Context: an optimization exercise on an open-source flow, tuned for small area and a short achievable clock period. The choices shown serve that exercise and are no tape-out recipe.
Where RTL was checked, it was by simulation tests only, not by an equivalence proof against the original.
Not every run is shown, and edits may drop behaviour that the tests do not exercise.
The RTL of runs 1, 4 and 5 was laid out without a check of its function.

## flow/design.v in outline (module list and top-level ports)
// module recip_x2_lut: 20 lines
// module float_recip: 172 lines
// module mul_a: 544 lines
// module mul_c: 1022 lines
// module booth_enc: 13 lines
// module rfa: 6 lines
// module rha: 6 lines
// module rbp: 7 lines
// module rbp_sel: 5 lines
// module rbp_inv: 5 lines
module float_recip(clk,rst,i_cip,i_sj,i_vstart,i_vector_length,i_v0,i_v1,i_v2,i_v3,i_v4,i_v5,i_v6,i_v7,o_result, o_busy);
  // ...
==> flow/flow/run.sh <==
#!/bin/bash
set -euo pipefail
bash standard.sh SETUP_SLACK_MARGIN=6.85 "BUFFER_PORTS_ARGS=-buffer_cell sky130_fd_sc_hd__buf_2" finish > standard_flow.log 2>&1
==> flow/standard.sh <==
#!/bin/bash
# synth_recipe.tcl (not shown) runs the flow's synth.tcl, then flattens the netlist and writes it again
# the make line also repeats each setting of config.mk as NAME=value (left out here)
make -C /OpenROAD-flow-scripts/flow DESIGN_CONFIG=/design/flow/config.mk WORK_HOME=/design/flow/orfs CLKGATE_MAP_FILE= SYNTH_SCRIPT=/design/flow/synth_recipe.tcl "${@:-finish}"
==> flow/config.mk <==
export PLATFORM = sky130hd
export DESIGN_NAME = float_recip
export DESIGN_NICKNAME = float_recip
export VERILOG_FILES = /design/flow/design.v
export SDC_FILE = /design/flow/constraint.sdc
export NUM_CORES = 4
export LEC_CHECK = 0
export CAP_MARGIN = 20
export CORE_MARGIN = 2
export CORE_UTILIZATION = 40
export CTS_CLUSTER_DIAMETER = 120
export CTS_CLUSTER_SIZE = 24
export PLACE_DENSITY = 0.6
export SLEW_MARGIN = 20
export SYNTH_HIERARCHICAL = 1
export SYNTH_MINIMUM_KEEP_SIZE = 0
==> flow/constraint.sdc <==
create_clock -name core_clock -period 10.0 [get_ports {clk}]
set_input_delay 2.0000 -clock core_clock [delete_from_list [all_inputs] [get_ports {clk}]]
set_output_delay 2.0000 -clock core_clock [all_outputs]
set_load 0.01 [all_outputs]
Figure 1. Supply network (run 1).
Pins as bars on the die edge. Tap cells in grey.
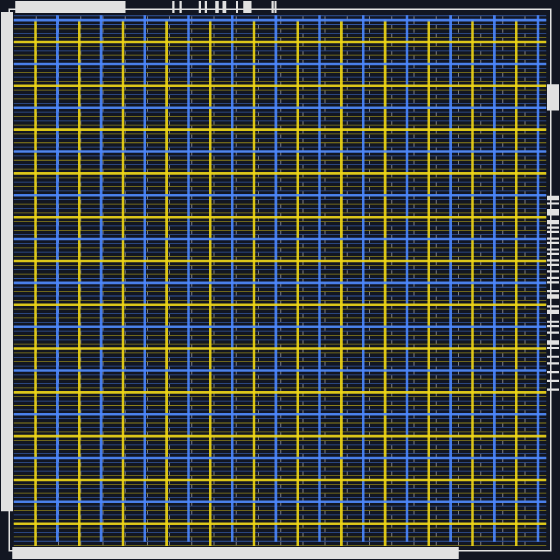
[VDD] blue
[VSS] yellow
met4 straps: 24
met1 rails: 122
signal pins: 667
met5 straps: 24
rows: 121
Die H: 335 um
Core Area: 0.109 sq mm
die width: 335 um

Figure 2. Signal wires by layer (run 1).
Two of the layers only.
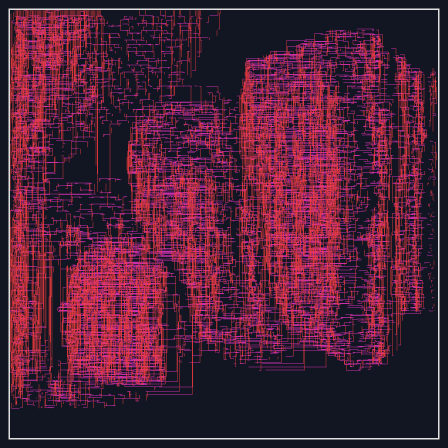
[metal 2] red | wire length: 62.5 mm
[metal 1] magenta | wire length: 50.9 mm

Figure 3. Routing congestion (run 1).
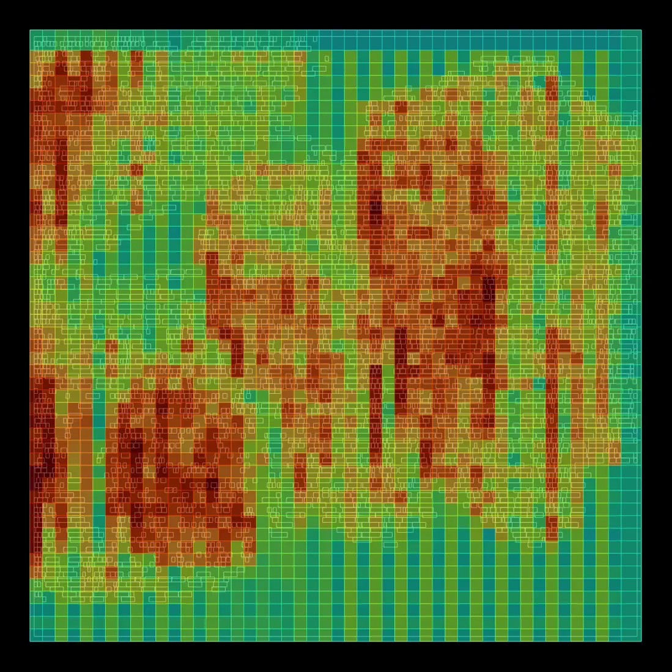
Total GRT Usage: 22.7%
routed len/inst: 23.0 um
most used routing layer: met2

==> flow_summary.toml, run 1 <==
[logic_synthesis]
yosysWarnings = 7

[final_layout]
largest_reg_flops = 64
nFillCells = 10100
postLayoutCellArea_sq_mm = 0.0492
syn2layout_area_growth_pct = 12.1
final-instance-count-excl-fill = 5692
final_common_cell = "dfxtp_1"

[routing]
dr.pass1.iters = 6
wirelength_um = 131000
drtIter0Drc = 3119
vias = 32700

[status]
outcome = "no timing/DRC/antenna violations"

[placed_design]
portBuffers = 365

[sta]
max_freq_ghz = 0.316
skew_ns = 0.0683
slew_headroom_pct = 32.9

[clock_tree]
clkSlewWorstSetupHoldPaths_ns = 0.09
cts_sinks = 784
cts_buffers = 40
clock_path_buffers = 3
root_buffer = "clkbuf_16"

[worst_setup_path]
crit_slowest_cell = "fa_1"
reg2reg_depth = 8
crit_buf_inv = 2
critPathMaxStageDelay_ns = 0.51
critical_path.endpoint_type = "register"
crit_chain = "buf_8, buf_4, a22o_1, xor2_1, fa_2, fa_1, fa_1, fa_1"

[global_routing]
overflow = 0
grt_max_degree = 92

[hold_path]
min_path_type = "reg2reg"

[floorplanning]
dieArea_sq_mm = 0.113
[run 1: layer usage]
layer,share of wire (%),GRT usage (%)
met2,48,38.9
met4,5.5,11.2
met1,39,27.6
met5,0.021,0
met3,7.9,3.90
[run 1: per-stage QoR]
| stage | hold WS, ns | util (%) |
|---|---|---|
| 2_1_floorplan | 0.309 | - |
| 3_3_place_gp | 0.309 | 42.5 |
| 3_5_place_dp | 0.312 | 42.5 |
| 4_1_cts | 0.327 | 44.4 |
| 5_1_grt | 0.328 | 45.2 |
| 6_report | 0.324 | 45.2 |
[run 1: area by class of cell]
cell class	count	area [sq um]	area share, %
Multi-Input combinational cell	2825	26400	53.6
Timing Repair Buffer	483	3360	6.83
Clock inverter	9	148	0.300
Inverter	119	447	0.907
Antenna cell	13	32.5	0.0661
Sequential cell	784	16100	32.7
Clock buffer	45	1020	2.07
Tap cell	1414	1770	3.59
[run 1: repair_timing]
action	in CTS	in global routing
endpoints found under the setup margin	106	71
buffers inserted	42	27
resized for setup	123	128
pin swaps	2	43
hold buffers	0	0
==> run 2: too many edits to list; what changed since run 1 <==
flow/design.v: 1800 -> 1799 lines; modules unchanged: 8
  mul_a: edited, 544 -> 539 lines
  mul_c: edited, 1022 -> 1021 lines
  rbp_seln: new, 5 lines
==> module rbp_seln as of run 2 <==
module rbp_seln(one, two, a, b, tn);
input wire one, two, a, b;
output wire tn;
assign tn = ~((one & a) | (two & b));
endmodule
--- a/flow/config.mk
+++ b/flow/config.mk
@@ -9,6 +9,6 @@
 export CORE_MARGIN = 2
 export CORE_UTILIZATION = 40
-export CTS_CLUSTER_DIAMETER = 120
-export CTS_CLUSTER_SIZE = 24
+export CTS_CLUSTER_DIAMETER = 150
+export CTS_CLUSTER_SIZE = 30
 export PLACE_DENSITY = 0.6
 export SLEW_MARGIN = 20
Figure 4. I/O nets highlighted (run 2).
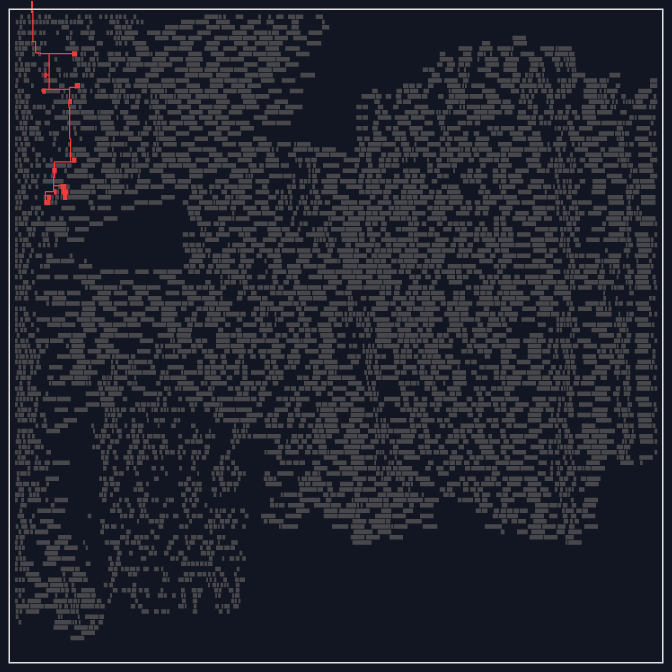
[rst] red | direction: input | end cells: 13 | wire: 173 um
I/O pins: 667
PortBufs: 365

Figure 5. Supply network (run 2).
Pins as bars on the die edge. Tap cells in grey.
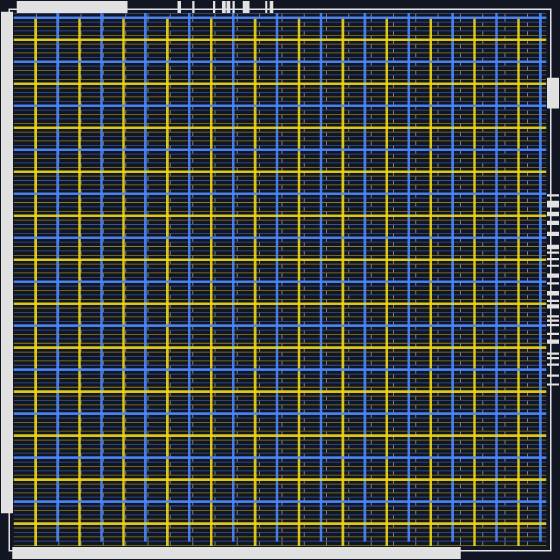
[VDD] blue
[VSS] yellow
rows: 121
met5 straps: 24
signal pins: 667
met1 rails: 122
tap cells: 1414
Die H: 334 um
die width: 334 um

==> flow_summary.toml, run 2 <==
[status]
outcome = "no timing/DRC/antenna violations"

[clock_tree]
cts_buffers = 31
clock_path_buffers = 3
root_buffer = "clkbuf_16"
cts_hold_buf = 0
clkSlewWorstSetupHoldPaths_ns = 0.12
cts_sinks = 784

[final_layout]
syn2layout_area_growth_pct = 11.0
final_common_cell = "dfxtp_1"
nFillCells = 10200
largest_reg_flops = 64
final-instance-count-excl-fill = 5585

[floorplanning]
core_area_sq_mm = 0.108
dieArea_sq_mm = 0.111

[routing]
vias = 32400
dr.pass1.iters = 7
detail_route.wl_per_cell_um = 23.0

[worst_setup_path]
crit_slowest_cell = "dfxtp_2"
reg2reg_depth = 8
crit_chain = "buf_6"
critical_path.endpoint_type = "output port"

[hold_path]
min_path_type = "reg2reg"

[sta]
skew_ns = 0.0456
max_freq_ghz = 0.314

[global_routing]
overflow = 0
grt_max_degree = 92

[logic_synthesis]
yosysWarnings = 7
Figure 6. Routing congestion (run 2).
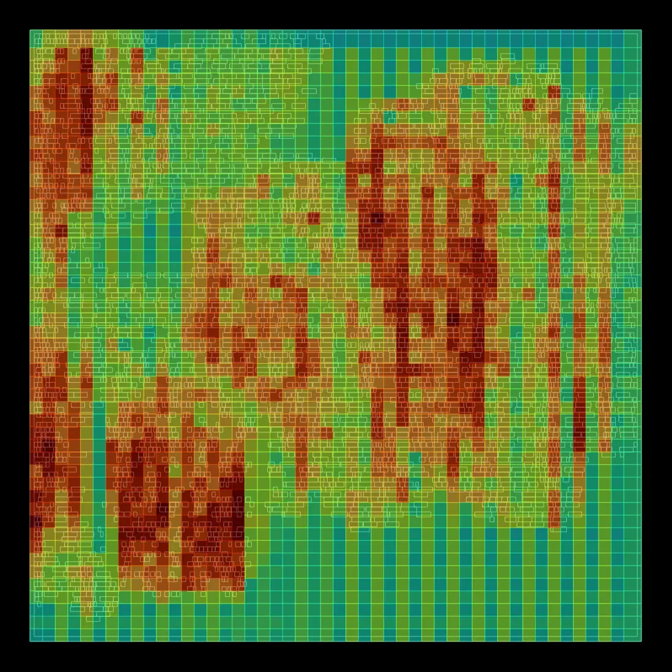
M3 GR Usage: 3.08%
Final Core Density: 44.6%
Total GRT Usage: 22.0%

==> run 2: cell types whose count changed in the layout (fill, tap and decap cells not counted), moves of 15 or more <==
cell     delta
xor2_1     -38
conb_1     -54
fa_2       -18
buf_6      +15
a22oi_2    +31
a22o_1     -32
==> run 2: layout make-up <==
cell class	count	area, sq um	area share, %
Multi-Input combinational cell	2719	25700	53.1
Sequential cell	784	16100	33.3
Timing Repair Buffer	494	3450	7.14
Tap cell	1414	1770	3.66
Clock buffer	36	795	1.64
Inverter	121	454	0.939
Clock inverter	4	96.3	0.199
Antenna cell	13	32.5	0.0673
==> run 2: through the flow <==
stage	hold WS [ns]	worst slack (ns)
5_1_grt	0.316	6.77
3_3_place_gp	0.310	6.23
2_1_floorplan	0.309	6.86
6_report	0.308	6.82
3_5_place_dp	0.312	6.47
4_1_cts	0.322	6.78
==> run 2: timing repair <==
action / 4_1_cts / 5_1_grt
gates resized for setup: 120 / 105
endpoints found under the setup margin: 123 / 124
buffers inserted: 27 / 52
cloned: 0 / 0
pin swaps: 2 / 36
==> run 2: per-layer routing <==
layer | share of wire, % | GRT usage [%] | vias to the layer above | routed length (um)
li1 | - | - | 14600 | -
met1 | 39 | 27.3 | 15600 | 50100
met2 | 47 | 37.6 | 1784 | 60900
met3 | 8.0 | 3.08 | 419 | 10300
met4 | 5.6 | 10.6 | 4 | 7190
met5 | 0.021 | 0 | - | 27
==> run 3: changes to the inputs <==
--- a/flow/config.mk
+++ b/flow/config.mk
@@ -9,6 +9,6 @@
 export CORE_MARGIN = 2
-export CORE_UTILIZATION = 40
-export CTS_CLUSTER_DIAMETER = 150
-export CTS_CLUSTER_SIZE = 30
-export PLACE_DENSITY = 0.6
+export CORE_UTILIZATION = 55
+export CTS_CLUSTER_DIAMETER = 120
+export CTS_CLUSTER_SIZE = 24
+export PLACE_DENSITY = 0.7
 export SLEW_MARGIN = 20
==> flow_summary.toml, run 3 <==
[worst_setup_path]
reg2reg_depth = 6
crit_path_frequent_cell = "fa_1"
critPathMaxStageDelay_ns = 0.64
cp.required_ns = 10.52
critical_path.endpoint_type = "register"
crit_slowest_cell = "dfxtp_2"
start_kind = "register"
rrSetupSlack_ns = 6.87
crit_chain = "a22o_1, xor2_1, fa_1, fa_1, fa_1, fa_1"
critPathMaxFanout = 17

[routing]
vias = 32800
dr.pass1.iters = 6
wirelength_um = 122000
drtIter0Drc = 3472

[floorplanning]
die_w_um = 285
fp.dieH_um = 285
dieArea_sq_mm = 0.0814
ioPinCount = 667

[final_layout]
syn2layout_area_growth_pct = 9.02
diodes = 0
nFillCells = 6472
drive_gt1_share_pct = 18.1
final_common_cell = "dfxtp_1"
largest_reg_flops = 64

[sta]
setup_slack_ns = 6.87
hold_viol = 0
skew_ns = 0.0261
max_freq_ghz = 0.319
period_share_pct = 31.3
drv_slew = 0
slew_headroom_pct = 26.9
rsz0062_at_grt = "yes"

[global_routing]
grt_pass1_vias = 33100
grt_max_degree = 92
grt_use_total_pct = 28.9
overflow = 0
grt_pass1_wl_um = 186000

[logic_synthesis]
yosysWarnings = 7
netlist_area_sq_mm = 0.0435

[status]
outcome = "no timing/DRC/antenna violations"

[hold_path]
min_path_type = "reg2reg"
holdPathStages = 0

[clock_tree]
cts_sinks = 784
cts_buffers = 41
cts.htree.levels = 2
root_buffer = "clkbuf_16"
clock_path_buffers = 3
clkSlewWorstSetupHoldPaths_ns = 0.10

[placed_design]
portBuffers = 365
detailed_place_hpwl_um = 80300
pre_cts_slack_ns = 6.49
post_dp_cell_area_sq_mm = 0.0451
run 3: per-layer routing:
layer / global-route usage, % / share of wire [%] / vias to the layer above
met4: 15.2 / 6.2 / 0
met2: 49.8 / 48 / 1951
met3: 5.73 / 8.9 / 496
met1: 34.0 / 37 / 15800
li1: - / - / 14600
met5: 0 / 0 / -
run 3: final cells by class:
cell class                 instances  area (sq um)  area share [%]
timing repair buffer             457          2930            6.18
multi-input combinational       2719         25500            53.8
clock buffer                      45          1040            2.19
tap                             1050          1310            2.77
inverter                         121           454           0.957
sequential                       784         16000            33.8
clock inverter                    10           181           0.382
run 3: critical path: cells and delay by family, from the launching register on:
family                   cells  cell delay [ns]
AO/OA/AOI/OAI                1             0.24
XOR/XNOR                     1             0.20
adder cells (fa/ha/maj)      4             1.95
flip-flops                   1             0.64
run 3: stage by stage:
| stage | cells | hold slack (ns) |
|---|---|---|
| after floorplan | 3957 | 0.309 |
| after global placement | 5080 | 0.309 |
| after detailed placement | 5080 | 0.312 |
| after CTS | 5141 | 0.314 |
| after global routing | 5186 | 0.326 |
| final | 5186 | 0.312 |
run 3: what timing repair did:
action                                  in CTS  in global routing
endpoints found under the setup margin     102                 79
pin swaps                                    2                  8
buffers inserted                             6                 45
hold buffers                                 0                  0
gates resized for setup                     93                 48
Figure 7. I/O nets highlighted (run 3).
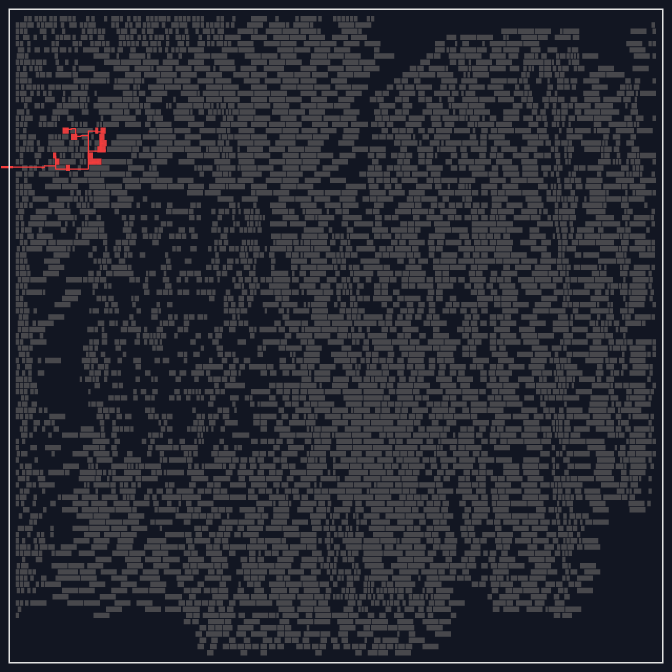
[rst] red | direction: input | end cells: 13 | wire: 100 um

Figure 8. Routing congestion (run 3).
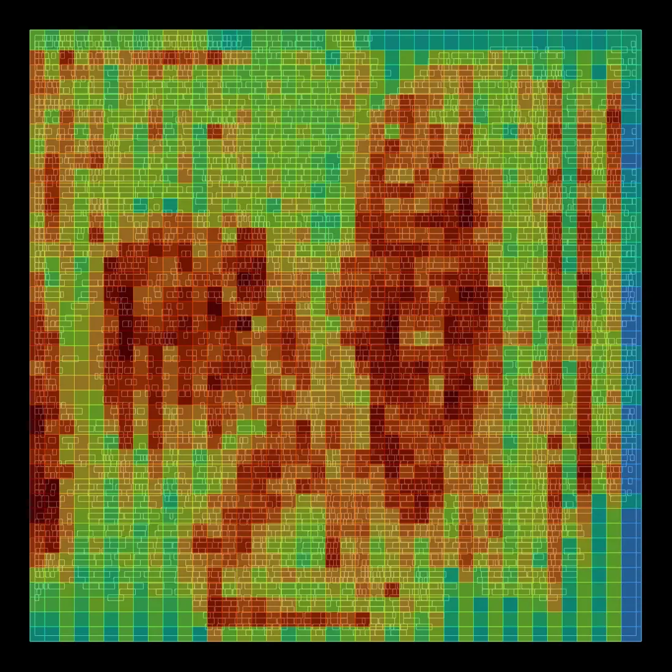
routed len/inst: 23.6 um
met1 Resource Use GR: 34.0%
M3 GR Usage: 5.73%
Final Core Density: 60.4%
met2 layer usage reported by global route: 49.8%

Figure 9. Placement by cell class (run 3).
The bar under the picture is 100 um long.
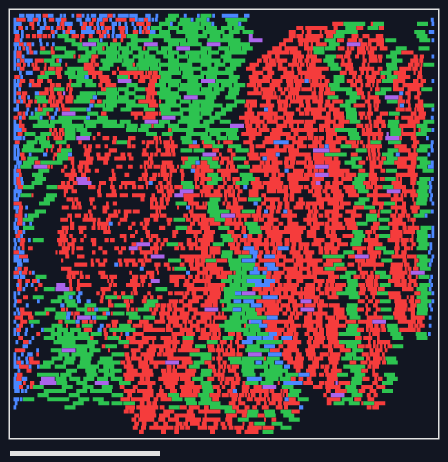
[clock drivers and dummy loads] purple | cells: 55 | share of their area: 2.6%
[other buffers and delay cells] blue | cells: 457 | share of their area: 6.4%
[combinational and other logic] red | cells: 2840 | share of their area: 56%
[flops] green | cells: 784 | share of their area: 35%
Core Area: 0.0786 sq mm
row cnt: 103
fraction of area in registers: 33.8%
final instance area: 0.0475 sq mm

==> run 4: changes to the inputs <==
--- a/flow/design.v
+++ b/flow/design.v
@@ -169,5 +169,7 @@
 end
+wire [32:0] b3_sum;
+cpa33 add_b3(.a(b3a_9), .b(b3b_9), .s(b3_sum));
 reg  [32:0] b3_10;
 always @(posedge clk)
-   b3_10 <= b3a_9 + b3b_9;
+   b3_10 <= b3_sum;
 wire [48:0] p_a, p_b;
@@ -183,5 +185,7 @@
 end
+wire [48:0] p_sum;
+cpa49 add_p(.a(pa_11), .b(pb_11), .s(p_sum));
 reg  [48:0] p_12;
 always @(posedge clk)
-   p_12 <= pa_11 + pb_11;
+   p_12 <= p_sum;
 wire [48:0] c3 = p_12 << s12;
@@ -1752,2 +1756,382 @@
 endmodule
+module cpa33(a, b, s);
+input  wire [32:0] a;
+input  wire [32:0] b;
+output wire [32:0] s;
+wire [32:0] p0 = a ^ b;
+wire [32:0] g0 = a & b;
+wire gk0 = g0[1] | (p0[1] & g0[0]);
+wire gk1 = g0[3] | (p0[3] & g0[2]);
+wire pk1 = p0[3] & p0[2];
+wire gk2 = g0[5] | (p0[5] & g0[4]);
+wire pk2 = p0[5] & p0[4];
+wire gk3 = g0[7] | (p0[7] & g0[6]);
+wire pk3 = p0[7] & p0[6];
+wire gk4 = g0[9] | (p0[9] & g0[8]);
+wire pk4 = p0[9] & p0[8];
+wire gk5 = g0[11] | (p0[11] & g0[10]);
+wire pk5 = p0[11] & p0[10];
+wire gk6 = g0[13] | (p0[13] & g0[12]);
+wire pk6 = p0[13] & p0[12];
+wire gk7 = g0[15] | (p0[15] & g0[14]);
+wire pk7 = p0[15] & p0[14];
+wire gk8 = g0[17] | (p0[17] & g0[16]);
+wire pk8 = p0[17] & p0[16];
+wire gk9 = g0[19] | (p0[19] & g0[18]);
+wire pk9 = p0[19] & p0[18];
+wire gk10 = g0[21] | (p0[21] & g0[20]);
+wire pk10 = p0[21] & p0[20];
+wire gk11 = g0[23] | (p0[23] & g0[22]);
+wire pk11 = p0[23] & p0[22];
+wire gk12 = g0[25] | (p0[25] & g0[24]);
+wire pk12 = p0[25] & p0[24];
+wire gk13 = g0[27] | (p0[27] & g0[26]);
+wire pk13 = p0[27] & p0[26];
+wire gk14 = g0[29] | (p0[29] & g0[28]);
+wire pk14 = p0[29] & p0[28];
+wire gk15 = g0[31] | (p0[31] & g0[30]);
+wire pk15 = p0[31] & p0[30];
+wire gk16 = gk1 | (pk1 & gk0);
+wire gk17 = gk3 | (pk3 & gk2);
+wire pk17 = pk3 & pk2;
+wire gk18 = gk5 | (pk5 & gk4);
+wire pk18 = pk5 & pk4;
+wire gk19 = gk7 | (pk7 & gk6);
+wire pk19 = pk7 & pk6;
+wire gk20 = gk9 | (pk9 & gk8);
+wire pk20 = pk9 & pk8;
+wire gk21 = gk11 | (pk11 & gk10);
+wire pk21 = pk11 & pk10;
+wire gk22 = gk13 | (pk13 & gk12);
+wire pk22 = pk13 & pk12;
+wire gk23 = gk15 | (pk15 & gk14);
+wire pk23 = pk15 & pk14;
+wire gk24 = gk17 | (pk17 & gk16);
+wire gk25 = gk19 | (pk19 & gk18);
+wire pk25 = pk19 & pk18;
+wire gk26 = gk21 | (pk21 & gk20);
+wire pk26 = pk21 & pk20;
+wire gk27 = gk23 | (pk23 & gk22);
+wire pk27 = pk23 & pk22;
+wire gk28 = gk25 | (pk25 & gk24);
+wire gk29 = gk27 | (pk27 & gk26);
+wire pk29 = pk27 & pk26;
+wire gk30 = gk29 | (pk29 & gk28);
+wire gk31 = gk26 | (pk26 & gk28);
+wire pk31 = pk26 & pk25;
+wire gk32 = gk18 | (pk18 & gk24);
+wire pk32 = pk18 & pk17;
+wire gk33 = gk20 | (pk20 & gk28);
+wire pk33 = pk20 & pk25;
+wire gk34 = gk22 | (pk22 & gk31);
+wire pk34 = pk22 & pk31;
+wire gk35 = gk2 | (pk2 & gk16);
+wire pk35 = pk2 & pk1;
+wire gk36 = gk4 | (pk4 & gk24);
+wire pk36 = pk4 & pk17;
+wire gk37 = gk6 | (pk6 & gk32);
+wire pk37 = pk6 & pk32;
+wire gk38 = gk8 | (pk8 & gk28);
+wire pk38 = pk8 & pk25;
+wire gk39 = gk10 | (pk10 & gk33);
+wire pk39 = pk10 & pk33;
+wire gk40 = gk12 | (pk12 & gk31);
+wire pk40 = pk12 & pk31;
+wire gk41 = gk14 | (pk14 & gk34);
+wire pk41 = pk14 & pk34;
+wire gk42 = g0[2] | (p0[2] & gk0);
+wire pk42 = p0[2] & p0[1];
+wire gk43 = g0[4] | (p0[4] & gk16);
+wire pk43 = p0[4] & pk1;
+wire gk44 = g0[6] | (p0[6] & gk35);
+wire pk44 = p0[6] & pk35;
+wire gk45 = g0[8] | (p0[8] & gk24);
+wire pk45 = p0[8] & pk17;
+wire gk46 = g0[10] | (p0[10] & gk36);
+wire pk46 = p0[10] & pk36;
+wire gk47 = g0[12] | (p0[12] & gk32);
+wire pk47 = p0[12] & pk32;
+wire gk48 = g0[14] | (p0[14] & gk37);
+wire pk48 = p0[14] & pk37;
+wire gk49 = g0[16] | (p0[16] & gk28);
+wire pk49 = p0[16] & pk25;
+wire gk50 = g0[18] | (p0[18] & gk38);
+wire pk50 = p0[18] & pk38;
+wire gk51 = g0[20] | (p0[20] & gk33);
+wire pk51 = p0[20] & pk33;
+wire gk52 = g0[22] | (p0[22] & gk39);
+wire pk52 = p0[22] & pk39;
+wire gk53 = g0[24] | (p0[24] & gk31);
+wire pk53 = p0[24] & pk31;
+wire gk54 = g0[26] | (p0[26] & gk40);
+wire pk54 = p0[26] & pk40;
+wire gk55 = g0[28] | (p0[28] & gk34);
+wire pk55 = p0[28] & pk34;
+wire gk56 = g0[30] | (p0[30] & gk41);
+wire pk56 = p0[30] & pk41;
+wire gk57 = g0[32] | (p0[32] & gk30);
+wire pk57 = p0[32] & pk29;
+assign s[0] = p0[0];
+assign s[1] = p0[1] ^ g0[0];
+assign s[2] = p0[2] ^ gk0;
+assign s[3] = p0[3] ^ gk42;
+assign s[4] = p0[4] ^ gk16;
+assign s[5] = p0[5] ^ gk43;
+assign s[6] = p0[6] ^ gk35;
+assign s[7] = p0[7] ^ gk44;
+assign s[8] = p0[8] ^ gk24;
+assign s[9] = p0[9] ^ gk45;
+assign s[10] = p0[10] ^ gk36;
+assign s[11] = p0[11] ^ gk46;
+assign s[12] = p0[12] ^ gk32;
+assign s[13] = p0[13] ^ gk47;
+assign s[14] = p0[14] ^ gk37;
+assign s[15] = p0[15] ^ gk48;
+assign s[16] = p0[16] ^ gk28;
+assign s[17] = p0[17] ^ gk49;
+assign s[18] = p0[18] ^ gk38;
+assign s[19] = p0[19] ^ gk50;
+assign s[20] = p0[20] ^ gk33;
+assign s[21] = p0[21] ^ gk51;
+assign s[22] = p0[22] ^ gk39;
+assign s[23] = p0[23] ^ gk52;
+assign s[24] = p0[24] ^ gk31;
+assign s[25] = p0[25] ^ gk53;
+assign s[26] = p0[26] ^ gk40;
+assign s[27] = p0[27] ^ gk54;
+assign s[28] = p0[28] ^ gk34;
+assign s[29] = p0[29] ^ gk55;
+assign s[30] = p0[30] ^ gk41;
+assign s[31] = p0[31] ^ gk56;
+assign s[32] = p0[32] ^ gk30;
+endmodule
+module cpa49(a, b, s);
+input  wire [48:0] a;
+input  wire [48:0] b;
+output wire [48:0] s;
+wire [48:0] p0 = a ^ b;
+wire [48:0] g0 = a & b;
+wire gk0 = g0[1] | (p0[1] & g0[0]);
+wire gk1 = g0[3] | (p0[3] & g0[2]);
+wire pk1 = p0[3] & p0[2];
+wire gk2 = g0[5] | (p0[5] & g0[4]);
+wire pk2 = p0[5] & p0[4];
+wire gk3 = g0[7] | (p0[7] & g0[6]);
+wire pk3 = p0[7] & p0[6];
+wire gk4 = g0[9] | (p0[9] & g0[8]);
+wire pk4 = p0[9] & p0[8];
+wire gk5 = g0[11] | (p0[11] & g0[10]);
+wire pk5 = p0[11] & p0[10];
+wire gk6 = g0[13] | (p0[13] & g0[12]);
+wire pk6 = p0[13] & p0[12];
+wire gk7 = g0[15] | (p0[15] & g0[14]);
+wire pk7 = p0[15] & p0[14];
+wire gk8 = g0[17] | (p0[17] & g0[16]);
+wire pk8 = p0[17] & p0[16];
+wire gk9 = g0[19] | (p0[19] & g0[18]);
+wire pk9 = p0[19] & p0[18];
+wire gk10 = g0[21] | (p0[21] & g0[20]);
+wire pk10 = p0[21] & p0[20];
+wire gk11 = g0[23] | (p0[23] & g0[22]);
+wire pk11 = p0[23] & p0[22];
+wire gk12 = g0[25] | (p0[25] & g0[24]);
+wire pk12 = p0[25] & p0[24];
+wire gk13 = g0[27] | (p0[27] & g0[26]);
+wire pk13 = p0[27] & p0[26];
+wire gk14 = g0[29] | (p0[29] & g0[28]);
+wire pk14 = p0[29] & p0[28];
+wire gk15 = g0[31] | (p0[31] & g0[30]);
+wire pk15 = p0[31] & p0[30];
+wire gk16 = g0[33] | (p0[33] & g0[32]);
+wire pk16 = p0[33] & p0[32];
+wire gk17 = g0[35] | (p0[35] & g0[34]);
+wire pk17 = p0[35] & p0[34];
+wire gk18 = g0[37] | (p0[37] & g0[36]);
+wire pk18 = p0[37] & p0[36];
+wire gk19 = g0[39] | (p0[39] & g0[38]);
+wire pk19 = p0[39] & p0[38];
+wire gk20 = g0[41] | (p0[41] & g0[40]);
+wire pk20 = p0[41] & p0[40];
+wire gk21 = g0[43] | (p0[43] & g0[42]);
+wire pk21 = p0[43] & p0[42];
+wire gk22 = g0[45] | (p0[45] & g0[44]);
+wire pk22 = p0[45] & p0[44];
+wire gk23 = g0[47] | (p0[47] & g0[46]);
+wire pk23 = p0[47] & p0[46];
+wire gk24 = gk1 | (pk1 & gk0);
+wire gk25 = gk3 | (pk3 & gk2);
+wire pk25 = pk3 & pk2;
+wire gk26 = gk5 | (pk5 & gk4);
+wire pk26 = pk5 & pk4;
+wire gk27 = gk7 | (pk7 & gk6);
+wire pk27 = pk7 & pk6;
+wire gk28 = gk9 | (pk9 & gk8);
+wire pk28 = pk9 & pk8;
+wire gk29 = gk11 | (pk11 & gk10);
+wire pk29 = pk11 & pk10;
+wire gk30 = gk13 | (pk13 & gk12);
+wire pk30 = pk13 & pk12;
+wire gk31 = gk15 | (pk15 & gk14);
+wire pk31 = pk15 & pk14;
+wire gk32 = gk17 | (pk17 & gk16);
+wire pk32 = pk17 & pk16;
+wire gk33 = gk19 | (pk19 & gk18);
+wire pk33 = pk19 & pk18;
+wire gk34 = gk21 | (pk21 & gk20);
+wire pk34 = pk21 & pk20;
+wire gk35 = gk23 | (pk23 & gk22);
+wire pk35 = pk23 & pk22;
+wire gk36 = gk25 | (pk25 & gk24);
+wire gk37 = gk27 | (pk27 & gk26);
+wire pk37 = pk27 & pk26;
+wire gk38 = gk29 | (pk29 & gk28);
+wire pk38 = pk29 & pk28;
+wire gk39 = gk31 | (pk31 & gk30);
+wire pk39 = pk31 & pk30;
+wire gk40 = gk33 | (pk33 & gk32);
+wire pk40 = pk33 & pk32;
+wire gk41 = gk35 | (pk35 & gk34);
+wire pk41 = pk35 & pk34;
+wire gk42 = gk37 | (pk37 & gk36);
+wire gk43 = gk39 | (pk39 & gk38);
+wire pk43 = pk39 & pk38;
+wire gk44 = gk41 | (pk41 & gk40);
+wire pk44 = pk41 & pk40;
+wire gk45 = gk43 | (pk43 & gk42);
+wire gk46 = gk44 | (pk44 & gk45);
+wire pk46 = pk44 & pk43;
+wire gk47 = gk38 | (pk38 & gk42);
+wire pk47 = pk38 & pk37;
+wire gk48 = gk40 | (pk40 & gk45);
+wire pk48 = pk40 & pk43;
+wire gk49 = gk26 | (pk26 & gk36);
+wire pk49 = pk26 & pk25;
+wire gk50 = gk28 | (pk28 & gk42);
+wire pk50 = pk28 & pk37;
+wire gk51 = gk30 | (pk30 & gk47);
+wire pk51 = pk30 & pk47;
+wire gk52 = gk32 | (pk32 & gk45);
+wire pk52 = pk32 & pk43;
+wire gk53 = gk34 | (pk34 & gk48);
+wire pk53 = pk34 & pk48;
+wire gk54 = gk2 | (pk2 & gk24);
+wire pk54 = pk2 & pk1;
+wire gk55 = gk4 | (pk4 & gk36);
+wire pk55 = pk4 & pk25;
+wire gk56 = gk6 | (pk6 & gk49);
+wire pk56 = pk6 & pk49;
+wire gk57 = gk8 | (pk8 & gk42);
+wire pk57 = pk8 & pk37;
+wire gk58 = gk10 | (pk10 & gk50);
+wire pk58 = pk10 & pk50;
+wire gk59 = gk12 | (pk12 & gk47);
+wire pk59 = pk12 & pk47;
+wire gk60 = gk14 | (pk14 & gk51);
+wire pk60 = pk14 & pk51;
+wire gk61 = gk16 | (pk16 & gk45);
+wire pk61 = pk16 & pk43;
+wire gk62 = gk18 | (pk18 & gk52);
+wire pk62 = pk18 & pk52;
+wire gk63 = gk20 | (pk20 & gk48);
+wire pk63 = pk20 & pk48;
+wire gk64 = gk22 | (pk22 & gk53);
+wire pk64 = pk22 & pk53;
+wire gk65 = g0[2] | (p0[2] & gk0);
+wire pk65 = p0[2] & p0[1];
+wire gk66 = g0[4] | (p0[4] & gk24);
+wire pk66 = p0[4] & pk1;
+wire gk67 = g0[6] | (p0[6] & gk54);
+wire pk67 = p0[6] & pk54;
+wire gk68 = g0[8] | (p0[8] & gk36);
+wire pk68 = p0[8] & pk25;
+wire gk69 = g0[10] | (p0[10] & gk55);
+wire pk69 = p0[10] & pk55;
+wire gk70 = g0[12] | (p0[12] & gk49);
+wire pk70 = p0[12] & pk49;
+wire gk71 = g0[14] | (p0[14] & gk56);
+wire pk71 = p0[14] & pk56;
+wire gk72 = g0[16] | (p0[16] & gk42);
+wire pk72 = p0[16] & pk37;
+wire gk73 = g0[18] | (p0[18] & gk57);
+wire pk73 = p0[18] & pk57;
+wire gk74 = g0[20] | (p0[20] & gk50);
+wire pk74 = p0[20] & pk50;
+wire gk75 = g0[22] | (p0[22] & gk58);
+wire pk75 = p0[22] & pk58;
+wire gk76 = g0[24] | (p0[24] & gk47);
+wire pk76 = p0[24] & pk47;
+wire gk77 = g0[26] | (p0[26] & gk59);
+wire pk77 = p0[26] & pk59;
+wire gk78 = g0[28] | (p0[28] & gk51);
+wire pk78 = p0[28] & pk51;
+wire gk79 = g0[30] | (p0[30] & gk60);
+wire pk79 = p0[30] & pk60;
+wire gk80 = g0[32] | (p0[32] & gk45);
+wire pk80 = p0[32] & pk43;
+wire gk81 = g0[34] | (p0[34] & gk61);
+wire pk81 = p0[34] & pk61;
+wire gk82 = g0[36] | (p0[36] & gk52);
+wire pk82 = p0[36] & pk52;
+wire gk83 = g0[38] | (p0[38] & gk62);
+wire pk83 = p0[38] & pk62;
+wire gk84 = g0[40] | (p0[40] & gk48);
+wire pk84 = p0[40] & pk48;
+wire gk85 = g0[42] | (p0[42] & gk63);
+wire pk85 = p0[42] & pk63;
+wire gk86 = g0[44] | (p0[44] & gk53);
+wire pk86 = p0[44] & pk53;
+wire gk87 = g0[46] | (p0[46] & gk64);
+wire pk87 = p0[46] & pk64;
+wire gk88 = g0[48] | (p0[48] & gk46);
+wire pk88 = p0[48] & pk46;
+assign s[0] = p0[0];
+assign s[1] = p0[1] ^ g0[0];
+assign s[2] = p0[2] ^ gk0;
+assign s[3] = p0[3] ^ gk65;
+assign s[4] = p0[4] ^ gk24;
+assign s[5] = p0[5] ^ gk66;
+assign s[6] = p0[6] ^ gk54;
+assign s[7] = p0[7] ^ gk67;
+assign s[8] = p0[8] ^ gk36;
+assign s[9] = p0[9] ^ gk68;
+assign s[10] = p0[10] ^ gk55;
+assign s[11] = p0[11] ^ gk69;
+assign s[12] = p0[12] ^ gk49;
+assign s[13] = p0[13] ^ gk70;
+assign s[14] = p0[14] ^ gk56;
+assign s[15] = p0[15] ^ gk71;
+assign s[16] = p0[16] ^ gk42;
+assign s[17] = p0[17] ^ gk72;
+assign s[18] = p0[18] ^ gk57;
+assign s[19] = p0[19] ^ gk73;
+assign s[20] = p0[20] ^ gk50;
+assign s[21] = p0[21] ^ gk74;
+assign s[22] = p0[22] ^ gk58;
+assign s[23] = p0[23] ^ gk75;
+assign s[24] = p0[24] ^ gk47;
+assign s[25] = p0[25] ^ gk76;
+assign s[26] = p0[26] ^ gk59;
+assign s[27] = p0[27] ^ gk77;
+assign s[28] = p0[28] ^ gk51;
+assign s[29] = p0[29] ^ gk78;
+assign s[30] = p0[30] ^ gk60;
+assign s[31] = p0[31] ^ gk79;
+assign s[32] = p0[32] ^ gk45;
+assign s[33] = p0[33] ^ gk80;
+assign s[34] = p0[34] ^ gk61;
+assign s[35] = p0[35] ^ gk81;
+assign s[36] = p0[36] ^ gk52;
+assign s[37] = p0[37] ^ gk82;
+assign s[38] = p0[38] ^ gk62;
+assign s[39] = p0[39] ^ gk83;
+assign s[40] = p0[40] ^ gk48;
+assign s[41] = p0[41] ^ gk84;
+assign s[42] = p0[42] ^ gk63;
+assign s[43] = p0[43] ^ gk85;
+assign s[44] = p0[44] ^ gk53;
+assign s[45] = p0[45] ^ gk86;
+assign s[46] = p0[46] ^ gk64;
+assign s[47] = p0[47] ^ gk87;
+assign s[48] = p0[48] ^ gk46;
+endmodule
 module booth_enc(yl, neg, one, two);
--- a/flow/config.mk
+++ b/flow/config.mk
@@ -9,6 +9,6 @@
 export CORE_MARGIN = 2
-export CORE_UTILIZATION = 55
+export CORE_UTILIZATION = 40
 export CTS_CLUSTER_DIAMETER = 120
 export CTS_CLUSTER_SIZE = 24
-export PLACE_DENSITY = 0.7
+export PLACE_DENSITY = 0.6
 export SLEW_MARGIN = 20
Figure 10. Signal wires by layer (run 4).
Two of the layers only.
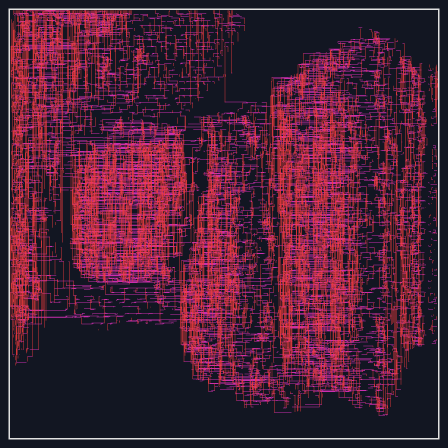
[metal 2] red | wire length: 60.6 mm
[metal 1] magenta | wire length: 47.5 mm
vias: 30700
Total GRT Usage: 22.1%
final WL: 125000 um
routed len/inst: 23.2 um

Figure 11. Routing congestion (run 4).
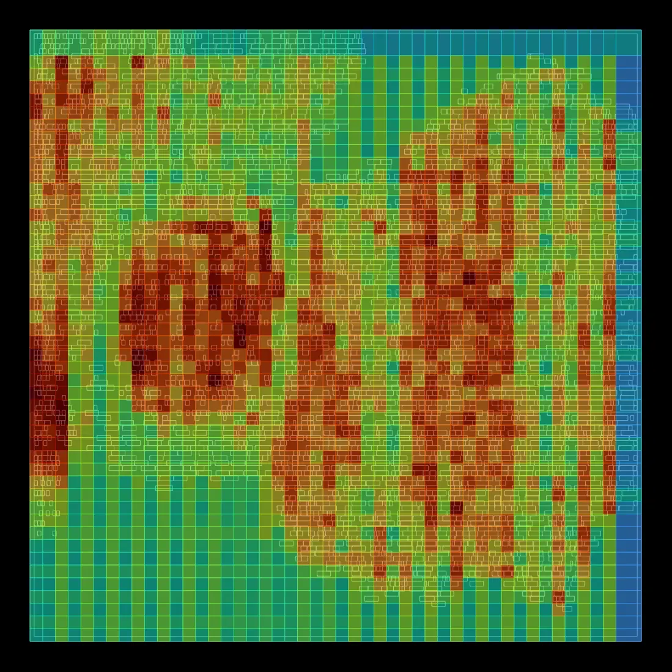
met1 Resource Use GR: 26.7%
M3 GR Usage: 4.03%
Final Core Density: 44.7%

Figure 12. Supply network (run 4).
Pins as bars on the die edge. Tap cells in grey.
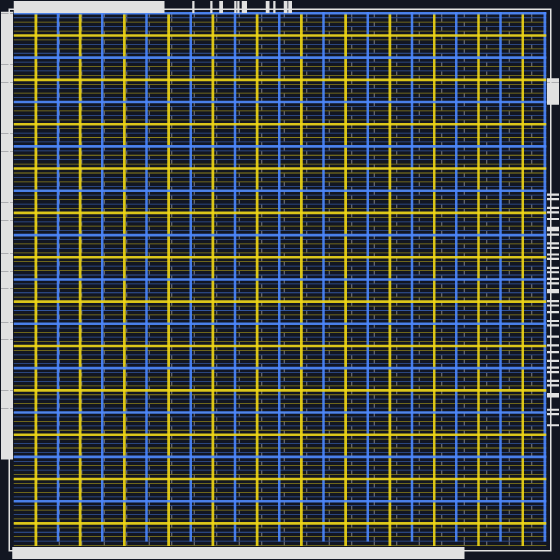
[VDD] blue
[VSS] yellow
signal pins: 667
rows: 120
tap cells: 1403
die width: 331 um

==> flow_summary.toml, run 4 <==
[clock_tree]
clkSlewWorstSetupHoldPaths_ns = 0.09
cts_sinks = 784
cts_buffers = 42
cts.htree.levels = 2
root_buffer = "clkbuf_16"
clock_path_buffers = 3

[global_routing]
grt.busiest_layer = "met2"
grt_util_met2_pct = 37.7
grt_max_degree = 85
grt_pass1_wl_um = 188000
overflow = 0
grt_pass1_vias = 30900
antenna_found_initial = 25

[routing]
drtIter0Drc = 2377

[floorplanning]
ioPinCount = 667
dieArea_sq_mm = 0.110
core_area_sq_mm = 0.107
rows = 120

[worst_setup_path]
critPathMaxStageDelay_ns = 0.34
cp.required_ns = 8.00
crit_family = "flip-flops"
crit_chain = "buf_6"
reg2reg_depth = 6
critical_path.endpoint_type = "output port"
start_kind = "register"
crit_slowest_cell = "dfxtp_2"
worstSetupPathDepth = 1
crit_buf_inv = 1
critPathMaxFanout = 2
rrSetupSlack_ns = 6.90

[hold_path]
holdPathStages = 0
min_path_type = "reg2reg"

[logic_synthesis]
synth.avg_cell_area_sq_um = 11.5
netlist_area_sq_mm = 0.0428
yosysWarnings = 7

[final_layout]
final_common_cell = "dfxtp_1"
final_cell_mix = "dfxtp_1 (672), a22o_1 (372), fa_1 (367), xor2_1 (358), buf_2 (350)"
largest_reg_flops = 64
syn2layout_area_growth_pct = 11.2
final-instance-count-excl-fill = 5364
drive_gt1_share_pct = 19.6
nFillCells = 9962

[placed_design]
detailed_place_hpwl_um = 82900
place_inst = 5237
portBuffers = 365

[sta]
max_freq_ghz = 0.322
period_share_pct = 31.1
hold_viol = 0
slew_headroom_pct = 30.1
drv_slew = 0
rsz0062_at_grt = "yes"

[status]
outcome = "no timing/DRC/antenna violations"
-- run 4: what timing repair did --
| action | CTS | global route |
|---|---|---|
| endpoints found under the setup margin | 100 | 83 |
| buffers inserted | 11 | 42 |
| hold buffers | 0 | 0 |
| pin swaps | 2 | 5 |
| resized for setup | 101 | 72 |
-- run 4: final cells by class --
type                            count  area, sq um  area share (%)
Antenna cell                       17         42.5          0.0894
Multi-Input combinational cell   2481        24600            51.7
Clock inverter                     11          198           0.415
Inverter                          151          567            1.19
Clock buffer                       46         1070            2.24
Sequential cell                   784        16100            33.8
Tap cell                         1403         1760            3.69
Timing Repair Buffer              471         3280            6.90
-- run 4: metrics by stage --
step / utilization, % / setup WS [ns] / hold WS (ns) / cell area, sq um
global placement: 42.1 / 6.53 / 0.310 / 44900
CTS: 43.7 / 6.83 / 0.319 / 46600
detailed placement: 42.1 / 6.48 / 0.312 / 44900
global route: 44.6 / 6.82 / 0.315 / 47600
finish: 44.7 / 6.89 / 0.316 / 47600
floorplan: - / 6.86 / 0.309 / 42800
-- run 4: routing by layer --
layer / part of all wire, % / vias up
met5: 0.021 / -
met1: 38 / 15100
met4: 5.4 / 4
met2: 49 / 1490
li1: - / 13700
met3: 7.8 / 371
==> run 5: changes to the inputs <==
--- a/flow/config.mk
+++ b/flow/config.mk
@@ -9,6 +9,6 @@
 export CORE_MARGIN = 2
-export CORE_UTILIZATION = 40
+export CORE_UTILIZATION = 55
 export CTS_CLUSTER_DIAMETER = 120
 export CTS_CLUSTER_SIZE = 24
-export PLACE_DENSITY = 0.6
+export PLACE_DENSITY = 0.7
 export SLEW_MARGIN = 20
==> flow_summary.toml, run 5 <==
[status]
outcome = "no timing/DRC/antenna violations"

[floorplanning]
rows = 102
core_area_sq_mm = 0.0772
dieArea_sq_mm = 0.0801
fp.dieH_um = 283
ioPinCount = 667

[final_layout]
final_cell_mix = "dfxtp_1 (676), a22o_1 (372), fa_1 (367), xor2_1 (362), buf_2 (359)"
final_common_cell = "dfxtp_1"
multi_input_area_sq_mm = 0.0246
nFillCells = 6257
ff_latch_area_sq_mm = 0.0161
largest_reg_flops = 64

[global_routing]
grt_pass1_wl_um = 180000
antenna_found_initial = 10
grt_pass1_vias = 31400

[logic_synthesis]
netlist_area_sq_mm = 0.0428

[sta]
rsz0062_at_grt = "yes"
period_share_pct = 31.5
slew_headroom_pct = 27.2

[clock_tree]
clock_path_buffers = 3

[routing]
dr.pass1.iters = 6
vias = 30900
wirelength_um = 120000
detail_route.wl_per_cell_um = 24.0

[worst_setup_path]
reg2reg_depth = 9
start_kind = "register"
cp.required_ns = 10.58
rrSetupSlack_ns = 6.85
## run 5: repair_timing
item / CTS / global route
buffers inserted: 5 / 54
setup endpoints to repair: 98 / 66
gates resized for setup: 93 / 60
hold buffers: 0 / 0
pin swaps: 2 / 3
## run 5: layout make-up
| type | count | share of cell area, % |
|---|---|---|
| diodes | 6 | 0.0321 |
| multi-input cells | 2481 | 52.5 |
| clock inverters | 8 | 0.323 |
| clock buffers | 46 | 2.19 |
| repair buffers | 472 | 6.64 |
| well taps | 1040 | 2.78 |
| inverters | 151 | 1.21 |
| flip-flops and latches | 784 | 34.3 |
## run 5: worst max-delay path: stages (launching register included)
cell	delay, ns
dfxtp_1	0.30
buf_4	0.23
or3_1	0.70
o41ai_2	0.47
nand4_1	0.24
a2111oi_0	0.51
nand4_1	0.17
buf_4	0.21
nand3b_1	0.16
o21ai_1	0.07
## run 5: per-stage QoR
stage | setup slack [ns] | area, sq um | instances | utilization, % | hold slack [ns]
after floorplan | 6.86 | 42800 | 3731 | - | 0.309
after global placement | 6.54 | 44400 | 4869 | 57.5 | 0.310
after detailed placement | 6.50 | 44400 | 4869 | 57.5 | 0.312
after CTS | 6.84 | 45900 | 4928 | 59.4 | 0.303
after global routing | 6.80 | 46800 | 4988 | 60.6 | 0.300
final | 6.85 | 46800 | 4988 | 60.6 | 0.312
## run 5: per-layer routing
layer | routed length, um | track usage, % | vias to the layer above
li1 | - | - | 13700
met5 | 13 | 0 | -
met2 | 58300 | 49.7 | 1757
met3 | 10200 | 5.09 | 465
met1 | 43700 | 33.3 | 15000
met4 | 7330 | 15.8 | 2
Figure 13. Supply network (run 5).
Pins as bars on the die edge. Tap cells in grey.
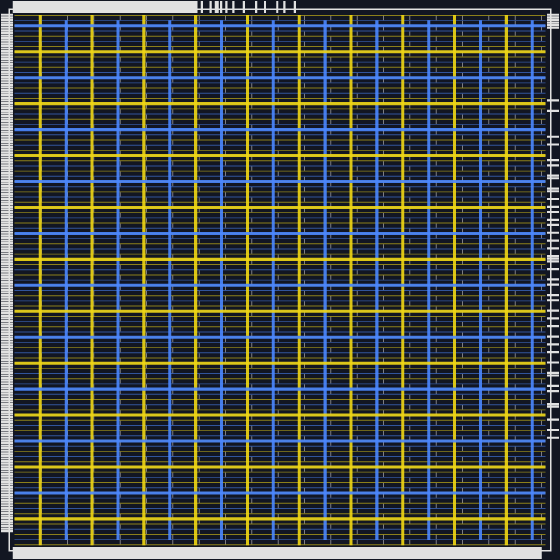
[VDD] blue
[VSS] yellow
met1 rails: 103
met5 straps: 20
tap cells: 1040

Figure 14. Routing congestion (run 5).
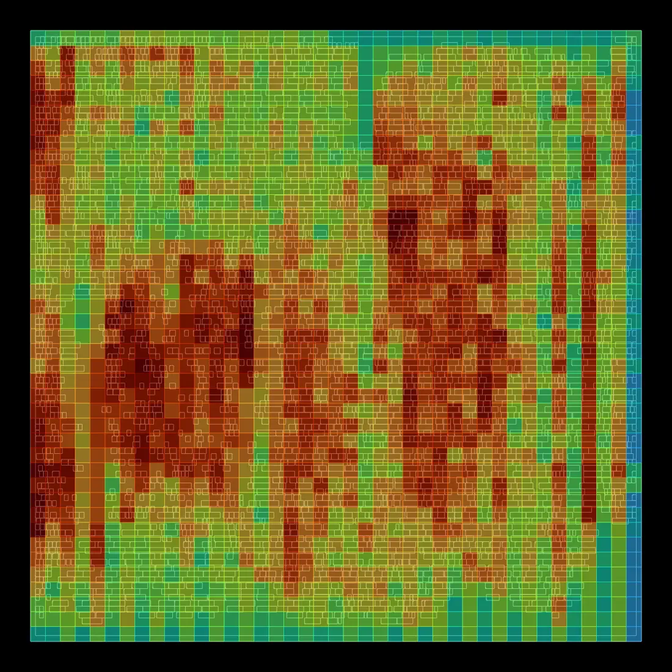
Total GRT Usage: 28.5%
met1 Resource Use GR: 33.3%

Figure 15. Placement by cell class (run 5).
The bar under the picture is 100 um long.
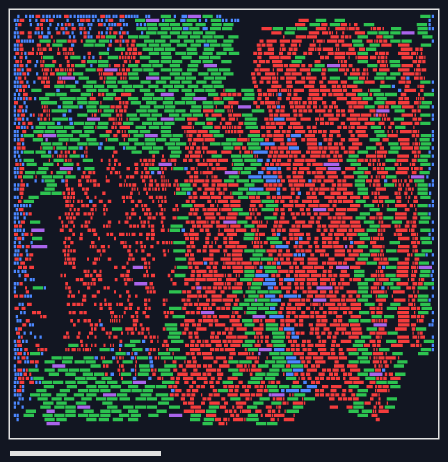
[combinational and other logic] red | cells: 2632 | share of their area: 55%
[clock drivers and dummy loads] purple | cells: 54 | share of their area: 2.6%
[flops] green | cells: 784 | share of their area: 35%
[other buffers and delay cells] blue | cells: 472 | share of their area: 6.8%

==> run 6: changes to the inputs <==
--- a/flow/design.v
+++ b/flow/design.v
@@ -39,3 +39,3 @@
 reg        busy;         
-reg  [7:0] vsel;         
+reg  [2:0] cur_j;        
 always @(posedge clk)
@@ -47,11 +47,8 @@
       reservation_time <= reservation_time - 8'd1;
-wire busy_next = ~rst & (i_vstart | (reservation_time[7:1] != 7'd0));
 always @(posedge clk)
-begin
-   busy <= busy_next;
+   busy <= ~rst & (i_vstart | (reservation_time[7:1] != 7'd0));
+always @(posedge clk)
    if (i_vstart)
-      vsel <= busy_next ? (8'd1 << i_cip[5:3]) : 8'd0;
-   else
-      vsel <= busy_next ? vsel : 8'd0;
-end
+      cur_j <= i_cip[5:3];
+wire [7:0] vsel = busy ? (8'd1 << cur_j) : 8'd0;
 assign o_busy = busy;
--- a/flow/config.mk
+++ b/flow/config.mk
@@ -9,6 +9,6 @@
 export CORE_MARGIN = 2
-export CORE_UTILIZATION = 55
+export CORE_UTILIZATION = 40
 export CTS_CLUSTER_DIAMETER = 120
 export CTS_CLUSTER_SIZE = 24
-export PLACE_DENSITY = 0.7
+export PLACE_DENSITY = 0.6
 export SLEW_MARGIN = 20
Figure 16. Signal wires by layer (run 6).
Two of the layers only.
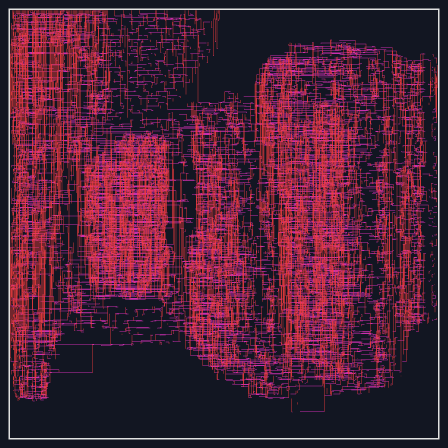
[metal 2] red | wire length: 63.8 mm
[metal 1] magenta | wire length: 47.7 mm

Figure 17. I/O nets highlighted (run 6).
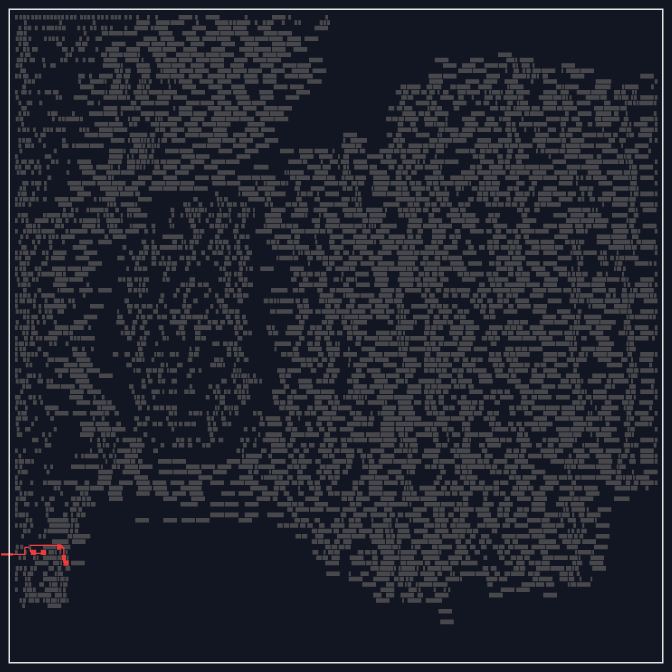
[rst] red | direction: input | end cells: 5 | wire: 49.3 um

==> flow_summary.toml, run 6 <==
[status]
outcome = "no timing/DRC/antenna violations"

[final_layout]
syn2layout_area_growth_pct = 10.8
largest_reg_flops = 64
drive_gt1_share_pct = 19.4
nFillCells = 9984

[worst_setup_path]
reg2reg_depth = 6
critPathMaxFanout = 2
start_kind = "register"
worstSetupPathDepth = 2
rrSetupSlack_ns = 6.91
crit_family = "flip-flops"

[routing]
detail_route.wl_per_cell_um = 24.0
drtIter0Drc = 2674
vias = 31000
wirelength_um = 130000

[clock_tree]
cts_hold_buf = 0
cts_sinks = 779
cts_buffers = 40
cts.htree.levels = 2
clock_path_buffers = 3

[sta]
rsz0062_at_grt = "yes"
max_freq_ghz = 0.305
drv_slew = 0
holdWs_ns = 0.296
skew_ns = 0.0476
hold_viol = 0

[floorplanning]
dieArea_sq_mm = 0.110
fp.dieH_um = 331
ioPinCount = 667
rows = 120

[hold_path]
holdPathStages = 0

[placed_design]
portBuffers = 365
place_inst = 5263

[global_routing]
grt_use_total_pct = 22.8
grt_max_degree = 85

[logic_synthesis]
netlist_area_sq_mm = 0.0429
yosysWarnings = 7
Figure 18. Supply network (run 6).
Pins as bars on the die edge. Tap cells in grey.
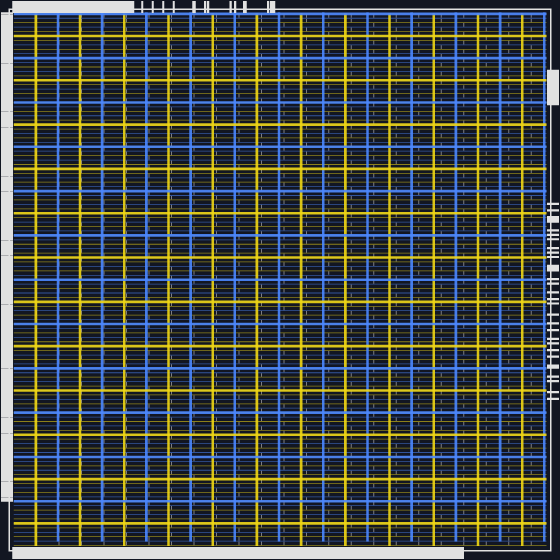
[VDD] blue
[VSS] yellow
tap cells: 1403
met5 straps: 24
rows: 120

## run 6: worst register-to-register path: cells and delay by family (launching register included)
kind | cells | cell delay (ns)
XOR/XNOR | 1 | 0.29
adder cells (fa/ha/maj) | 4 | 1.92
buffers and inverters | 1 | 0.42
flip-flops | 1 | 0.33
## run 6: routing by layer
layer | up-vias | GRT usage, % | part of all wire, %
met5 | - | 0 | 0.017
li1 | 13800 | - | -
met2 | 1706 | 40.2 | 49
met1 | 15000 | 26.1 | 37
met3 | 442 | 3.61 | 7.6
met4 | 4 | 13.2 | 6.3
## run 6: what timing repair did
action,4_1_cts,5_1_grt
endpoints found under the setup margin,89,77
pin swaps,2,4
resized for setup,89,62
gates cloned,1,0
buffers inserted,11,51
## run 6: cell type report
cell class / instances / area, sq um / share of cell area (%)
Tap cell: 1403 / 1760 / 3.69
Sequential cell: 779 / 15900 / 33.5
Antenna cell: 15 / 37.5 / 0.0790
Timing Repair Buffer: 470 / 3170 / 6.67
Multi-Input combinational cell: 2520 / 24800 / 52.3
Clock inverter: 10 / 200 / 0.421
Inverter: 154 / 578 / 1.22
Clock buffer: 44 / 1020 / 2.14
## run 6: stage by stage
stage	setup slack, ns	util (%)	area, sq um
global route	6.69	44.5	47500
finish	6.73	44.5	47500
floorplan	6.86	-	42900
global placement	6.51	42.1	44900
detailed placement	6.48	42.1	44900
CTS	6.68	43.6	46500
==> run 7: changes to the inputs <==
--- a/flow/config.mk
+++ b/flow/config.mk
@@ -9,6 +9,6 @@
 export CORE_MARGIN = 2
-export CORE_UTILIZATION = 40
+export CORE_UTILIZATION = 65
 export CTS_CLUSTER_DIAMETER = 120
 export CTS_CLUSTER_SIZE = 24
-export PLACE_DENSITY = 0.6
+export PLACE_DENSITY = 0.78
 export SLEW_MARGIN = 20
Figure 19. Supply network (run 7).
Pins as bars on the die edge. Tap cells in grey.
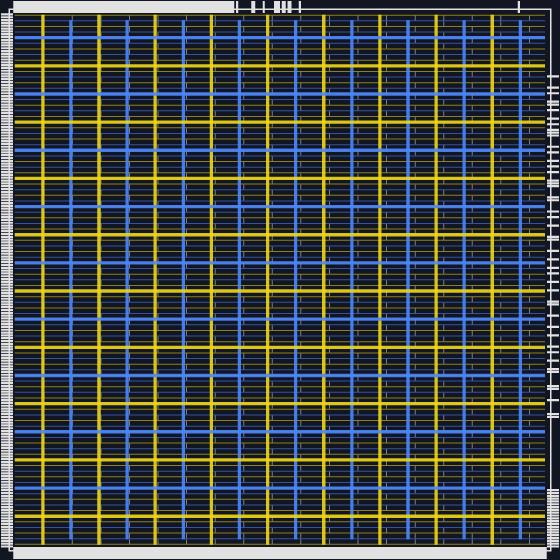
[VSS] yellow
[VDD] blue
tap cells: 864
met1 rails: 95
met5 straps: 18
met4 straps: 18

Figure 20. I/O nets highlighted (run 7).
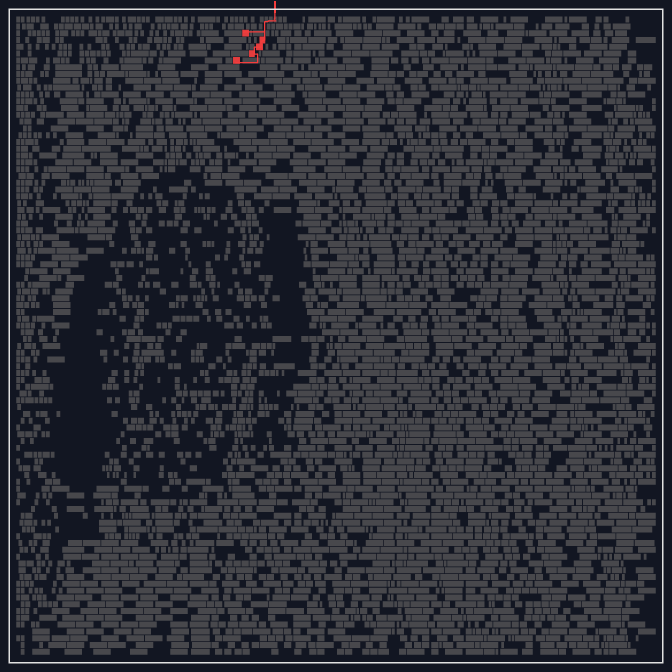
[rst] red | direction: input | end cells: 5 | wire: 48.3 um

Figure 21. Signal wires by layer (run 7).
Two of the layers only.
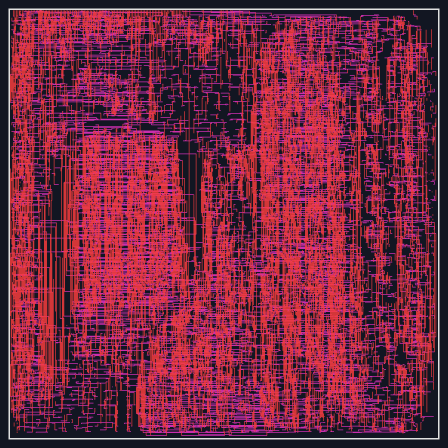
[metal 1] magenta | wire length: 43.7 mm
[metal 2] red | wire length: 59.8 mm
final WL: 125000 um
Total GRT Usage: 35.3%
vias: 31700
routed len/inst: 26.0 um

==> flow_summary.toml, run 7 <==
[clock_tree]
cts_buffers = 39
cts.htree.levels = 2
clkSlewWorstSetupHoldPaths_ns = 0.09
cts_sinks = 779
cts_hold_buf = 0
clock_path_buffers = 3
root_buffer = "clkbuf_16"

[worst_setup_path]
reg2reg_depth = 8
rrSetupSlack_ns = 6.84
critical_path.endpoint_type = "output port"
arrival_ns = 1.17
start_kind = "register"
critPathMaxFanout = 2

[final_layout]
final_cell_mix = "dfxtp_1 (684), a22o_1 (370), fa_1 (366), xor2_1 (364), buf_2 (364)"
syn2layout_area_growth_pct = 8.32
final_common_cell = "dfxtp_1"
postLayoutCellArea_sq_mm = 0.0465

[floorplanning]
dieArea_sq_mm = 0.0681
core_area_sq_mm = 0.0655
rows = 94
fp.dieH_um = 261
die_w_um = 261

[sta]
rsz0062_at_grt = "yes"
period_share_pct = 31.7
max_freq_ghz = 0.315
setup_slack_ns = 6.83
holdWs_ns = 0.309
drv_slew = 0
skew_ns = 0.0350
hold_viol = 0
slew_headroom_pct = 28.8

[global_routing]
grt_pass1_wl_um = 185000
grt_pass1_vias = 32300
overflow = 0
grt_max_degree = 85
antenna_found_initial = 5

[placed_design]
portBuffers = 365
post_dp_cell_area_sq_mm = 0.0442
detailed_place_hpwl_um = 82100
gp_congestion = 1.00

[logic_synthesis]
netlist_area_sq_mm = 0.0429
synth.avg_cell_area_sq_um = 11.4
yosysWarnings = 7

[routing]
drtIter0Drc = 3822
dr.pass1.iters = 9

[hold_path]
min_path_type = "reg2reg"
holdPathStages = 0

[status]
outcome = "no timing/DRC/antenna violations"
-- run 7: metal layers --
metal	part of all wire, %	global-route usage (%)	wire length (um)	vias up
met4	7.5	22.0	9390	2
met3	9.8	7.81	12300	579
li1	-	-	-	13800
met1	35	40.7	43700	15300
met2	48	59.7	59800	2099
met5	0.010	0	13	-
-- run 7: worst max-delay path: stages (launching register included) --
cell and delay (ns):
dfxtp_4 0.36, buf_12 0.12, buf_6 0.11
-- run 7: layout make-up --
class	instances	area [sq um]	area share, %
clock buffer	43	991	2.13
antenna	5	12.5	0.0269
inverter	154	578	1.24
timing repair buffer	455	2980	6.42
multi-input combinational	2520	24900	53.5
tap	864	1080	2.33
sequential	779	15900	34.2
clock inverter	6	67.6	0.145
-- run 7: metrics by stage --
step	utilization, %	cells
after floorplan	-	3768
final	70.9	4826
after detailed placement	67.5	4721
after global routing	70.9	4823
after global placement	67.5	4721
after CTS	69.6	4779
-- run 7: what timing repair did --
item,4_1_cts,5_1_grt
setup buffers,8,42
gates resized for setup,90,47
endpoints found under the setup margin,87,71
pin swaps,1,6
cloned,1,0
Figure 22. Placement by cell class (run 7).
The bar under the picture is 100 um long.
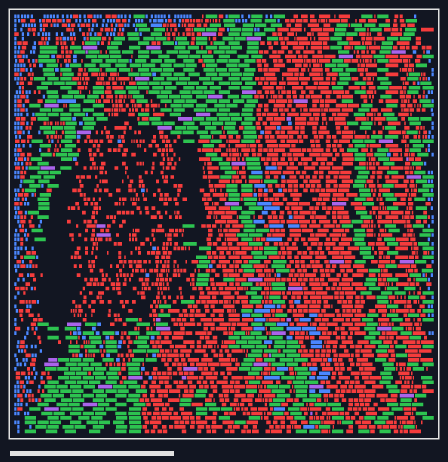

==> run 8: changes to the inputs <==
--- a/flow/config.mk
+++ b/flow/config.mk
@@ -9,6 +9,6 @@
 export CORE_MARGIN = 2
-export CORE_UTILIZATION = 65
+export CORE_UTILIZATION = 55
 export CTS_CLUSTER_DIAMETER = 120
 export CTS_CLUSTER_SIZE = 24
-export PLACE_DENSITY = 0.78
+export PLACE_DENSITY = 0.7
 export SLEW_MARGIN = 20
Figure 23. Placement by cell class (run 8).
The bar under the picture is 100 um long.
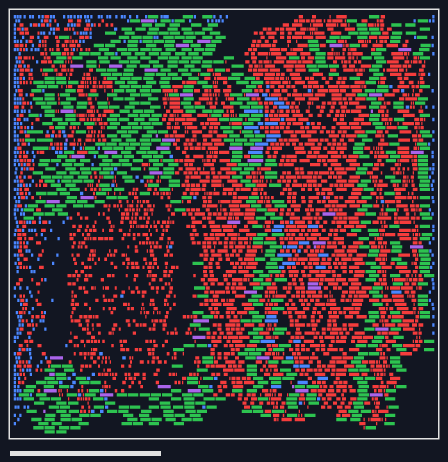
[flops] green | cells: 779 | share of their area: 35%
[clock drivers and dummy loads] purple | cells: 49 | share of their area: 2.4%
[other buffers and delay cells] blue | cells: 452 | share of their area: 6.5%
[combinational and other logic] red | cells: 2674 | share of their area: 56%
fraction of area in registers: 34.0%
row cnt: 102
final instance area: 0.0466 sq mm
Final Core Density: 60.2%

Figure 24. Routing congestion (run 8).
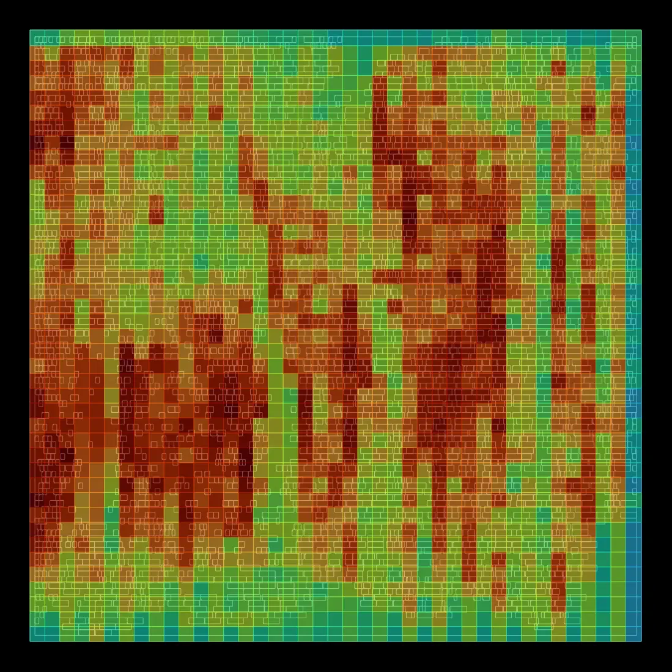
routed len/inst: 24.8 um
met1 Resource Use GR: 33.6%
Total GRT Usage: 29.6%

Figure 25. Signal wires by layer (run 8).
Two of the layers only.
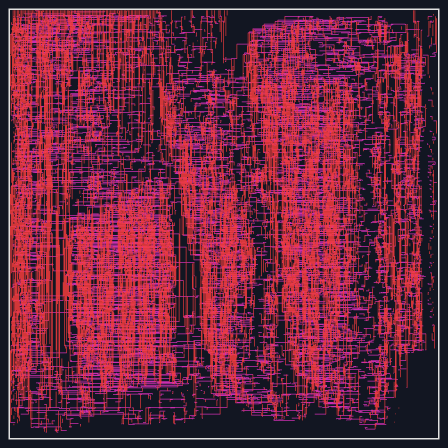
[metal 2] red | wire length: 61.2 mm
[metal 1] magenta | wire length: 44.4 mm

==> flow_summary.toml, run 8 <==
[worst_setup_path]
start_kind = "register"
cp.required_ns = 10.51
arrival_ns = 3.64
rrSetupSlack_ns = 6.88
reg2reg_depth = 7
critical_path.endpoint_type = "register"

[sta]
drv_slew = 0
rsz0062_at_grt = "yes"
hold_viol = 0
skew_ns = 0.0733
slew_headroom_pct = 30.5
max_freq_ghz = 0.320

[floorplanning]
ioPinCount = 667
fp.dieH_um = 283
dieArea_sq_mm = 0.0802
core_area_sq_mm = 0.0773

[clock_tree]
cts.htree.levels = 2
clkSlewWorstSetupHoldPaths_ns = 0.10
cts_sinks = 779

[routing]
wirelength_um = 124000
dr.pass1.iters = 7
drtIter0Drc = 3037

[hold_path]
holdPathStages = 0

[final_layout]
drive_gt1_share_pct = 18.7
final_cell_mix = "dfxtp_1 (687), a22o_1 (370), fa_1 (369), xor2_1 (364), buf_2 (364)"

[logic_synthesis]
synth.avg_cell_area_sq_um = 11.4
yosysWarnings = 7

[global_routing]
grt_pass1_vias = 31100
grt_max_degree = 85
overflow = 0

[placed_design]
portBuffers = 365
gp_congestion = 0.972

[status]
outcome = "no timing/DRC/antenna violations"
## run 8: stage by stage
| stage | cell area (sq um) | std cells | hold WS, ns | worst slack, ns |
|---|---|---|---|---|
| 5_1_grt | 46600 | 5007 | 0.308 | 6.77 |
| 3_3_place_gp | 44500 | 4903 | 0.309 | 6.52 |
| 6_report | 46600 | 5009 | 0.303 | 6.88 |
| 2_1_floorplan | 42900 | 3768 | 0.309 | 6.86 |
| 4_1_cts | 45700 | 4956 | 0.308 | 6.84 |
| 3_5_place_dp | 44500 | 4903 | 0.312 | 6.54 |
## run 8: worst max-delay path: stages, from the launching register on
cell and delay, ns:
dfxtp_4 0.55, buf_16 0.22, a22o_1 0.17, xor2_1 0.20
fa_1 0.49, fa_1 0.44, fa_1 0.52, fa_1 0.41
## run 8: final cells by class
class                   count  area, sq um
well taps                1040         1300
flip-flops and latches    779        15800
clock buffers              45          977
clock inverters             4         91.3
fillers                  6411        30800
multi-input cells        2520        24800
inverters                 154          578
repair buffers            452         2930
diodes                     15         37.5
## run 8: metal layers
metal	global-route usage, %	wire length, um
met2	51.4	61200
met3	5.21	9760
met5	0	0
met4	18.8	9000
met1	33.6	44400
## run 8: repair_timing
action,4_1_cts,5_1_grt
endpoints found under the setup margin,82,75
pin swaps,2,2
setup buffers,4,38
resized for setup,72,39
Figure 26. Supply network (run 8).
Pins as bars on the die edge. Tap cells in grey.
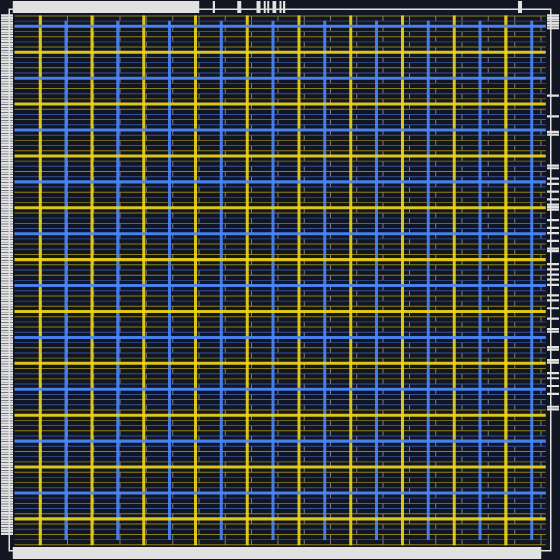

==> run 9: changes to the inputs <==
==> flow/flow/run.sh (replaced) <==
#!/bin/bash
set -euo pipefail
bash standard.sh SETUP_SLACK_MARGIN=7.0 TNS_END_PERCENT=0 "BUFFER_PORTS_ARGS=-buffer_cell sky130_fd_sc_hd__buf_2" finish > standard_flow.log 2>&1
Figure 27. Supply network (run 9).
Pins as bars on the die edge. Tap cells in grey.
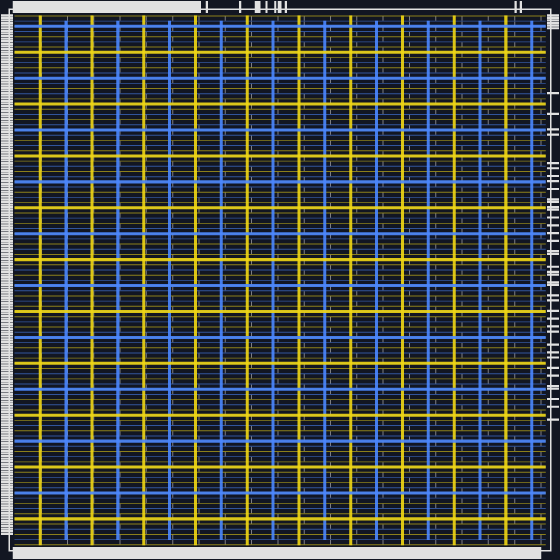
[VDD] blue
[VSS] yellow
met4 straps: 20
met5 straps: 20

Figure 28. Placement by cell class (run 9).
The bar under the picture is 100 um long.
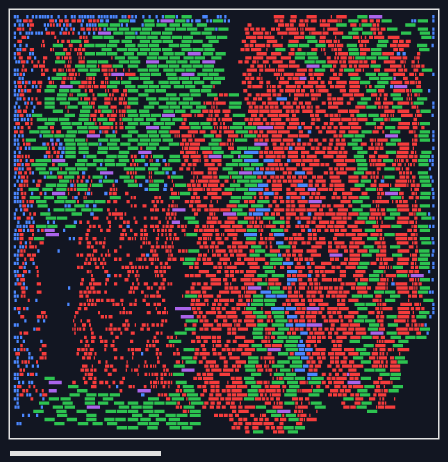
[clock drivers and dummy loads] purple | cells: 53 | share of their area: 2.6%
[other buffers and delay cells] blue | cells: 462 | share of their area: 6.6%
[combinational and other logic] red | cells: 2674 | share of their area: 56%
[flops] green | cells: 779 | share of their area: 35%
final instance area: 0.0469 sq mm
Final Core Density: 60.7%
Core Area: 0.0773 sq mm
fraction of area in registers: 33.9%

==> flow_summary.toml, run 9 <==
[status]
outcome = "no timing/DRC/antenna violations"

[placed_design]
detailed_place_hpwl_um = 87000
pre_cts_slack_ns = 6.58
portBuffers = 365

[worst_setup_path]
crit_slowest_cell = "dfxtp_2"
arrival_ns = 1.09
start_kind = "register"
crit_buf_inv = 1

[sta]
drv_slew = 0
slew_headroom_pct = 26.5
skew_ns = 0.0490
rsz0062_at_grt = "yes"

[routing]
vias = 31200

[global_routing]
overflow = 0
grt_pass1_wl_um = 189000
antenna_found_initial = 34
grt_max_degree = 85

[logic_synthesis]
yosysWarnings = 7
netlist_area_sq_mm = 0.0429

[clock_tree]
cts_buffers = 40

[floorplanning]
dieArea_sq_mm = 0.0802
fp.dieH_um = 283

[hold_path]
holdPathStages = 0

[final_layout]
syn2layout_area_growth_pct = 9.41
final_cell_mix = "dfxtp_1 (673), a22o_1 (370), fa_1 (367), buf_2 (361), xor2_1 (360)"
Figure 29. I/O nets highlighted (run 9).
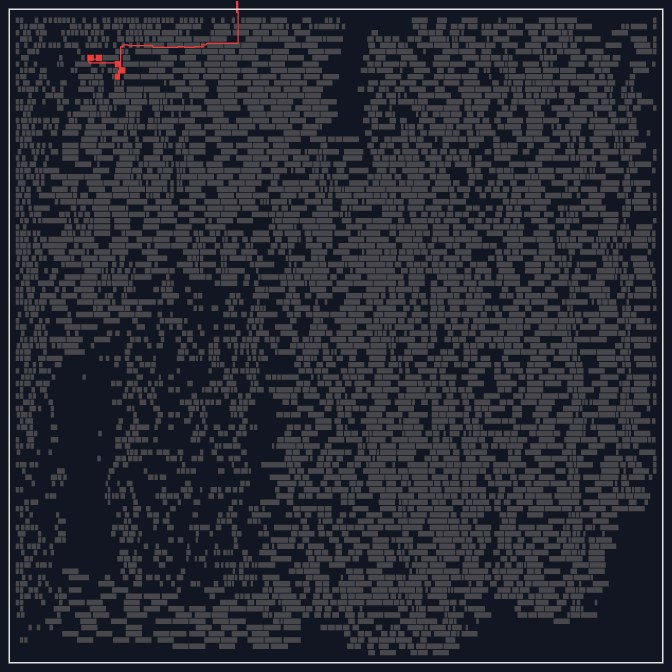
[rst] red | direction: input | end cells: 5 | wire: 108 um

## run 9: layer usage
layer,global-route usage (%),part of all wire (%)
met1,34.4,35
met5,0,0.010
met4,18.2,7.5
met2,53.7,49
met3,5.61,8.2
## run 9: through the flow
stage	cells	util (%)	hold WS [ns]	cell area (sq um)
5_1_grt	5018	60.7	0.314	46900
6_report	5020	60.7	0.296	46900
2_1_floorplan	3768	-	0.309	43000
3_5_place_dp	4897	57.5	0.312	44500
4_1_cts	4959	59.5	0.292	46000
3_3_place_gp	4897	57.5	0.309	44500
## run 9: area by class of cell
| class | instances | area, sq um | share of cell area [%] |
|---|---|---|---|
| Sequential cell | 779 | 15900 | 33.9 |
| Inverter | 154 | 578 | 1.23 |
| Clock buffer | 46 | 1030 | 2.20 |
| Multi-Input combinational cell | 2520 | 24900 | 53.1 |
| Timing Repair Buffer | 462 | 3020 | 6.43 |
| Clock inverter | 7 | 159 | 0.339 |
| Antenna cell | 12 | 30.0 | 0.0640 |
| Tap cell | 1040 | 1300 | 2.77 |
## run 9: repair_timing
| item | CTS | global route |
|---|---|---|
| setup endpoints to repair | 175 | 185 |
| pin swaps | 1 | 4 |
| gates resized for setup | 71 | 51 |
| buffers inserted | 9 | 49 |
==> run 10: changes to the inputs <==
==> flow/flow/run.sh (replaced) <==
#!/bin/bash
set -euo pipefail
bash standard.sh SETUP_SLACK_MARGIN=6.95 "BUFFER_PORTS_ARGS=-buffer_cell sky130_fd_sc_hd__buf_2" finish > standard_flow.log 2>&1
Figure 30. Signal wires by layer (run 10).
Two of the layers only.
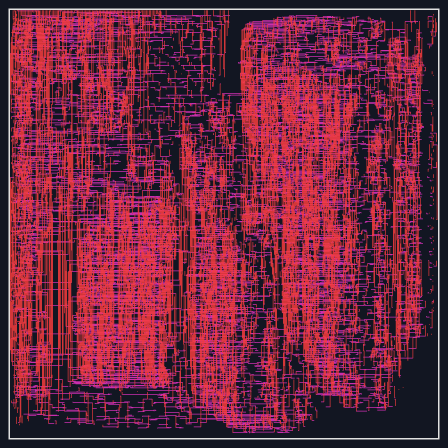
[metal 2] red | wire length: 63.2 mm
[metal 1] magenta | wire length: 44.8 mm
final WL: 129000 um
vias: 31500
Total GRT Usage: 31.2%
routed len/inst: 25.5 um

Figure 31. Placement by cell class (run 10).
The bar under the picture is 100 um long.
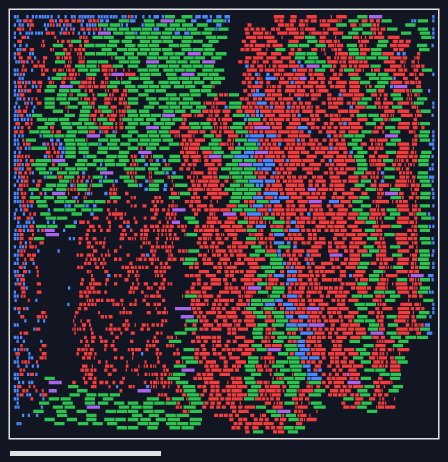
[combinational and other logic] red | cells: 2674 | share of their area: 55%
[clock drivers and dummy loads] purple | cells: 53 | share of their area: 2.6%
[other buffers and delay cells] blue | cells: 510 | share of their area: 7.8%
[flops] green | cells: 779 | share of their area: 34%
Final Core Density: 61.9%
final instance area: 0.0479 sq mm
fraction of area in registers: 33.4%

==> flow_summary.toml, run 10 <==
[status]
outcome = "no timing/DRC/antenna violations"

[worst_setup_path]
crit_family = "flip-flops"
critPathMaxStageDelay_ns = 0.36
reg2reg_depth = 7
start_kind = "register"
crit_buf_inv = 1

[final_layout]
syn2layout_area_growth_pct = 11.6
final_common_cell = "dfxtp_1"
largest_reg_flops = 64
drive_gt1_share_pct = 22.3

[sta]
max_freq_ghz = 0.324
hold_viol = 0
drv_slew = 0
period_share_pct = 30.9
slew_headroom_pct = 29.8
rsz0062_at_grt = "yes"

[routing]
drtIter0Drc = 3053

[placed_design]
gp_congestion = 1.01
post_dp_cell_area_sq_mm = 0.0445
detailed_place_hpwl_um = 87000

[clock_tree]
root_buffer = "clkbuf_16"
clock_path_buffers = 3
cts.htree.levels = 2
cts_buffers = 40

[floorplanning]
ioPinCount = 667
die_w_um = 283
dieArea_sq_mm = 0.0802
rows = 102

[logic_synthesis]
netlist_area_sq_mm = 0.0429
yosysWarnings = 7
synth.avg_cell_area_sq_um = 11.4

[global_routing]
grt_pass1_wl_um = 193000
antenna_found_initial = 34
overflow = 0
grt_pass1_vias = 32000

[hold_path]
min_path_type = "reg2reg"
holdPathStages = 0
Figure 32. Routing congestion (run 10).
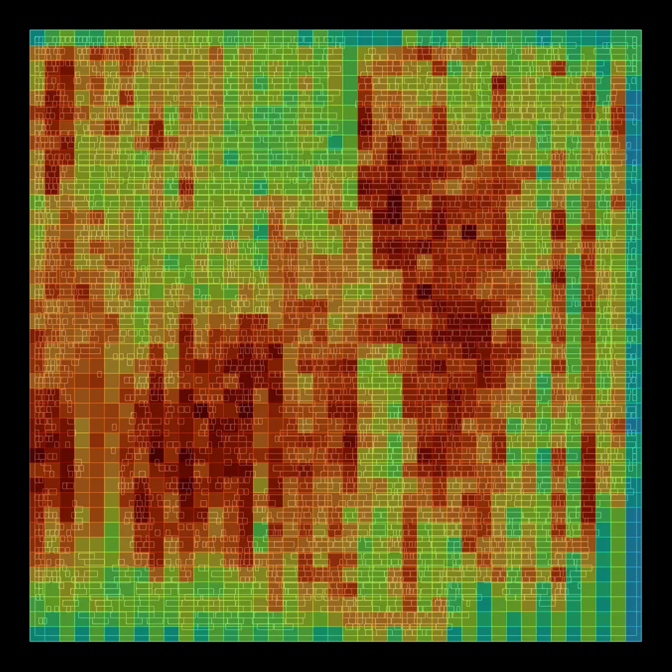
M3 GR Usage: 6.27%
met2 layer usage reported by global route: 54.4%
met1 Resource Use GR: 34.8%

run 10: routing by layer:
metal	vias to the layer above	track usage [%]	part of all wire, %
li1	13900	-	-
met1	15200	34.8	35
met2	1875	54.4	49
met3	580	6.27	8.8
met4	2	20.0	7.8
met5	-	0	0.010
run 10: per-stage QoR:
stage / util (%) / hold slack (ns) / std cells / setup WS [ns]
after floorplan: - / 0.309 / 3768 / 6.95
after global placement: 57.5 / 0.309 / 4897 / 6.55
after detailed placement: 57.5 / 0.312 / 4897 / 6.58
after CTS: 60.2 / 0.292 / 4991 / 6.87
after global routing: 61.9 / 0.305 / 5066 / 6.85
final: 61.9 / 0.291 / 5070 / 6.91
run 10: layout make-up:
type	instances	area, sq um
diodes	14	35.0
flip-flops and latches	779	16000
clock inverters	7	159
well taps	1040	1300
fillers	6165	29500
clock buffers	46	1030
repair buffers	510	3640
multi-input cells	2520	25200
inverters	154	578
run 10: what timing repair did:
action	in CTS	in global routing
setup buffers	41	65
setup endpoints to repair	162	159
pin swaps	2	29
resized for setup	99	134

-- static timing again, ports no longer ideal --
The flow's constraints put no driver on any port. The routed layouts listed below were extracted and timed again, unchanged, in two steps. Step 1 (the two cells are an assumption about what drives the block):
set clk [get_ports {clk}]
set_driving_cell -lib_cell sky130_fd_sc_hd__clkbuf_16 $clk
set_driving_cell -lib_cell sky130_fd_sc_hd__buf_2 [delete_from_list [all_inputs] $clk]
Step 2, shift: input delay + t, output delay - t, t = (earliest + latest rising clock arrival at the registers) / 2. This alone moves slack from input paths to output paths. Three values: ideal ports, drivers, drivers and shift; two values: the first two.
| run | shift t [ns] | setup WS [ns] | worst setup path at the end | worst data-port slew with drivers (ns) | cell pins on the clock port's net |
|---|---|---|---|---|---|
| run 1 | 0.707 | 6.832 / 6.807 / 6.832 | register to register | 0.14 | 1 |
| run 2 | 0.739 | 6.820 / 6.748 / 6.858 | register to register | 0.16 | 1 |
| run 3 | 0.690 | 6.869 / 6.835 / 6.869 | register to register | 0.12 | 1 |
| run 4 | 0.714 | 6.892 / 6.827 / 6.828 | input to register | 0.18 | 1 |
| run 5 | 0.707 | 6.852 / 6.813 / 6.852 | register to register | 0.23 | 1 |
| run 6 | 0.704 | 6.727 / 6.657 / 6.570 | input to register | 0.24 | 1 |
| run 7 | 0.661 | 6.829 / 6.757 / 6.732 | input to register | 0.16 | 1 |
| run 8 | 0.675 | 6.876 / 6.825 / 6.684 | input to register | 0.25 | 1 |
| run 9 | 0.681 | 6.908 / 6.835 / 6.608 | input to register | 0.25 | 1 |
| run 10 | 0.674 | 6.913 / 6.848 / 6.547 | input to register | 0.25 | 1 |
After both steps setup and hold are still met in every run listed. For run 10, which loses most, drivers alone change the setup slack by -0.065 ns; drivers and shift together by -0.366 ns.
